What follows belongs to an exercise in optimizing a design on an open flow for small area, a short achievable clock period and few clock cycles; a production flow would make more cautious choices. At most, simulation tests tie the RTL to the original design; equivalence was not proved. Not every run is shown, and edits may drop behaviour that the tests do not exercise. Only the layout flow was run in runs 3 to 5 and 7; the RTL was not checked for function there. Power is estimated from default activity; no workload was simulated.

==> flow/design.v <==
module MIPS(clk, reset, imem_addr, imem_data, dmem_addr, dmem_wdata, dmem_we, dmem_rdata);
	input clk, reset;
	output [31:0] imem_addr;
	input [31:0] imem_data;
	output [31:0] dmem_addr, dmem_wdata;
	output dmem_we;
	input [31:0] dmem_rdata;
	reg [29:0] pc;
	reg [31:0] ir;
	reg        v;      
	assign imem_addr = {pc, 2'b00};
	wire [5:0] op = ir[31:26];
	wire [5:0] fn = ir[5:0];
	wire [4:0] rs = ir[25:21];
	wire [4:0] rt = ir[20:16];
	wire [4:0] rd = ir[15:11];
	wire [15:0] imm = ir[15:0];
	wire rtype  = (op == 6'b000000);
	wire i_add  = rtype & (fn == 6'b100000);
	wire i_sub  = rtype & (fn == 6'b100010);
	wire i_slt  = rtype & (fn == 6'b101010);
	wire i_jr   = rtype & (fn == 6'b001000);
	wire i_lw   = (op == 6'b100011);
	wire i_sw   = (op == 6'b101011);
	wire i_bne  = (op == 6'b000101);
	wire i_xori = (op == 6'b001110);
	wire i_j    = (op == 6'b000010);
	reg [31:0] m_res, m_wdata;
	reg [4:0]  m_rd;
	reg        m_we, m_ld;
	reg [31:0] rf [1:31];
	wire [31:0] wdec = 32'b1 << m_rd;      
	wire [31:0] rs_dec = 32'b1 << rs;
	wire [31:0] rt_dec = 32'b1 << rt;
	wire fwa = |(rs_dec[31:1] & wdec[31:1]);
	wire fwb = |(rt_dec[31:1] & wdec[31:1]);
	wire [31:0] sel_a = {rs_dec[31:1] & ~wdec[31:1], fwa};
	wire [31:0] sel_b = {rt_dec[31:1] & ~wdec[31:1], fwb};
	wire [31:0] src [0:31];
	assign src[0] = m_res;
	genvar g, h;
	generate
		for (g = 1; g < 32; g = g + 1) begin : srcs
			assign src[g] = rf[g];
		end
	endgenerate
	wire [31:0] a, b;
	generate
		for (h = 0; h < 32; h = h + 1) begin : rbit
			wire [10:0] ta, tb;
			for (g = 0; g < 10; g = g + 1) begin : grp
				aoi222 ua (.a0(src[3*g][h]), .s0(sel_a[3*g]), .a1(src[3*g+1][h]), .s1(sel_a[3*g+1]),
				           .a2(src[3*g+2][h]), .s2(sel_a[3*g+2]), .y(ta[g]));
				aoi222 ub (.a0(src[3*g][h]), .s0(sel_b[3*g]), .a1(src[3*g+1][h]), .s1(sel_b[3*g+1]),
				           .a2(src[3*g+2][h]), .s2(sel_b[3*g+2]), .y(tb[g]));
			end
			aoi222 ua (.a0(src[30][h]), .s0(sel_a[30]), .a1(src[31][h]), .s1(sel_a[31]),
			           .a2(1'b0), .s2(1'b0), .y(ta[10]));
			aoi222 ub (.a0(src[30][h]), .s0(sel_b[30]), .a1(src[31][h]), .s1(sel_b[31]),
			           .a2(1'b0), .s2(1'b0), .y(tb[10]));
			assign a[h] = ~&ta;
			assign b[h] = ~&tb;
		end
	endgenerate
	wire        use_imm = i_lw | i_sw;
	wire        do_sub  = i_sub | i_slt;
	wire [31:0] sext    = {{16{imm[15]}}, imm};
	wire [31:0] addb    = use_imm ? sext : (do_sub ? ~b : b);
	wire [31:0] sum     = a + addb + {31'b0, do_sub};
	wire        lt      = (a[31] ^ b[31]) ? a[31] : sum[31];
	wire [31:0] res     = i_xori ? (a ^ {16'b0, imm}) :
	                      i_slt  ? {31'b0, lt} : sum;
	wire        wr_reg  = v & (i_add | i_sub | i_slt | i_xori | i_lw);
	wire [4:0]  dst     = rtype ? rd : rt;
	wire        taken   = v & i_bne & (a != b);
	wire [29:0] pc_seq  = pc + 30'd1;
	wire [29:0] pc_br   = pc + {{14{imm[15]}}, imm};
	wire [29:0] pc_next = (v & i_j)  ? {pc[29:26], ir[25:0]} :
	                      (v & i_jr) ? a[31:2] :
	                      taken      ? pc_br : pc_seq;
	always @(posedge clk) begin
		if (reset) begin
			pc <= 30'd0;
			v  <= 1'b0;
			m_we <= 1'b0;
			m_rd <= 5'd0;
		end else begin
			pc <= pc_next;
			v  <= 1'b1;
			m_we <= v & i_sw;
			m_rd <= wr_reg ? dst : 5'd0;
		end
		ir <= imem_data;
		m_res <= res;
		m_wdata <= b;
		m_ld <= i_lw;
	end
	assign dmem_addr  = m_res;
	assign dmem_wdata = m_wdata;
	assign dmem_we    = m_we;
	wire [31:0] wdata = m_ld ? dmem_rdata : m_res;
	integer j;
	always @(posedge clk)
		for (j = 1; j < 32; j = j + 1)
			if (wdec[j]) rf[j] <= wdata;
endmodule
module aoi222(a0, s0, a1, s1, a2, s2, y);
	input a0, s0, a1, s1, a2, s2;
	output y;
	assign y = ~((a0 & s0) | (a1 & s1) | (a2 & s2));
endmodule
==> flow/run.sh <==
#!/bin/bash
# synth_recipe.tcl (not shown) runs the flow's synth.tcl, then flattens the netlist and writes it again
# the make line also repeats each setting of config.mk as NAME=value (left out here)
make -C /OpenROAD-flow-scripts/flow DESIGN_CONFIG=/design/flow/config.mk WORK_HOME=/design/flow/orfs CLKGATE_MAP_FILE= SYNTH_SCRIPT=/design/flow/synth_recipe.tcl finish
==> flow/config.mk <==
export PLATFORM = sky130hd
export DESIGN_NAME = MIPS
export DESIGN_NICKNAME = MIPS
export VERILOG_FILES = /design/flow/design.v
export SDC_FILE = /design/flow/constraint.sdc
export NUM_CORES = 4
export LEC_CHECK = 0
export CAP_MARGIN = 20
export CORE_MARGIN = 2
export CORE_UTILIZATION = 40
export SLEW_MARGIN = 20
export SYNTH_HIERARCHICAL = 1
==> flow/constraint.sdc <==
create_clock -name core_clock -period 24.0 [get_ports {clk}]
set_input_delay 4.8000 -clock core_clock [delete_from_list [all_inputs] [get_ports {clk}]]
set_output_delay 4.8000 -clock core_clock [all_outputs]
set_load 0.01 [all_outputs]
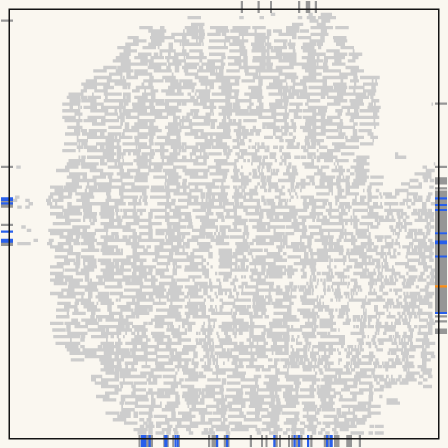
**Above:** run 1 (pin placement).
Pins as bars across the die edge, other pins in grey.
blue -> dmem_rdata  # pins 32, direction input, edge 18 bottom, 8 right, 6 left
orange -> reset  # pins 1, direction input, edge right

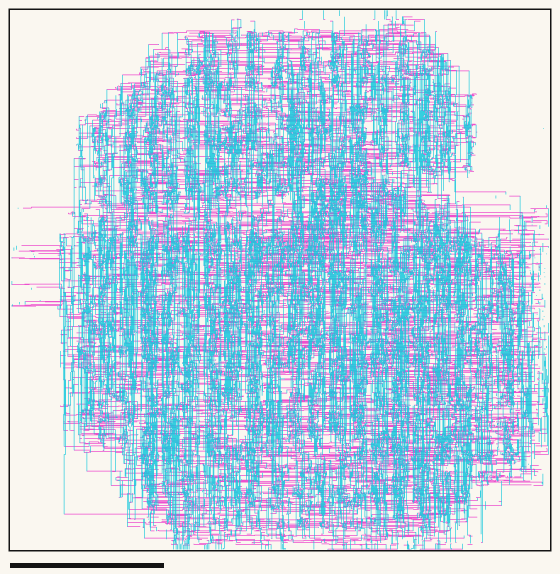
**Above:** run 1 (signal wires by layer).
Bar = 100 µm. Two of the layers only.
cyan -> M2  # wire length 85.4 mm
magenta -> M1  # wire length 70.6 mm

==> summary.md, run 1 <==
| Metric | Value |
|---|---|
| Status | timing/DRC/antenna clean |
| DR DRC count | 0 |
| Post-Syn Area | 47990 µm² |
| Die area | ~120000 µm² |
| Max Slew Vio Count | 0 |
| Worst Max-Slew Pin Slew | approximately 1.1 ns |
| Dpl hpwl | 122700 µm |
| CP max FO | 35 |
| Area leader, netlist | edfxtp_1 |
| Mapped Avg Cell Area | approximately 15 µm² |
| RSZ-0062 raised after global routing | no |
| CP most frequent cell | buf_4 |
| Largest net degree at the start of global routing | 46 |
| GRT overflow | 0 |
| I/O Buffers | 160 |
| Synth Flop Type | edfxtp_1 |
| Wire per inst | about 37 µm |
| DR iter-0 viols | 9616 |
| DP Area | 53520 µm² |
| Slowest stage delay, CP | 0.88 ns |
| Max Cap Viol | 0 |
| Setup TNS Final | 0 ns |
| Critical Path RT | 24.67 ns |
| Core Footprint | 119500 µm² |
| RePlAce Congestion | 0.9896 |
| Placed cells | 5183 |
| Slowest cell on the critical path | nor3_1 |
| Net Sw Power | between 1.5 and 2 mW |
| Final period util | slightly above 40% |
| Cell count after synthesis | 3200 |
| DR pass1 iterations | 15 |
| Initial antenna violation count | 7 |
| Final min period | between 9 and 10 ns |
| Routed Antenna Nets | 0 |
| Leakage | 18.47 nW |
| First-pass GRT wire length | 271400 µm |
| Syn-to-layout area delta | 19.12% |
| Final Hold Vio Count | 0 |
| Register area share after synthesis | 67.66% |
| Max Buffers Root-to-Sink | 3 |
| CP delay by family, top | simple AND/OR/NAND/NOR gates |
| H-tree depth | 3 |
| Peak supply drop | 61.37 µV |
| Starting Density | 40.16% |
| CTS tree | done |
| I/O pins | approximately 160 |
| Clock Skew | 0.05566 ns |
| Max_slew headroom | ~24% |
| Vias in the first global route | 36100 |
| Drt via density | between 7 and 8 |
| F_max | 100.9 MHz |
| Dpl ws | 14.49 ns |
| Synth top area share | 62.07% |
| Combinational Power Share | 20.1% |
| Post_cts resized | 0 |
| Root Buffer | clkbuf_16 |
| Cts bufs inserted | 115 |
| Synth Register Bits | 1126 |
| Worst Setup End Kind | register |
| Worst skew pair latency | 0.75 ns |
| EDFF count, synth | 992 |
| Yosys warns | 9 |
| Layout cell share with drive strength beyond 1 | 12.25% |
| Post-route insts no fill | 5404 |
| Pwr per Cell Area | 93.43 nW/µm² |
| # hold bufs at CTS | 0 |
| Post-CTS Setup Bufs | 0 |
| Clock slew at reported path FFs | ~0.060 ns |
| CP Buf/Inv Count | 3 |
| Sequential share of power | between 40% and 50% |
| Worst min-delay path class | reg -> reg |
| Post-route setup slack | 14.09 ns |
| Clock power frac | 32.7% |
| Count leader, synth | edfxtp_1 |
| Number of setup violations in the final report | 0 |
| Via count | 38260 |
| CTS Sinks | 1126 |
| Unique masters post-synth | 77 |
| Worst Setup Start Kind | register |
| P_int | approximately 3.7 mW |
| Crit path arrival time | 10.58 ns |
| Sw Ratio | 30.08% |
| Post-synth ARST share | 0% |
| Synth area leaders | edfxtp_1, a222oi_1, dfxtp_1 |
| Nets@finish | roughly 3800 |
| CP Class | reg -> reg |
| GRT Total Usage | 31.18% |
| Most frequent cells after synthesis | edfxtp_1, a222oi_1, nor3_1, nor2_1, nand4_1 |
Testbench counts for the RTL of run 1, summed over its fixed seeds: cycles 63,693.
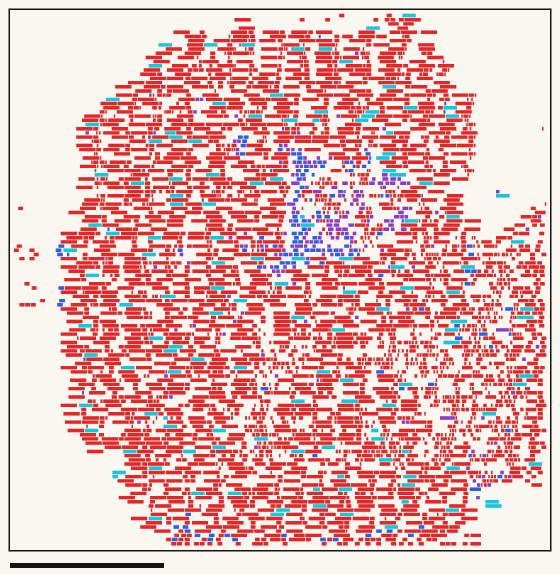
**Above:** run 1 (cells by drive strength).
Bar = 100 µm.
cyan -> x6 and larger  # cells 135, share 3.6%
blue -> x2  # cells 139, share 3.7%
red -> x1 and smaller  # cells 3324, share 88%
purple -> x3 and x4  # cells 190, share 5.0%

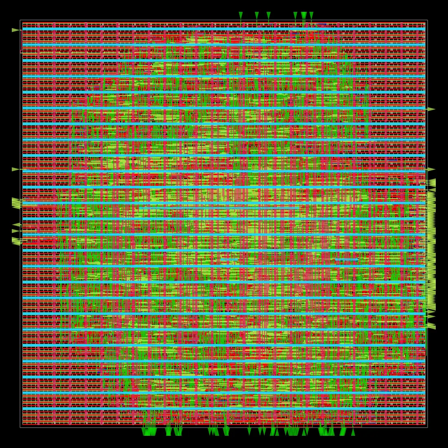
**Above:** run 1 (the whole layout, all layers).
row cnt: 127
Die Wd: 350.4 µm
Post-Layout Inst Area: 57160 µm²
total wire length: 197400 µm

run 1: cells in the final DEF, fill, tap and decap left out, drive strengths merged, types with 90 or more instances in the layout:
master / Yosys / layout
buf: 16 / 148
nor3: 171 / 171
edfxtp: 992 / 992
nor2: 143 / 143
dfxtp: 134 / 134
clkbuf: 50 / 157
a222oi: 704 / 704
conb: 1 / 130
nand4: 141 / 141
inv: 86 / 90
clkdlybuf4s50: 0 / 160
run 1: stage by stage:
stage          power (mW)  utilization, %  hold WS (ns)
4_1_cts             5.307           47.83        0.5302
3_3_place_gp        3.579           44.78        0.5191
5_1_grt             5.465           47.83        0.5593
3_5_place_dp        3.586           44.78        0.5139
2_1_floorplan       3.049               -        0.4559
6_report            5.341           47.84        0.5326
run 1: power by group through the flow:
stage / registers, mW / logic [mW] / clock network [mW]
floorplan: 2.53 / 0.524 / 0
global placement: 2.56 / 1.02 / 0
detailed placement: 2.56 / 1.03 / 0
CTS: 2.52 / 1.04 / 1.75
global route: 2.52 / 1.11 / 1.83
finish: 2.52 / 1.07 / 1.75
run 1: registers in the layout, summed over array words and instances (netlist names), 5 cells and up:
register,cells
rf,992
pc,30
ir,32
m_wdata,32
m_rd,5
m_res,32
run 1: per-module statistics from Yosys (local to each module, per instance):
module / copies in the design / flip-flops and latches / cells / area (µm²)
MIPS: 1 / 1126 / 2496 / 40940
aoi222: 704 / 0 / 1 / 10.01
run 1: cells by family after synthesis:
logic type | Yosys count | synth area share [%]
and+or+nand+nor | 688 | 7.391
DFF | 1126 | 67.66
AOI/OAI and AO/OA | 1003 | 18.80
xor gates and xnor gates | 127 | 2.318
other | 1 | 0.007814
adders and majority gates | 62 | 1.663
muxes | 41 | 0.9464
buffers and inverters | 152 | 1.215
run 1: worst register-to-register path: cells and delay by family, from the launching register on:
kind | cells | cell delay [ns]
adder cells (fa/ha/maj) | 1 | 0.34
buffers and inverters | 3 | 0.86
AND/OR/NAND/NOR | 13 | 4.43
XOR/XNOR | 2 | 0.26
multiplexers | 1 | 0.38
AO/OA/AOI/OAI | 12 | 3.23
flip-flops | 1 | 0.39
run 1: path summary, 6_finish.rpt:
kind	startpoint	endpoint	slack, ns	cells past startpoint
setup / recovery	m_rd[3]	pc[29]	14.09	32
hold reg to reg	ir[7]	pc[7]	0.53	2
hold / removal	ir[7]	pc[7]	0.53	2
setup reg to reg	m_rd[3]	pc[29]	14.09	32
run 1: final cells by class:
cell class | instances | area [µm²]
antenna | 4 | 10.01
clock inverter | 60 | 465.4
clock buffer | 157 | 3169
tap | 1612 | 2017
timing repair buffer | 308 | 2713
inverter | 86 | 322.8
sequential | 1126 | 32470
fill | 10350 | 62330
multi-input combinational | 2051 | 16000
run 1: layer usage:
metal  wire [µm]  track usage (%)
met5         165           0.7849
met4       13590            19.29
met3       27650            8.032
met2       85400            46.68
met1       70580            40.49
==> run 2: changes to the inputs <==
--- a/flow/config.mk
+++ b/flow/config.mk
@@ -7,6 +7,6 @@
 export LEC_CHECK = 0
-export CAP_MARGIN = 20
+export CAP_MARGIN = 70
 export CORE_MARGIN = 2
 export CORE_UTILIZATION = 40
-export SLEW_MARGIN = 20
+export SLEW_MARGIN = 70
 export SYNTH_HIERARCHICAL = 1
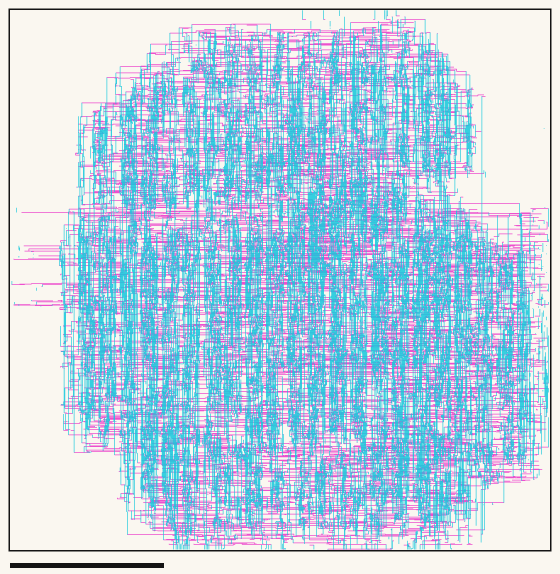
**Above:** run 2 (signal wires by layer).
Bar = 100 µm. Two of the layers only.
cyan -> M2  # wire length 86.7 mm
magenta -> M1  # wire length 71.2 mm

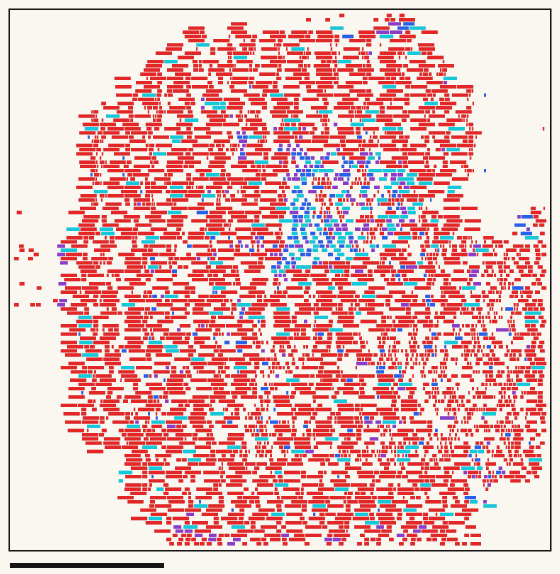
**Above:** run 2 (cells by drive strength).
Bar = 100 µm.
red -> x1 and smaller  # cells 3253, share 84%
cyan -> x6 and larger  # cells 225, share 5.8%
blue -> x2  # cells 209, share 5.4%
purple -> x3 and x4  # cells 194, share 5.0%

==> summary.md, run 2 <==
| Metric | Value |
|---|---|
| Synth area leaders | edfxtp_1, a222oi_1, dfxtp_1 |
| CTS tree | done |
| Vias in the first global route | 36760 |
| Peak supply drop | 65.61 µV |
| Top layer in use | met4 |
| Synth top area share | 62.07% |
| Yosys warns | 9 |
| Max Cap Viol | 0 |
| H-tree depth | 3 |
| Syn-to-layout area delta | 23.05% |
| EDFF count, synth | a little under 1000 |
| Row cnt | 127 |
| Number of setup violations in the final report | 0 |
| Worst min-delay path class | reg -> reg |
| Worst Setup End Kind | register |
| DR iter-0 viols | slightly above 10000 |
| Drt via density | 7.080 |
| GRT overflow | 0 |
| Total power | 5.461 mW |
| Wire per inst | 36.37 µm |
| Final hold slack | 0.5349 ns |
| Via count | 38900 |
| Slowest stage delay, CP | a little over 0.6 ns |
| Cell count after synthesis | 3200 |
| First-pass GRT wire length | 275400 µm |
| Crit path arrival time | about 9.5 ns |
| Count leader, synth | edfxtp_1 |
| DR pass1 iterations | 14 |
| Hold Path Cell Cnt | 2 |
| Pwr per Cell Area | around 90 nW/µm² |
| Core Footprint | 119500 µm² |
| Critical Path RT | 24.67 ns |
| GRT Total Usage | 31.60% |
| Cts bufs inserted | 115 |
| WP depth | 30 |
| Max FFs per register | between 900 and 1000 |
| Unique masters post-synth | 77 |
| Dpl hpwl | 125200 µm |
| Leakage | 19.31 nW |
| Slowest cell on the critical path | clkdlybuf4s50_1 |
| WL met3 | ~28000 µm |
| Post_cts resized | 0 |
| Nets@finish | 3912 |
| Final Hold Vio Count | 0 |
| I/O Buffers | 160 |
| CP max FO | 34 |
| Met1 Wirelength | 71230 µm |
| Largest net degree at the start of global routing | between 40 and 50 |
| Status | timing/DRC/antenna clean |
| RePlAce Congestion | 0.9896 |
| Total wire length | around 200000 µm |
| Most frequent cells in the layout | edfxtp_1, a222oi_1, clkdlybuf4s50_1, nand4_1, conb_1 |
| Setup TNS Final | 0 ns |
| Post-Syn Area | 47990 µm² |
| Area leader, netlist | edfxtp_1 |
| # hold bufs at CTS | 0 |
| R2R depth | 30 |
| Max Buffers Root-to-Sink | 3 |
| CP delay by family, top | simple AND/OR/NAND/NOR gates |
| Routed wl met2 | ~87000 µm |
| Root Buffer | clkbuf_16 |
| Final period util | 36.68% |
| Worst Setup Start Kind | register |
| Max Slew Vio Count | 0 |
| F_max | 113.6 MHz |
| Post-synth ARST share | 0% |
| Clock Skew | 0.04909 ns |
| DR DRC count | 0 |
| RSZ-0062 raised after global routing | no |
| Die Wd | between 300 and 400 µm |
| Post-CTS Setup Bufs | 0 |
| Worst skew pair latency | 0.75 ns |
| Clock slew at reported path FFs | 0.06 ns |
| Register area share after synthesis | between 60 and 70% |
| CP Class | reg -> reg |
| Layout cell share with drive strength beyond 1 | 16.18% |
| Most flop-heavy register | rf |
| Starting Density | 40.16% |
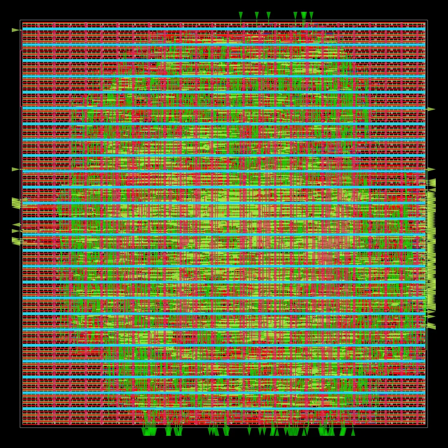
**Above:** run 2 (the whole layout, all layers).
die height: 350.4 µm
post-layout util: 49.42%
I/O pins: 163
die area: 122800 µm²
Post-Layout Inst Area: 59050 µm²

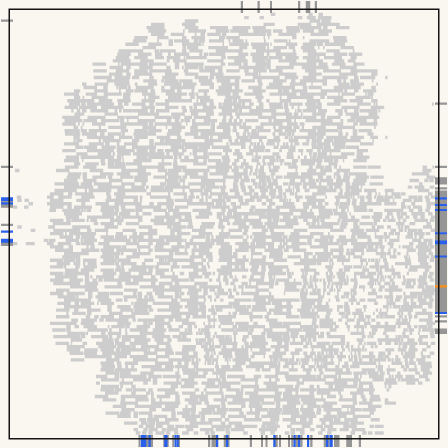
**Above:** run 2 (pin placement).
Pins as bars across the die edge, other pins in grey.
blue -> dmem_rdata  # pins 32, direction input, edge 18 bottom, 8 right, 6 left
orange -> reset  # pins 1, direction input, edge right

run 2: cell counts after synthesis:
No cell type changed its count.
run 2: kinds of logic after synthesis:
family	Yosys count	share of synthesized area, %
xor gates and xnor gates	127	2.318
buffers and inverters	152	1.215
adders and majority gates	62	1.663
and+or+nand+nor	688	7.391
DFF	1126	67.66
AOI/OAI and AO/OA	1003	18.80
muxes	41	0.9464
other	1	0.007814
run 2: per-layer routing:
layer  vias to the layer above  GRT usage, %
li1                      15670             -
met3                       604         8.806
met1                     19140         40.86
met5                         -             0
met4                         0         19.67
met2                      3487         47.03
run 2: final cells by class:
type	instances	area, µm²	area share [%]
Multi-Input combinational cell	2051	16540	28.01
Antenna cell	1	2.502	0.004238
Clock buffer	151	3179	5.384
Inverter	86	327.8	0.5551
Tap cell	1612	2017	3.415
Timing Repair Buffer	404	3939	6.670
Sequential cell	1126	32500	55.03
Clock inverter	63	551.8	0.9344
run 2: final timing paths:
check        startpoint  endpoint  slack, ns
max             m_rd[0]    pc[29]      15.20
min               ir[7]     pc[7]       0.53
max reg2reg     m_rd[0]    pc[29]      15.20
min reg2reg       ir[7]     pc[7]       0.53
run 2: per-stage QoR:
| step | std cells | setup WS, ns | instance area [µm²] |
|---|---|---|---|
| detailed placement | 5255 | 15.55 | 54930 |
| floorplan | 3329 | 14.81 | 48480 |
| global placement | 5183 | 14.51 | 53500 |
| finish | 5494 | 15.20 | 59050 |
| CTS | 5469 | 15.53 | 58660 |
| global route | 5494 | 14.89 | 59050 |
run 2: power breakdown:
group          switching, mW  internal, mW
logic                  0.779         0.369
registers             0.0830          2.44
clock network          0.779          1.01
run 2: worst register-to-register path, delay by kind of cell (launching register included):
kind / cells / cell delay, ns
compound gates: 9 / 2.48
fa+ha+maj: 1 / 0.35
simple gates: 14 / 3.84
buf+inv: 4 / 1.38
xor+xnor: 2 / 0.24
flops: 1 / 0.47
run 2: per-module statistics from Yosys, one instance, submodules excluded:
module	flip-flops and latches	cells	area, µm²
MIPS	1126	2496	40940
aoi222	0	1	10.01
--- run 3 (changed files replaced; the others as in run 2) ---
==> flow/design.v <==
module MIPS(clk, reset, imem_addr, imem_data, dmem_addr, dmem_wdata, dmem_we, dmem_rdata);
	input clk, reset;
	output [31:0] imem_addr;
	input [31:0] imem_data;
	output [31:0] dmem_addr, dmem_wdata;
	output dmem_we;
	input [31:0] dmem_rdata;
	reg [29:0] pc;              
	reg [31:0] ir;              
	reg        v;               
	reg [31:0] m_res, m_wdata;  
	reg [4:0]  m_rd;            
	reg        m_we, m_ld;      
	reg [31:0] rf [1:31];       
	assign imem_addr  = {pc, 2'b00};
	assign dmem_addr  = m_res;
	assign dmem_wdata = m_wdata;
	assign dmem_we    = m_we;
	wire [5:0]  op  = ir[31:26];
	wire [5:0]  fn  = ir[5:0];
	wire [4:0]  rs  = ir[25:21];
	wire [4:0]  rt  = ir[20:16];
	wire [4:0]  rd  = ir[15:11];
	wire [15:0] imm = ir[15:0];
	wire rtype  = (op == 6'b000000);
	wire i_add  = rtype & (fn == 6'b100000);
	wire i_sub  = rtype & (fn == 6'b100010);
	wire i_slt  = rtype & (fn == 6'b101010);
	wire i_jr   = rtype & (fn == 6'b001000);
	wire i_lw   = (op == 6'b100011);
	wire i_sw   = (op == 6'b101011);
	wire i_bne  = (op == 6'b000101);
	wire i_xori = (op == 6'b001110);
	wire i_j    = (op == 6'b000010);
	wire [31:0] rs_dec, rt_dec, wdec;
	dec5 drs (.x(rs),   .y(rs_dec));
	dec5 drt (.x(rt),   .y(rt_dec));
	dec5 dwr (.x(m_rd), .y(wdec));
	wire fwa = (rs == m_rd) & (m_rd != 5'd0);
	wire fwb = (rt == m_rd) & (m_rd != 5'd0);
	wire [31:0] sel_a = {rs_dec[31:1] & ~wdec[31:1], fwa};
	wire [31:0] sel_b = {rt_dec[31:1] & ~wdec[31:1], fwb};
	wire [31:0] src [0:31];
	assign src[0] = m_res;
	genvar g, h;
	generate
		for (g = 1; g < 32; g = g + 1) begin : srcs
			assign src[g] = rf[g];
		end
	endgenerate
	wire [31:0] a, b;
	generate
		for (h = 0; h < 32; h = h + 1) begin : rbit
			wire [10:0] ta, tb;
			for (g = 0; g < 11; g = g + 1) begin : grp
				aoi222 ua (.a0(src[3*g][h]), .s0(sel_a[3*g]), .a1(src[3*g+1][h]), .s1(sel_a[3*g+1]),
				           .a2(g < 10 ? src[3*g+2][h] : 1'b0), .s2(g < 10 ? sel_a[3*g+2] : 1'b0), .y(ta[g]));
				aoi222 ub (.a0(src[3*g][h]), .s0(sel_b[3*g]), .a1(src[3*g+1][h]), .s1(sel_b[3*g+1]),
				           .a2(g < 10 ? src[3*g+2][h] : 1'b0), .s2(g < 10 ? sel_b[3*g+2] : 1'b0), .y(tb[g]));
			end
			nand11 ra (.x(ta), .y(a[h]));
			nand11 rb (.x(tb), .y(b[h]));
		end
	endgenerate
	wire [31:0] res;
	alu32 alu (.a(a), .b(b), .imm(imm), .use_imm(i_lw | i_sw), .do_sub(i_sub | i_slt),
	           .is_xori(i_xori), .is_slt(i_slt), .res(res));
	wire ne;
	neq32 cmp (.a(a), .b(b), .ne(ne));
	wire [29:0] pc_seq, pc_br;
	pcadd pca (.pc(pc), .imm(imm), .seq(pc_seq), .br(pc_br));
	wire s_j   = v & i_j;
	wire s_jr  = v & i_jr;
	wire bnev  = v & i_bne;
	wire s_br  = bnev & ne;
	wire s_seq = ~(s_j | s_jr | s_br);
	wire [29:0] pc_next = ({30{s_j}}   & {pc[29:26], ir[25:0]}) |
	                      ({30{s_jr}}  & a[31:2]) |
	                      ({30{s_br}}  & pc_br) |
	                      ({30{s_seq}} & pc_seq);
	wire       wr_reg = v & (i_add | i_sub | i_slt | i_xori | i_lw);
	wire [4:0] dst    = rtype ? rd : rt;
	always @(posedge clk) begin
		if (reset) begin
			pc   <= 30'd0;
			v    <= 1'b0;
			m_we <= 1'b0;
			m_rd <= 5'd0;
		end else begin
			pc   <= pc_next;
			v    <= 1'b1;
			m_we <= v & i_sw;
			m_rd <= wr_reg ? dst : 5'd0;
		end
		ir      <= imem_data;
		m_res   <= res;
		m_wdata <= b;
		m_ld    <= i_lw;
	end
	wire [31:0] wdata = m_ld ? dmem_rdata : m_res;
	integer j;
	always @(posedge clk)
		for (j = 1; j < 32; j = j + 1)
			if (wdec[j]) rf[j] <= wdata;
endmodule
module dec5(x, y);
	input [4:0] x;
	output [31:0] y;
	assign y = 32'b1 << x;
endmodule
module aoi222(a0, s0, a1, s1, a2, s2, y);
	input a0, s0, a1, s1, a2, s2;
	output y;
	assign y = ~((a0 & s0) | (a1 & s1) | (a2 & s2));
endmodule
module nand11(x, y);
	input [10:0] x;
	output y;
	assign y = ~&x;
endmodule
module alu32(a, b, imm, use_imm, do_sub, is_xori, is_slt, res);
	input [31:0] a, b;
	input [15:0] imm;
	input use_imm, do_sub, is_xori, is_slt;
	output [31:0] res;
	wire [31:0] addb = use_imm ? {{16{imm[15]}}, imm} : (do_sub ? ~b : b);
	wire [31:0] sum  = a + addb + {31'b0, do_sub};
	wire        lt   = (a[31] ^ b[31]) ? a[31] : sum[31];
	assign res = is_xori ? {a[31:16], a[15:0] ^ imm} :
	             is_slt  ? {31'b0, lt} : sum;
endmodule
module neq32(a, b, ne);
	input [31:0] a, b;
	output ne;
	assign ne = |(a ^ b);
endmodule
module pcadd(pc, imm, seq, br);
	input [29:0] pc;
	input [15:0] imm;
	output [29:0] seq, br;
	assign seq = pc + 30'd1;
	assign br  = pc + {{14{imm[15]}}, imm};
endmodule
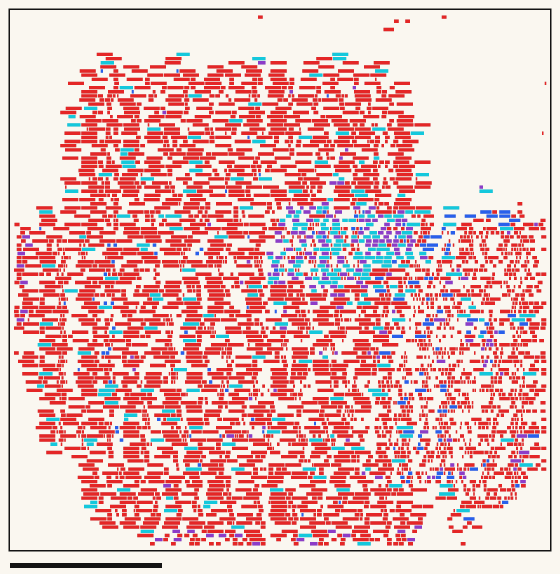
**Above:** run 3 (cells by drive strength).
Bar = 100 µm.
cyan -> x6 and larger  # cells 260, share 6.6%
blue -> x2  # cells 130, share 3.3%
purple -> x3 and x4  # cells 179, share 4.6%
red -> x1 and smaller  # cells 3349, share 85%

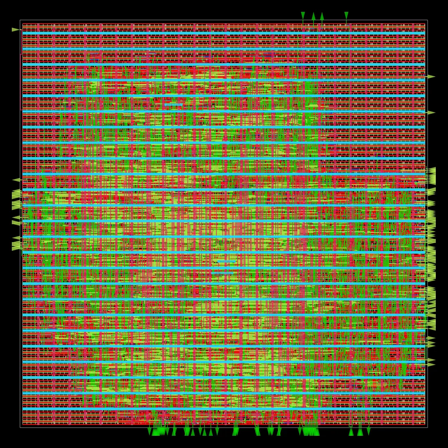
**Above:** run 3 (the whole layout, all layers).
row cnt: 128
die height: 354.2 µm
die area: 125400 µm²

==> summary.md, run 3 <==
| Metric | Value |
|---|---|
| Vias in the first global route | 37420 |
| H-tree depth | 3 |
| Most common cell after layout, fill and taps aside | edfxtp_1 |
| RePlAce Congestion | slightly below 1 |
| CP Class | reg -> out |
| Starting Density | 40.30% |
| I/O Buffers | 160 |
| Mapped Avg Cell Area | 14.79 µm² |
| Pwr per Cell Area | 87.60 nW/µm² |
| Post-CTS Setup Bufs | 0 |
| Post_cts resized | 0 |
| Root Buffer | clkbuf_16 |
| F_max | between 100 and 150 MHz |
| DR iter-0 viols | 10180 |
| Post-route setup slack | 17.20 ns |
| Clock Skew | 0.03820 ns |
| Max FFs per register | 992 |
| Max Buffers Root-to-Sink | 3 |
| Worst r2r dst | m_res[24] |
| Dpl hpwl | 120000 µm |
| Fillcell total | 10360 |
| Die Wd | approximately 350 µm |
| Layout cell share with drive strength beyond 1 | ~15% |
| Max Slew Vio Count | 0 |
| DR pass1 iterations | 13 |
| DR DRC count | 0 |
| RSZ-0062 raised after global routing | no |
| R2R Setup Slk | 17.80 ns |
| Status | timing/DRC/antenna clean |
| CTS Sinks | 1126 |
| Largest net degree at the start of global routing | 50 |
| Crit path arrival time | 2.00 ns |
| GRT Total Usage | 30.77% |
| Post-Syn Area | 49050 µm² |
| Multi-input logic area | between 15000 and 20000 µm² |
| Drt via density | 7.116 |
| Dpl ws | 17.75 ns |
| Worst Max-Slew Pin Slew | 0.5043 ns |
| Final hold slack | 0.5724 ns |
| Leakage | 19.45 nW |
| Worst min-delay path class | reg -> reg |
| Routed Antenna Nets | 0 |
| Critical Path RT | 19.20 ns |
| Setup TNS Final | 0 ns |
| First-pass GRT wire length | 276000 µm |
| Final period util | 28.33% |
| CP max FO | 4 |
| Reg2reg start | m_rd[3] |
| Most frequent cells in the layout | edfxtp_1, a222oi_1, nand4_1, clkdlybuf4s50_1, nand2_1 |
| Cell count after synthesis | 3317 |
| Hold Path Cell Cnt | 2 |
| GRT overflow | 0 |
| Initial antenna violation count | 8 |
| Total wire length | roughly 200000 µm |
| Worst Setup Start Kind | register |
| Nets@finish | 3948 |
| CP delay by family, top | buffers and inverters |
| I/O pins | 163 |
| Final min period | 6.798 ns |
| Peak supply drop | 82.42 µV |
| Via count | 39450 |
| Sequential Area | 32500 µm² |
| Worst Setup End Kind | primary output |
| Slowest cell on the critical path | clkdlybuf4s50_1 |
| Yosys warns | 9 |
| Wire per inst | 36.15 µm |
| Core Footprint | 121700 µm² |
| Clock slew at reported path FFs | 0.06 ns |
| # hold bufs at CTS | 0 |
| Max_slew headroom | 66.38% |
| CP Buf/Inv Count | 1 |
| Max Cap Viol | 0 |
| Worst Hold End | m_ld |
| Number of setup violations in the final report | 0 |
| R2R depth | 21 |
| Worst skew pair latency | 0.74 ns |
| Final Hold Vio Count | 0 |
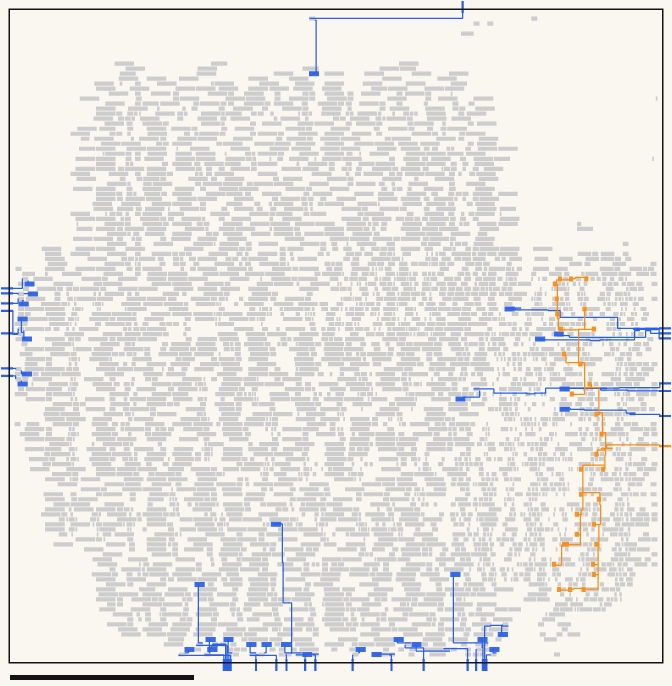
**Above:** run 3 (wires at chosen ports, followed through buffers).
Bar = 100 µm.
blue -> dmem_rdata  # direction input, edge 18 bottom, 7 left, 6 right, 1 top, end cells 32, buffers 32, wire 1220 µm
orange -> reset  # direction input, edge right, end cells 32, buffers 2, wire 429 µm

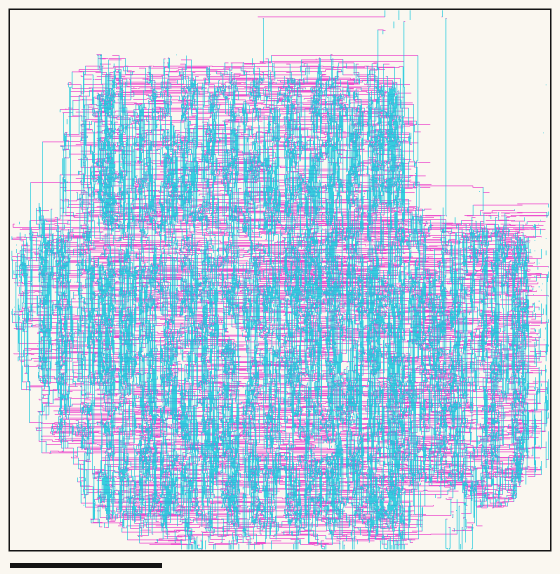
**Above:** run 3 (signal wires by layer).
Bar = 100 µm. Two of the layers only.
magenta -> M1  # wire length 72.0 mm
cyan -> M2  # wire length 84.9 mm

## run 3: cell count changes in the layout (fill, tap and decap cells not counted), moves of 41 or more
cell     change
nand2_1     +78
nor3_2      -81
or3_1       +41
nor2b_4     +57
nor3_1      -63
buf_4       -68
nand4_1     +42
inv_1       -61
## run 3: worst max-delay path by stage
stage,from,to,slack [ns],depth (start not counted)
finish,m_res[29],dmem_addr[29],17.20,1
global route,m_res[29],dmem_addr[29],17.17,1
CTS,m_res[29],dmem_addr[29],17.23,1
detailed placement,reset,m_rd[2],17.75,5
global placement,m_rd[3],m_res[24],17.63,21
floorplan,m_rd[0],m_res[24],17.36,19
## run 3: area by class of cell
class                   instances  share of cell area, %
diodes                          1               0.004189
inverters                      22                 0.1382
multi-input cells            2230                  29.53
well taps                    1625                  3.404
clock buffers                 155                  5.379
clock inverters                62                  1.043
flip-flops and latches       1126                  54.41
repair buffers                323                  6.087
## run 3: worst register-to-register path, cell delays in order, from the launching register on
cell      delay, ns
dfxtp_2        0.47
or3b_1         0.56
nor2_4         0.19
buf_8          0.34
nor2b_4        0.10
buf_6          0.25
a222oi_1       0.39
nand4_1        0.34
or3_1          0.65
xnor2_1        0.20
o21ai_0        0.23
fa_1           0.29
inv_1          0.08
fa_1           0.39
nand2b_1       0.19
a21oi_1        0.24
o21ai_2        0.13
a21oi_4        0.19
o21ai_2        0.09
a211o_1        0.34
a21o_1         0.20
a32o_1         0.25
## run 3: stage by stage
| step | power (mW) | std cells | area, µm² |
|---|---|---|---|
| finish | 5.232 | 5544 | 59730 |
| global route | 5.347 | 5543 | 59730 |
| CTS | 5.198 | 5520 | 59320 |
| detailed placement | 3.393 | 5303 | 55480 |
| global placement | 3.366 | 5276 | 54380 |
| floorplan | 2.920 | 3446 | 49530 |
## run 3: routing by layer
metal  GRT usage, %  vias to the layer above  part of all wire (%)
met4          18.71                        6                   6.5
met1          39.47                    19520                    36
met3          11.07                      598                    15
li1               -                    15910                     -
met2          44.44                     3407                    42
met5         0.4528                        -                 0.022
## run 3: power breakdown
part | leakage, nW | total [mW] | switching, mW | internal (mW)
logic | 7.55 | 0.866 | 0.609 | 0.257
clock network | 1.86 | 1.83 | 0.786 | 1.05
registers | 10.0 | 2.53 | 0.109 | 2.43
==> run 4: changes to the inputs <==
--- a/flow/design.v
+++ b/flow/design.v
@@ -34,10 +34,5 @@
 	wire i_j    = (op == 6'b000010);
-	wire [31:0] rs_dec, rt_dec, wdec;
-	dec5 drs (.x(rs),   .y(rs_dec));
-	dec5 drt (.x(rt),   .y(rt_dec));
+	reg  [31:0] sel_a, sel_b;
+	wire [31:0] wdec;
 	dec5 dwr (.x(m_rd), .y(wdec));
-	wire fwa = (rs == m_rd) & (m_rd != 5'd0);
-	wire fwb = (rt == m_rd) & (m_rd != 5'd0);
-	wire [31:0] sel_a = {rs_dec[31:1] & ~wdec[31:1], fwa};
-	wire [31:0] sel_b = {rt_dec[31:1] & ~wdec[31:1], fwb};
 	wire [31:0] src [0:31];
@@ -82,2 +77,11 @@
 	wire [4:0] dst    = rtype ? rd : rt;
+	wire [4:0] rd_n   = wr_reg ? dst : 5'd0;    
+	wire [31:0] nrs_dec, nrt_dec, ndst_dec;
+	dec5 dns (.x(imem_data[25:21]), .y(nrs_dec));
+	dec5 dnt (.x(imem_data[20:16]), .y(nrt_dec));
+	dec5 dnd (.x(rd_n), .y(ndst_dec));
+	wire        fwa_n   = (imem_data[25:21] == rd_n) & (rd_n != 5'd0);
+	wire        fwb_n   = (imem_data[20:16] == rd_n) & (rd_n != 5'd0);
+	wire [31:0] sel_a_n = {nrs_dec[31:1] & ~ndst_dec[31:1], fwa_n};
+	wire [31:0] sel_b_n = {nrt_dec[31:1] & ~ndst_dec[31:1], fwb_n};
 	always @(posedge clk) begin
@@ -92,4 +96,6 @@
 			m_we <= v & i_sw;
-			m_rd <= wr_reg ? dst : 5'd0;
+			m_rd <= rd_n;
 		end
+		sel_a   <= sel_a_n;
+		sel_b   <= sel_b_n;
 		ir      <= imem_data;
@@ -126,3 +132,4 @@
 	wire [31:0] addb = use_imm ? {{16{imm[15]}}, imm} : (do_sub ? ~b : b);
-	wire [31:0] sum  = a + addb + {31'b0, do_sub};
+	wire [31:0] sum;
+	add32 add (.a(a), .b(addb), .cin(do_sub), .s(sum));
 	wire        lt   = (a[31] ^ b[31]) ? a[31] : sum[31];
@@ -130,2 +137,35 @@
 	             is_slt  ? {31'b0, lt} : sum;
+endmodule
+module add32(a, b, cin, s);
+	input [31:0] a, b;
+	input cin;
+	output [31:0] s;
+	bkadd #(.N(32)) bk (.a(a), .b(b), .cin(cin), .s(s));
+endmodule
+module bkadd(a, b, cin, s);
+	parameter N = 32;
+	input [N-1:0] a, b;
+	input cin;
+	output [N-1:0] s;
+	wire [N-1:0] g [0:9];
+	wire [N-1:0] p [0:9];
+	assign g[0] = (a & b) | ((a ^ b) & {{(N-1){1'b0}}, cin});
+	assign p[0] = a ^ b;
+	genvar t, i;
+	generate
+		for (t = 1; t <= 9; t = t + 1) begin : lv
+			localparam integer L  = (t <= 5) ? t - 1 : 9 - t;
+			for (i = 0; i < N; i = i + 1) begin : b
+				if ((t <= 5 && ((i + 1) % (2 << L)) == 0) ||
+				    (t > 5 && ((i + 1) % (2 << L)) == (1 << L) && i >= (2 << L))) begin : op
+					assign g[t][i] = g[t-1][i] | (p[t-1][i] & g[t-1][i-(1<<L)]);
+					assign p[t][i] = p[t-1][i] & p[t-1][i-(1<<L)];
+				end else begin : pass
+					assign g[t][i] = g[t-1][i];
+					assign p[t][i] = p[t-1][i];
+				end
+			end
+		end
+	endgenerate
+	assign s = p[0] ^ {g[9][N-2:0], cin};
 endmodule
@@ -140,4 +180,5 @@
 	output [29:0] seq, br;
+	wire [29:0] off = {{14{imm[15]}}, imm};
+	bkadd #(.N(30)) bk (.a(pc), .b(off), .cin(1'b0), .s(br));
 	assign seq = pc + 30'd1;
-	assign br  = pc + {{14{imm[15]}}, imm};
 endmodule
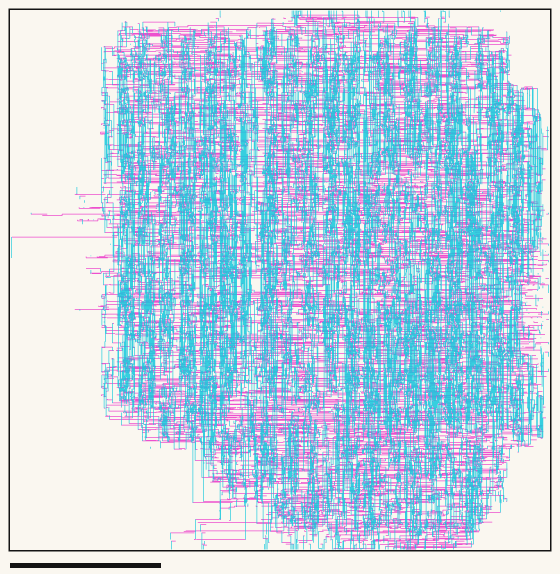
**Above:** run 4 (signal wires by layer).
Bar = 100 µm. Two of the layers only.
cyan -> M2  # wire length 85.8 mm
magenta -> M1  # wire length 71.3 mm

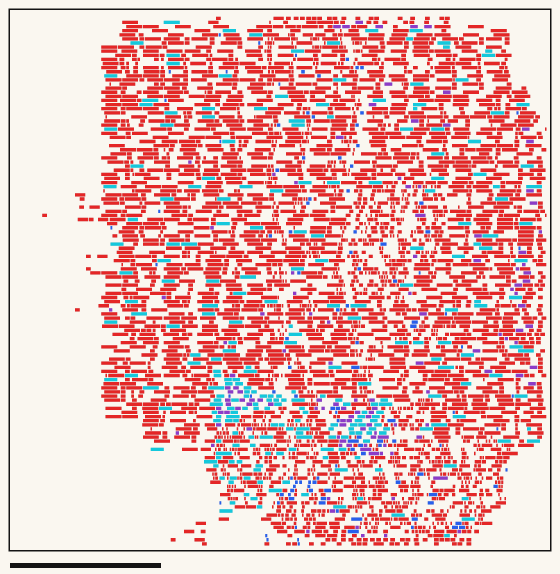
**Above:** run 4 (cells by drive strength).
Bar = 100 µm.
blue -> x2  # cells 111, share 2.9%
cyan -> x6 and larger  # cells 251, share 6.5%
red -> x1 and smaller  # cells 3377, share 87%
purple -> x3 and x4  # cells 123, share 3.2%

==> summary.md, run 4 <==
| Metric | Value |
|---|---|
| Status | timing/DRC/antenna clean |
| Leakage | 19.92 nW |
| Initial antenna violation count | 14 |
| H-tree depth | 3 |
| Mapped Avg Cell Area | 15.33 µm² |
| Die Wd | 357.8 µm |
| Post-Syn Area | 50060 µm² |
| Total power | 5.349 mW |
| Wire per inst | ~36 µm |
| Worst Setup End Kind | primary output |
| Number of setup violations in the final report | 0 |
| WP depth | 1 |
| CP delay by family, top | buffers and inverters |
| DR pass1 iterations | 12 |
| Dpl hpwl | 115200 µm |
| I/O Buffers | 160 |
| DP Area | about 56000 µm² |
| # hold bufs at CTS | 0 |
| Crit path arrival time | 1.95 ns |
| Cts bufs inserted | 118 |
| Root Buffer | clkbuf_16 |
| Die height | 357.8 µm |
| RePlAce Congestion | 0.9261 |
| Via count | 38350 |
| Peak supply drop | 63.46 µV |
| CP Class | reg -> out |
| Total wire length | approximately 200000 µm |
| Max Slew Vio Count | 0 |
| Core Footprint | 124000 µm² |
| Worst min-delay path class | reg -> reg |
| Dpl ws | 17.34 ns |
| Most frequent cells in the layout | edfxtp_1, a222oi_1, dfxtp_1, clkdlybuf4s50_1, nor2_1 |
| Slowest stage delay, CP | 0.62 ns |
| Slowest cell on the critical path | clkdlybuf4s50_1 |
| Vias in the first global route | 36420 |
| Most flop-heavy register | rf |
| Post-Layout Inst Area | 60090 µm² |
| GRT overflow | 0 |
| DR iter-0 viols | between 9000 and 10000 |
| Post-CTS Setup Bufs | 0 |
| Cell count after synthesis | 3266 |
| Max FFs per register | 992 |
| Post-route insts no fill | approximately 5500 |
| Max Buffers Root-to-Sink | 3 |
| Post-route setup slack | between 15 and 20 ns |
| Final hold slack | 0.4903 ns |
| CTS tree | done |
| Drt via density | 6.971 |
| Placed cells | 5267 |
| Final period util | 28.12% |
| Final Hold Vio Count | 0 |
| Pwr per Cell Area | 89.02 nW/µm² |
| Routed Antenna Nets | 0 |
| I/O pins | 163 |
| Largest net degree at the start of global routing | 49 |
| Critical Path RT | 19.20 ns |
| Final min period | just under 7 ns |
| First-pass GRT wire length | between 200000 and 300000 µm |
| CP Buf/Inv Count | 1 |
| Clock slew at reported path FFs | roughly 0.060 ns |
| CTS Sinks | 1190 |
| Setup TNS Final | 0 ns |
| CP max FO | 4 |
| RSZ-0062 raised after global routing | no |
| Most common cell after layout, fill and taps aside | edfxtp_1 |
| Yosys warns | 11 |
| Syn-to-layout area delta | 20.02% |
| Worst skew pair latency | 0.75 ns |
| Row cnt | 129 |
| Layout cell share with drive strength beyond 1 | 12.56% |
| Hold Path Cell Cnt | 2 |
| Post-layout util | 48.47% |
| Die area | 128000 µm² |
| DR DRC count | 0 |
| Max Cap Viol | 0 |
| Starting Density | 40.39% |
| Nets@finish | 3912 |
| Worst Setup Start Kind | register |
| GRT Total Usage | ~30% |
| Clock Skew | 0.03405 ns |
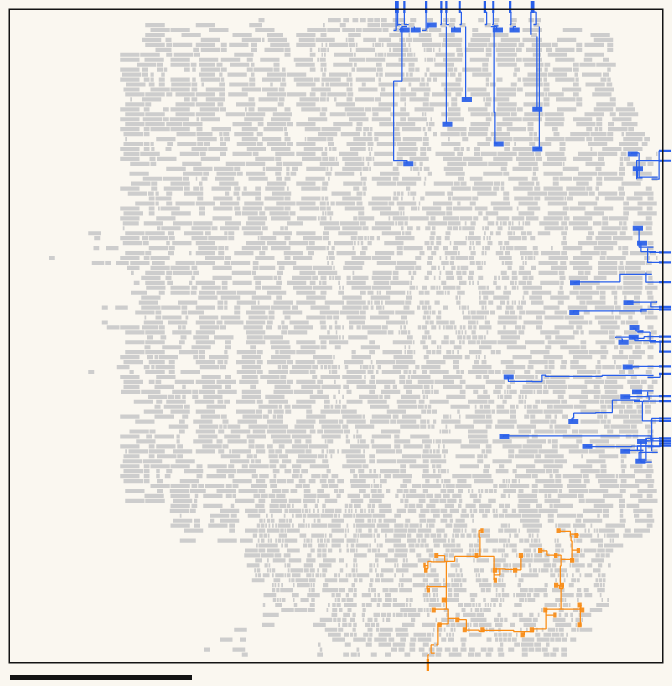
**Above:** run 4 (wires at chosen ports, followed through buffers).
Bar = 100 µm.
blue -> dmem_rdata  # direction input, edge 20 right, 12 top, end cells 32, buffers 32, wire 1340 µm
orange -> reset  # direction input, edge bottom, end cells 31, buffers 2, wire 398 µm

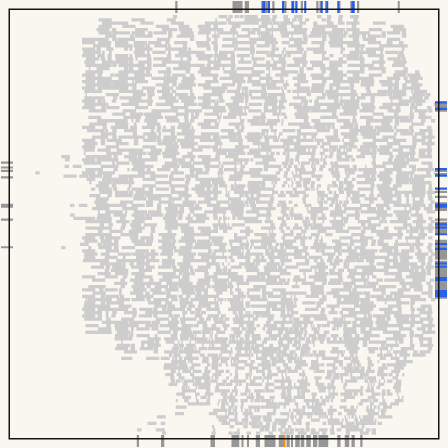
**Above:** run 4 (pin placement).
Pins as bars across the die edge, other pins in grey.
blue -> dmem_rdata  # pins 32, direction input, edge 20 right, 12 top
orange -> reset  # pins 1, direction input, edge bottom

## run 4: final timing paths
check | startpoint | end | slack (ns)
worst max register to register | sel_b[17] | m_res[0] | 17.92
worst min register to register | ir[21] | pc[21] | 0.49
worst max-delay path | m_res[25] | dmem_addr[25] | 17.25
worst min-delay path | ir[21] | pc[21] | 0.49
## run 4: layout make-up
class	count	area (µm²)	share of cell area, %
clock inverters	79	888.4	1.478
diodes	3	7.507	0.01249
clock buffers	145	3124	5.200
repair buffers	303	3263	5.431
well taps	1637	2048	3.409
flip-flops and latches	1190	33760	56.18
inverters	56	210.2	0.3498
multi-input cells	2089	16790	27.94
## run 4: metal layers
layer / GRT usage, % / vias to the layer above / share of wire (%)
met5: 0 / - / 0.022
met4: 15.10 / 8 / 5.0
met3: 8.107 / 494 / 15
met2: 44.55 / 3162 / 44
met1: 39.12 / 19120 / 36
li1: - / 15570 / -
## run 4: report_power, final
part | switching [mW] | internal [mW]
Sequential | 0.0707 | 2.53
Combinational | 0.582 | 0.248
Clock | 0.831 | 1.08
Total | 1.48 | 3.87
==> run 5: changes to the inputs <==
==> flow/flow/run.sh (new file) <==
#!/bin/bash
set -euo pipefail
bash standard.sh BUFFER_PORTS_ARGS="-buffer_cell sky130_fd_sc_hd__buf_4" finish > standard_flow.log 2>&1
==> flow/standard.sh (new file) <==
#!/bin/bash
# synth_recipe.tcl (not shown) runs the flow's synth.tcl, then flattens the netlist and writes it again
# the make line also repeats each setting of config.mk as NAME=value (left out here)
make -C /OpenROAD-flow-scripts/flow DESIGN_CONFIG=/design/flow/config.mk WORK_HOME=/design/flow/orfs CLKGATE_MAP_FILE= SYNTH_SCRIPT=/design/flow/synth_recipe.tcl "${@:-finish}"
removed: flow/run.sh
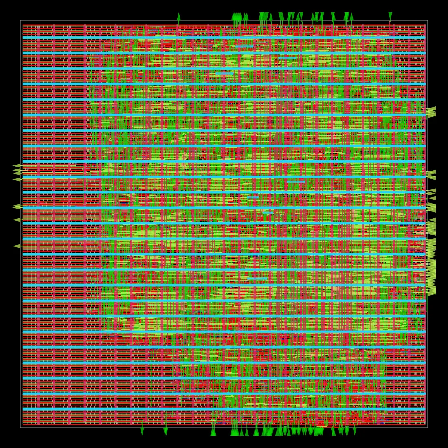
**Above:** run 5 (the whole layout, all layers).
Die Wd: 357.8 µm
post-layout util: 48.28%

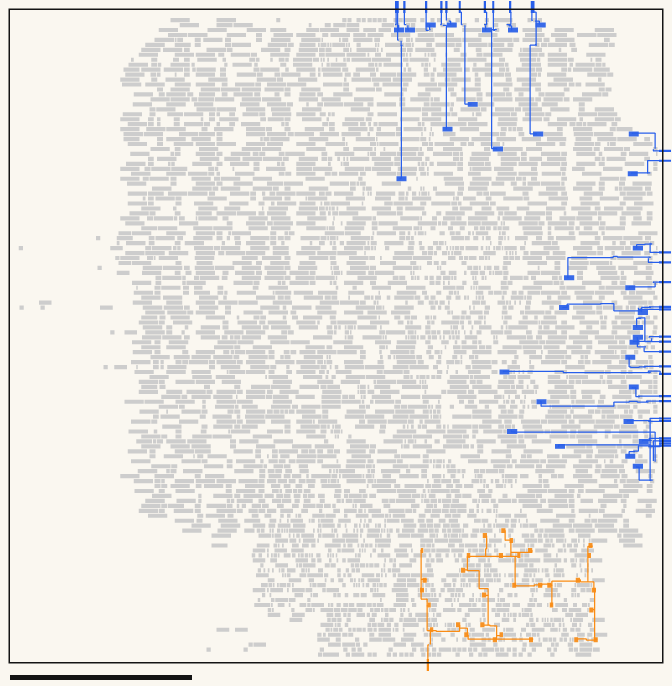
**Above:** run 5 (wires at chosen ports, followed through buffers).
Bar = 100 µm.
blue -> dmem_rdata  # direction input, edge 20 right, 12 top, end cells 32, buffers 32, wire 1270 µm
orange -> reset  # direction input, edge bottom, end cells 31, buffers 1, wire 422 µm

==> summary.md, run 5 <==
| Metric | Value |
|---|---|
| Status | timing/DRC/antenna clean |
| Reg2reg start | sel_b[6] |
| Max FFs per register | 992 |
| GRT overflow | 0 |
| Yosys warns | 11 |
| Root Buffer | clkbuf_16 |
| Total power | 5.372 mW |
| Combinational Power Share | roughly 15% |
| Nets@finish | 3920 |
| Layout cell share with drive strength beyond 1 | 16.64% |
| Critical Path Start | pc[4] |
| Sequential share of power | 48.5% |
| Total wire length | 196200 µm |
| Worst Setup Start Kind | register |
| Post-Syn Area | 50060 µm² |
| Crit path arrival time | about 1.5 ns |
| Worst min-delay path class | reg -> reg |
| Largest net degree at the start of global routing | 39 |
| Peak supply drop | 76.99 µV |
| Critical Path RT | 19.20 ns |
| RSZ-0062 raised after global routing | no |
| I/O pins | roughly 160 |
| Vias in the first global route | 36610 |
| Final min period | around 6.3 ns |
| Initial antenna violation count | 24 |
| First-pass GRT wire length | ~270000 µm |
| Worst Setup End Kind | primary output |
| Die area | 128000 µm² |
| Post-CTS Setup Bufs | 0 |
| F_max | between 150 and 200 MHz |
| Max Cap Viol | 0 |
| Min-delay src | ir[21] |
| CP max FO | 8 |
| CP delay by family, top | flip-flops |
| GRT Total Usage | 29.73% |
| Clock slew at reported path FFs | 0.06 ns |
| Net Sw Power | 1.509 mW |
| Wire per inst | 35.59 µm |
| Routed Antenna Nets | 0 |
| RePlAce Congestion | ~0.9 |
| CP Buf/Inv Count | 1 |
| CTS Sinks | 1190 |
| Drt via density | 6.982 |
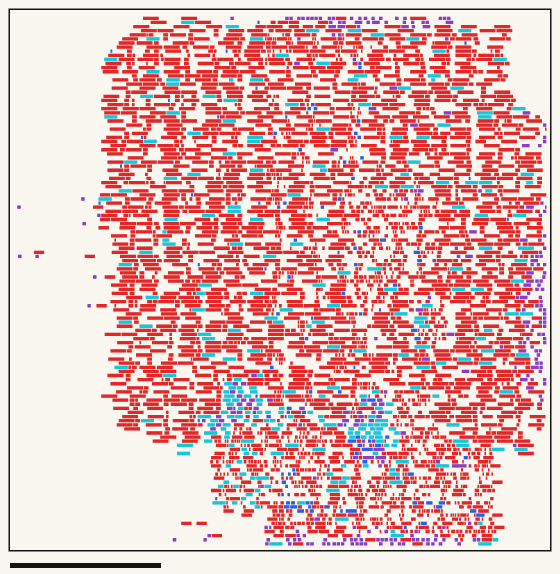
**Above:** run 5 (cells by drive strength).
Bar = 100 µm.
cyan -> x6 and larger  # cells 267, share 6.9%
red -> x1 and smaller  # cells 3226, share 83%
blue -> x2  # cells 112, share 2.9%
purple -> x3 and x4  # cells 265, share 6.8%

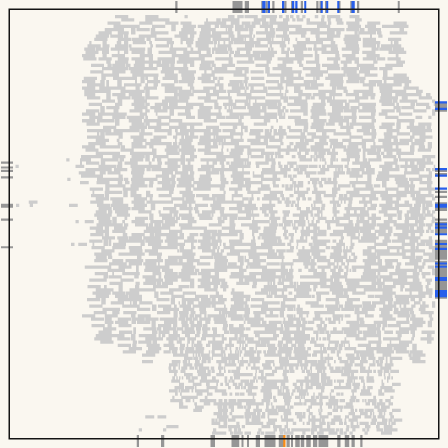
**Above:** run 5 (pin placement).
Pins as bars across the die edge, other pins in grey.
blue -> dmem_rdata  # pins 32, direction input, edge 20 right, 12 top
orange -> reset  # pins 1, direction input, edge bottom

## run 5: layer usage
metal | GRT usage (%) | routed length [µm] | vias up
met5 | 0 | 86 | -
met4 | 17.10 | 11050 | 14
met3 | 8.718 | 28300 | 579
met2 | 44.46 | 86050 | 3215
met1 | 38.56 | 70660 | 19090
li1 | - | - | 15590
## run 5: cell type report
cell class                      count  area (µm²)
Fill cell                       10620       64110
Sequential cell                  1190       33750
Multi-Input combinational cell   2089       16790
Clock buffer                      166        3533
Timing Repair Buffer              297        2873
Tap cell                         1637        2048
Clock inverter                     72       626.9
Inverter                           56       210.2
Antenna cell                        5       12.51
## run 5: per-stage QoR
step                cells  setup WS, ns  instance area [µm²]
finish               5512         17.67                59850
global placement     5249         17.95                54620
CTS                  5498         17.63                59620
floorplan            3395         18.24                50550
detailed placement   5260         17.95                55460
global route         5507         17.63                59840
## run 5: final timing paths
kind                            cells after the start           end  slack, ns
worst max-delay path                                1  imem_addr[6]      17.67
worst max register to register                     22      m_res[0]      17.91
worst min-delay path                                2        pc[21]       0.52
worst min register to register                      2        pc[21]       0.52
## run 5: power by group through the flow
stage	clock, mW	sequential, mW	combinational, mW
finish	1.96	2.61	0.806
global route	2.05	2.61	0.842
CTS	1.97	2.60	0.773
detailed placement	0	2.64	0.770
global placement	0	2.65	0.735
floorplan	0	2.63	0.365
==> run 6: changes to the inputs <==
--- a/flow/design.v
+++ b/flow/design.v
@@ -48,11 +48,11 @@
 		for (h = 0; h < 32; h = h + 1) begin : rbit
-			wire [10:0] ta, tb;
-			for (g = 0; g < 11; g = g + 1) begin : grp
+			wire [9:0] ta, tb;
+			for (g = 0; g < 10; g = g + 1) begin : grp
 				aoi222 ua (.a0(src[3*g][h]), .s0(sel_a[3*g]), .a1(src[3*g+1][h]), .s1(sel_a[3*g+1]),
-				           .a2(g < 10 ? src[3*g+2][h] : 1'b0), .s2(g < 10 ? sel_a[3*g+2] : 1'b0), .y(ta[g]));
+				           .a2(src[3*g+2][h]), .s2(sel_a[3*g+2]), .y(ta[g]));
 				aoi222 ub (.a0(src[3*g][h]), .s0(sel_b[3*g]), .a1(src[3*g+1][h]), .s1(sel_b[3*g+1]),
-				           .a2(g < 10 ? src[3*g+2][h] : 1'b0), .s2(g < 10 ? sel_b[3*g+2] : 1'b0), .y(tb[g]));
+				           .a2(src[3*g+2][h]), .s2(sel_b[3*g+2]), .y(tb[g]));
 			end
-			nand11 ra (.x(ta), .y(a[h]));
-			nand11 rb (.x(tb), .y(b[h]));
+			rdtail ra (.t(ta), .a0(src[30][h]), .s0(sel_a[30]), .a1(src[31][h]), .s1(sel_a[31]), .y(a[h]));
+			rdtail rb (.t(tb), .a0(src[30][h]), .s0(sel_b[30]), .a1(src[31][h]), .s1(sel_b[31]), .y(b[h]));
 		end
@@ -121,6 +121,7 @@
 endmodule
-module nand11(x, y);
-	input [10:0] x;
+module rdtail(t, a0, s0, a1, s1, y);
+	input [9:0] t;
+	input a0, s0, a1, s1;
 	output y;
-	assign y = ~&x;
+	assign y = ~&t | (a0 & s0) | (a1 & s1);
 endmodule
@@ -142,25 +143,28 @@
 	output [31:0] s;
-	bkadd #(.N(32)) bk (.a(a), .b(b), .cin(cin), .s(s));
+	wire [31:0] p = a ^ b;
+	wire [31:0] c;
+	bkprefix #(.N(32)) pf (.g(a & b), .p(p), .cin(cin), .c(c));
+	assign s = p ^ c;
 endmodule
-module bkadd(a, b, cin, s);
+module bkprefix(g, p, cin, c);
 	parameter N = 32;
-	input [N-1:0] a, b;
+	input [N-1:0] g, p;
 	input cin;
-	output [N-1:0] s;
-	wire [N-1:0] g [0:9];
-	wire [N-1:0] p [0:9];
-	assign g[0] = (a & b) | ((a ^ b) & {{(N-1){1'b0}}, cin});
-	assign p[0] = a ^ b;
+	output [N-1:0] c;
+	wire [N:0] gg [0:11];
+	wire [N:0] pp [0:11];
+	assign gg[0] = {g, cin};
+	assign pp[0] = {p, 1'b0};
 	genvar t, i;
 	generate
-		for (t = 1; t <= 9; t = t + 1) begin : lv
-			localparam integer L  = (t <= 5) ? t - 1 : 9 - t;
-			for (i = 0; i < N; i = i + 1) begin : b
-				if ((t <= 5 && ((i + 1) % (2 << L)) == 0) ||
-				    (t > 5 && ((i + 1) % (2 << L)) == (1 << L) && i >= (2 << L))) begin : op
-					assign g[t][i] = g[t-1][i] | (p[t-1][i] & g[t-1][i-(1<<L)]);
-					assign p[t][i] = p[t-1][i] & p[t-1][i-(1<<L)];
+		for (t = 1; t <= 11; t = t + 1) begin : lv
+			localparam integer L = (t <= 6) ? t - 1 : 11 - t;
+			for (i = 0; i <= N; i = i + 1) begin : b
+				if ((t <= 6 && ((i + 1) % (2 << L)) == 0) ||
+				    (t > 6 && ((i + 1) % (2 << L)) == (1 << L) && i >= (2 << L))) begin : op
+					assign gg[t][i] = gg[t-1][i] | (pp[t-1][i] & gg[t-1][i-(1<<L)]);
+					assign pp[t][i] = pp[t-1][i] & pp[t-1][i-(1<<L)];
 				end else begin : pass
-					assign g[t][i] = g[t-1][i];
-					assign p[t][i] = p[t-1][i];
+					assign gg[t][i] = gg[t-1][i];
+					assign pp[t][i] = pp[t-1][i];
 				end
@@ -169,3 +173,3 @@
 	endgenerate
-	assign s = p[0] ^ {g[9][N-2:0], cin};
+	assign c = gg[11][N-1:0];
 endmodule
@@ -181,3 +185,6 @@
 	wire [29:0] off = {{14{imm[15]}}, imm};
-	bkadd #(.N(30)) bk (.a(pc), .b(off), .cin(1'b0), .s(br));
+	wire [29:0] p = pc ^ off;
+	wire [29:0] c;
+	bkprefix #(.N(30)) pf (.g(pc & off), .p(p), .cin(1'b0), .c(c));
+	assign br = p ^ c;
 	assign seq = pc + 30'd1;
==> flow/flow/run.sh (replaced) <==
#!/bin/bash
set -euo pipefail
bash standard.sh BUFFER_PORTS_ARGS="-buffer_cell sky130_fd_sc_hd__buf_2" finish > standard_flow.log 2>&1
--- a/flow/config.mk
+++ b/flow/config.mk
@@ -7,6 +7,8 @@
 export LEC_CHECK = 0
-export CAP_MARGIN = 70
+export CAP_MARGIN = 50
 export CORE_MARGIN = 2
 export CORE_UTILIZATION = 40
-export SLEW_MARGIN = 70
+export CTS_CLUSTER_DIAMETER = 100
+export CTS_CLUSTER_SIZE = 25
+export SLEW_MARGIN = 50
 export SYNTH_HIERARCHICAL = 1
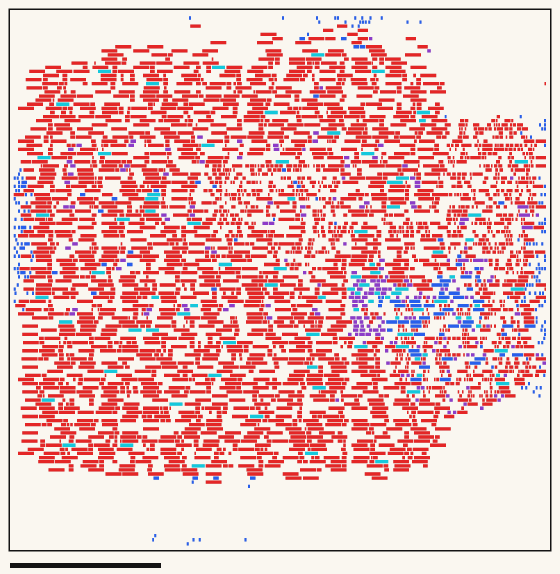
**Above:** run 6 (cells by drive strength).
Bar = 100 µm.
red -> x1 and smaller  # cells 3043, share 85%
purple -> x3 and x4  # cells 201, share 5.6%
cyan -> x6 and larger  # cells 87, share 2.4%
blue -> x2  # cells 252, share 7.0%

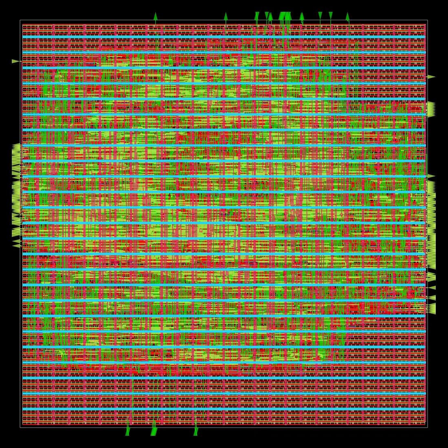
**Above:** run 6 (the whole layout, all layers).
row cnt: 129
die height: 357.5 µm
Die Wd: 357.5 µm
post-layout util: 44.88%
Post-Layout Inst Area: 55560 µm²

==> summary.md, run 6 <==
| Metric | Value |
|---|---|
| Max Buffers Root-to-Sink | 3 |
| Yosys warns | 11 |
| Post-route insts no fill | 5220 |
| Most frequent cells in the layout | edfxtp_1, a222oi_1, nand2_1, dfxtp_1 |
| CTS Sinks | 1190 |
| GRT overflow | 0 |
| Number of setup violations in the final report | 0 |
| F_max | approximately 160 MHz |
| Wire per inst | 38.82 µm |
| DR pass1 iterations | 12 |
| Slowest cell on the critical path | dfxtp_1 |
| Placed cells | 5113 |
| Root Buffer | clkbuf_16 |
| Via count | roughly 38000 |
| CTS tree | done |
| Total wire length | ~200000 µm |
| Final period util | 26.71% |
| DR DRC count | 0 |
| Pwr per Cell Area | 80.67 nW/µm² |
| Worst Max-Slew Pin Slew | around 0.81 ns |
| Largest net degree at the start of global routing | 50 |
| CP delay by family, top | flip-flops |
| CP Buf/Inv Count | 1 |
| Dpl ws | 17.88 ns |
| Fillcell total | 10880 |
| Crit-path cells | buf_2 |
| Status | timing/DRC/antenna clean |
| CP Class | reg -> out |
| Clock slew at reported path FFs | 0.12 ns |
| Worst Setup End Kind | primary output |
| Max Slew Vio Count | 0 |
| Initial antenna violation count | 6 |
| # hold bufs at CTS | 0 |
| Final min period | 6.411 ns |
| Crit path arrival time | 1.61 ns |
| Nets@finish | roughly 3700 |
| First-pass GRT wire length | approximately 270000 µm |
| Antenna diodes | 0 |
| Setup TNS Final | 0 ns |
| Peak supply drop | 89.02 µV |
| Post-CTS Setup Bufs | 0 |
| CP max FO | 4 |
| DR iter-0 viols | 9888 |
| Max FFs per register | slightly below 1000 |
| Post_cts resized | 0 |
| Post-Syn Area | 49990 µm² |
| Max Cap Viol | 0 |
| Max_slew headroom | 46.07% |
| Vias in the first global route | 35420 |
| Clock Skew | 0.04631 ns |
| Mapped Avg Cell Area | 15.33 µm² |
| Most flop-heavy register | rf |
| Core Footprint | 123800 µm² |
| Cts bufs inserted | 54 |
| Leakage | 18.64 nW |
| Drt via density | 7.286 |
| H-tree depth | 2 |
| Worst min-delay path class | reg -> reg |
| Cell count after synthesis | around 3300 |
| Layout cell share with drive strength beyond 1 | roughly 15% |
| RePlAce Congestion | 0.9215 |
| I/O pins | 163 |
| RSZ-0062 raised after global routing | no |
| Starting Density | 40.38% |
| Routed Antenna Nets | 0 |
| Critical Path RT | 19.20 ns |
| I/O Buffers | 160 |
| Most common cell after layout, fill and taps aside | edfxtp_1 |
| Post-route setup slack | 17.59 ns |
| GRT Total Usage | 30.46% |
| Dpl hpwl | 114600 µm |
| Worst Setup Start Kind | register |
| Worst skew pair latency | between 0.7 and 0.8 ns |
| Syn-to-layout area delta | 11.13% |
| Slowest stage delay, CP | 0.66 ns |
| Die area | 127800 µm² |
| Final Hold Vio Count | 0 |
Testbench counts for the RTL of run 6, summed over its fixed seeds: cycles 63,693.
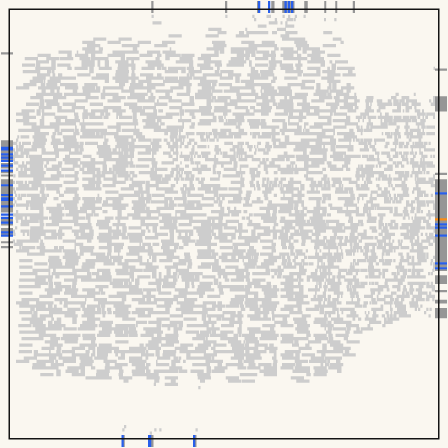
**Above:** run 6 (pin placement).
Pins as bars across the die edge, other pins in grey.
blue -> dmem_rdata  # pins 32, direction input, edge 17 left, 6 right, 5 top, 4 bottom
orange -> reset  # pins 1, direction input, edge right

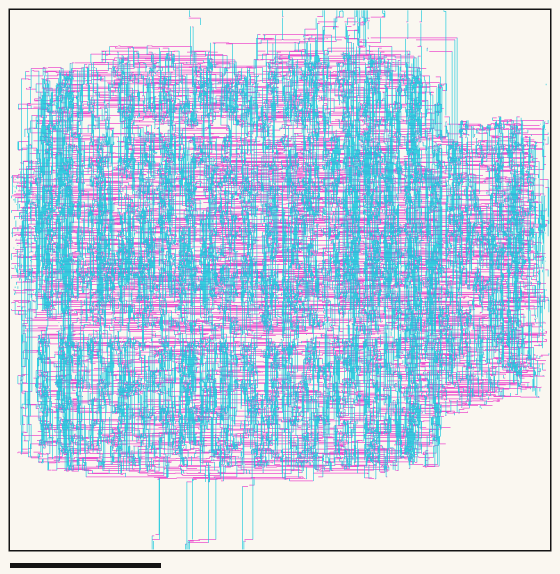
**Above:** run 6 (signal wires by layer).
Bar = 100 µm. Two of the layers only.
magenta -> M1  # wire length 73.4 mm
cyan -> M2  # wire length 83.6 mm

## run 6: final cells by class
class	instances	area, µm²	area share [%]
clock inverters	7	121.4	0.2185
inverters	7	26.28	0.04729
well taps	1637	2048	3.687
repair buffers	281	1887	3.396
flip-flops and latches	1190	33800	60.83
clock buffers	94	1511	2.721
multi-input cells	2004	16170	29.10
## run 6: power by group
part           total (mW)  internal [mW]  switching (mW)
combinational       0.746          0.192           0.554
sequential           2.63           2.53          0.0942
clock                1.11          0.441           0.667
## run 6: per-stage QoR
stage	total power [mW]	utilization, %	hold slack (ns)	area, µm²
after CTS	4.450	44.77	0.5549	55420
after floorplan	3.005	-	0.4409	50000
after global placement	3.371	43.34	0.5286	53650
after detailed placement	3.378	43.45	0.5434	53790
final	4.482	44.88	0.5451	55560
after global routing	4.576	44.88	0.5800	55560
## run 6: final timing paths
kind | from | endpoint | slack (ns) | cells after the start
min reg2reg | pc[29] | pc[29] | 0.55 | 2
max | m_res[7] | dmem_addr[7] | 17.59 | 1
min | pc[29] | pc[29] | 0.55 | 2
max reg2reg | sel_b[12] | m_res[0] | 18.67 | 18
## run 6: routing by layer
| layer | vias to the layer above | track usage (%) | routed length [µm] |
|---|---|---|---|
| li1 | 15140 | - | - |
| met1 | 18770 | 41.73 | 73430 |
| met2 | 3576 | 43.06 | 83570 |
| met3 | 552 | 9.761 | 33360 |
| met4 | 0 | 16.00 | 12270 |
| met5 | - | 0 | 0 |
==> run 7: changes to the inputs <==
--- a/flow/design.v
+++ b/flow/design.v
@@ -8,2 +8,3 @@
 	reg [29:0] pc;              
+	reg [29:0] pcn;             
 	reg [31:0] ir;              
@@ -11,2 +12,3 @@
 	reg [31:0] m_res, m_wdata;  
+	reg [31:0] m_addr;          
 	reg [4:0]  m_rd;            
@@ -15,3 +17,3 @@
 	assign imem_addr  = {pc, 2'b00};
-	assign dmem_addr  = m_res;
+	assign dmem_addr  = m_addr;
 	assign dmem_wdata = m_wdata;
@@ -65,3 +67,4 @@
 	wire [29:0] pc_seq, pc_br;
-	pcadd pca (.pc(pc), .imm(imm), .seq(pc_seq), .br(pc_br));
+	wire [29:0] pci = ~pcn;
+	pcadd pca (.pc(pci), .imm(imm), .seq(pc_seq), .br(pc_br));
 	wire s_j   = v & i_j;
@@ -71,3 +74,3 @@
 	wire s_seq = ~(s_j | s_jr | s_br);
-	wire [29:0] pc_next = ({30{s_j}}   & {pc[29:26], ir[25:0]}) |
+	wire [29:0] pc_next = ({30{s_j}}   & {pci[29:26], ir[25:0]}) |
 	                      ({30{s_jr}}  & a[31:2]) |
@@ -89,2 +92,4 @@
 			pc   <= 30'd0;
+			pcn  <= ~30'd0;
+			m_addr <= 32'd0;
 			v    <= 1'b0;
@@ -94,2 +99,4 @@
 			pc   <= pc_next;
+			pcn  <= ~pc_next;
+			m_addr <= res;
 			v    <= 1'b1;
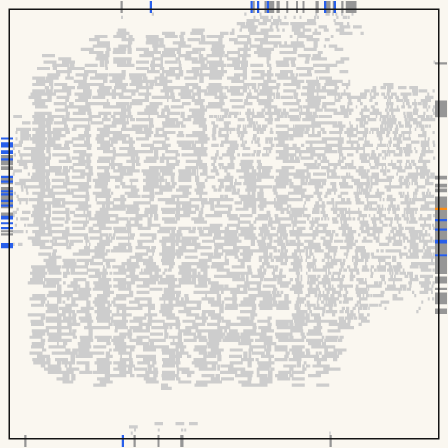
**Above:** run 7 (pin placement).
Pins as bars across the die edge, other pins in grey.
orange -> reset  # pins 1, direction input, edge right
blue -> dmem_rdata  # pins 32, direction input, edge 20 left, 6 top, 5 right, 1 bottom
all pins by edge = 80 right, 43 left, 33 top, 7 bottom

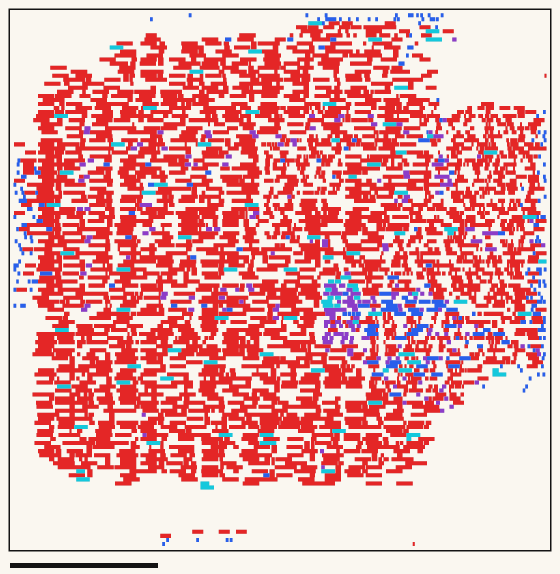
**Above:** run 7 (cells by drive strength).
Bar = 100 µm.
blue -> x2  # cells 253, share 6.7%
red -> x1 and smaller  # cells 3205, share 85%
cyan -> x6 and larger  # cells 89, share 2.4%
purple -> x3 and x4  # cells 210, share 5.6%

==> summary.md, run 7 <==
| Metric | Value |
|---|---|
| RePlAce Congestion | 0.8999 |
| I/O pins | 163 |
| Dpl hpwl | roughly 120000 µm |
| Cell count after synthesis | 3428 |
| Slowest stage delay, CP | 0.59 ns |
| Layout cell share with drive strength beyond 1 | 14.69% |
| Max Slew Vio Count | 0 |
| R2R depth | 18 |
| Wire per inst | approximately 38 µm |
| Clock Skew | 0.07395 ns |
| Worst Setup End Kind | primary output |
| Final period util | 26.55% |
| Via count | 39230 |
| Leakage | 19.71 nW |
| Post-Syn Area | between 50000 and 60000 µm² |
| CP max FO | 1 |
| CTS Sinks | ~1300 |
| Most flop-heavy register | rf |
| Max FFs per register | 992 |
| Most common cell after layout, fill and taps aside | edfxtp_1 |
| Critical Path Start | m_addr[1] |
| Reg2reg start | sel_b[12] |
| CP Buf/Inv Count | 1 |
| Cts bufs inserted | 59 |
| CP delay by family, top | flip-flops |
| H-tree depth | 2 |
| Nets@finish | about 3800 |
| First-pass GRT wire length | 282500 µm |
| Status | timing/DRC/antenna clean |
| Vias in the first global route | 36970 |
| DR pass1 iterations | 13 |
| GRT overflow | 0 |
| RSZ-0062 raised after global routing | no |
| Drt via density | 7.128 |
| Total power | 4.725 mW |
| Initial antenna violation count | 8 |
| Worst skew pair latency | between 0.7 and 0.8 ns |
| DR DRC count | 0 |
| Mapped Avg Cell Area | 15.11 µm² |
| Critical Path End | dmem_addr[1] |
| Max Buffers Root-to-Sink | 3 |
| Final Hold Vio Count | 0 |
| Core Footprint | 129000 µm² |
| Slowest cell on the critical path | dfxtp_1 |
| Routed Antenna Nets | 0 |
| Peak supply drop | 74.90 µV |
| Final min period | 6.371 ns |
| F_max | 157.0 MHz |
| Most frequent cells in the layout | edfxtp_1, a222oi_1, nand2_1, dfxtp_1, nor2_1 |
| I/O Buffers | 160 |
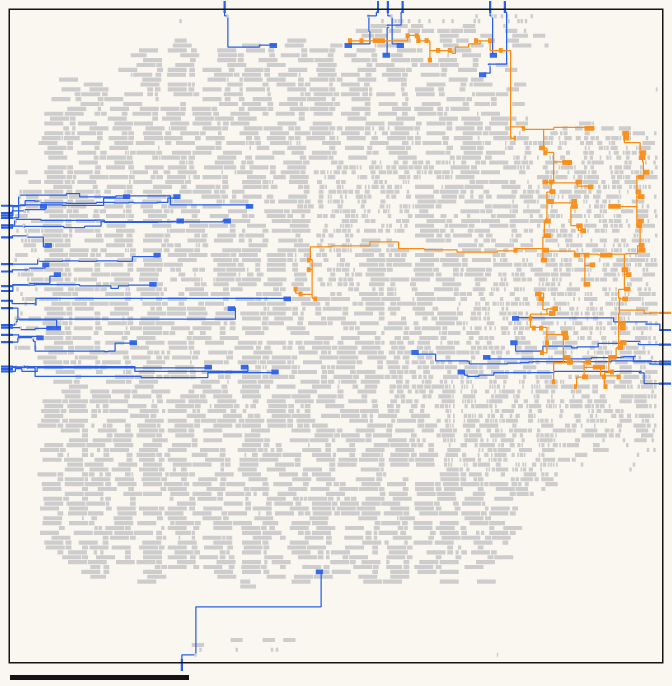
**Above:** run 7 (wires at chosen ports, followed through buffers).
Bar = 100 µm.
orange -> reset  # direction input, edge right, end cells 96, buffers 1, wire 1060 µm
blue -> dmem_rdata  # direction input, edge 20 left, 6 top, 5 right, 1 bottom, end cells 32, buffers 32, wire 2590 µm

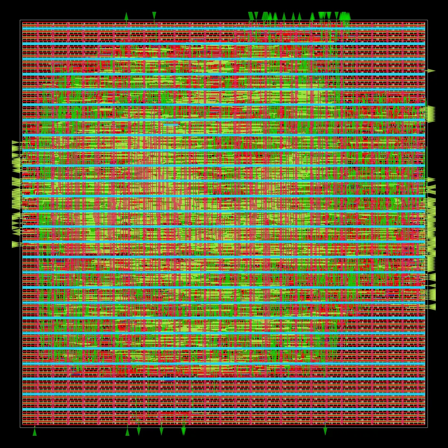
**Above:** run 7 (the whole layout, all layers).
post-layout util: 44.69%
die height: 363.9 µm

==> run 7: worst min path at each step <==
stage	from	endpoint	slack, ns	cells after the start
3_5_place_dp	v	m_we	0.53	2
6_report	v	m_we	0.54	2
5_1_grt	v	m_we	0.57	2
4_1_cts	v	m_we	0.55	2
2_1_floorplan	v	m_we	0.47	2
3_3_place_gp	v	m_we	0.53	2
==> run 7: per-stage QoR <==
stage          hold slack (ns)  setup slack, ns  std cells  utilization [%]  instance area [µm²]
6_report                0.5369            17.63       5504            44.69                57640
5_1_grt                 0.5743            17.66       5499            44.68                57630
3_5_place_dp            0.5304            18.12       5386            43.19                55710
2_1_floorplan           0.4727            18.29       3430                -                51820
3_3_place_gp            0.5287            17.90       5381            43.10                55590
4_1_cts                 0.5452            17.70       5495            44.60                57530
==> run 7: final cells by class <==
class                           instances  share of cell area (%)
Antenna cell                            5                 0.02171
Clock buffer                           96                   2.802
Clock inverter                         13                  0.3495
Inverter                               38                  0.2474
Multi-Input combinational cell       2076                   28.78
Sequential cell                      1252                   60.79
Tap cell                             1742                   3.781
Timing Repair Buffer                  282                   3.230
==> run 7: worst reg2reg max path, delay by kind of cell (launching register included) <==
family | cells | cell delay, ns
flops | 1 | 0.32
fa+ha+maj | 1 | 0.37
buf+inv | 1 | 0.30
compound gates | 9 | 2.61
xor+xnor | 2 | 0.64
simple gates | 5 | 1.56
==> run 7: per-layer routing <==
layer  up-vias  GRT usage (%)  wire length, µm
li1      15630              -                -
met4         2          17.98            14220
met5         -              0               11
met2      3518          44.15            87090
met3       585          10.05            33130
met1     19500          39.86            74840
==> run 7: power breakdown <==
part	internal (mW)	switching (mW)	leakage [nW]
clock	0.488	0.713	0.865
combinational	0.201	0.584	7.76
sequential	2.66	0.0829	11.1

## what the ideal ports hide
In the flow no input, the clock included, has a driving cell. The finished layouts below were timed again as built, in two steps.
Step 1 (the two cells are an assumption about what drives the block):
set clk [get_ports {clk}]
set_driving_cell -lib_cell sky130_fd_sc_hd__clkbuf_16 $clk
set_driving_cell -lib_cell sky130_fd_sc_hd__buf_2 [delete_from_list [all_inputs] $clk]
Step 2 adds t to the input delays and takes it off the output delays; t is the mean of the earliest and latest rising clock arrival at the registers after step 1. Input paths then give back, and output paths get back, about the clock's delay inside the block.
a / b / c = no drivers / after step 1 / after step 2; a / b = the first two.
run | shift t [ns] | setup WS [ns] | worst setup path after step 2
run 1 | 0.797 | 14.090 / 14.090 / 14.090 | register to register
run 2 | 0.801 | 15.196 / 15.196 / 15.196 | register to register
run 3 | 0.801 | 17.202 / 17.121 / 17.694 | input to register
run 4 | 0.807 | 17.251 / 17.175 / 17.469 | input to register
run 5 | 0.843 | 17.665 / 17.588 / 17.905 | input to register
run 6 | 0.776 | 17.589 / 17.516 / 17.867 | input to register
run 7 | 0.817 | 17.629 / 17.544 / 18.071 | input to register
After both steps setup and hold are still met in every run listed.
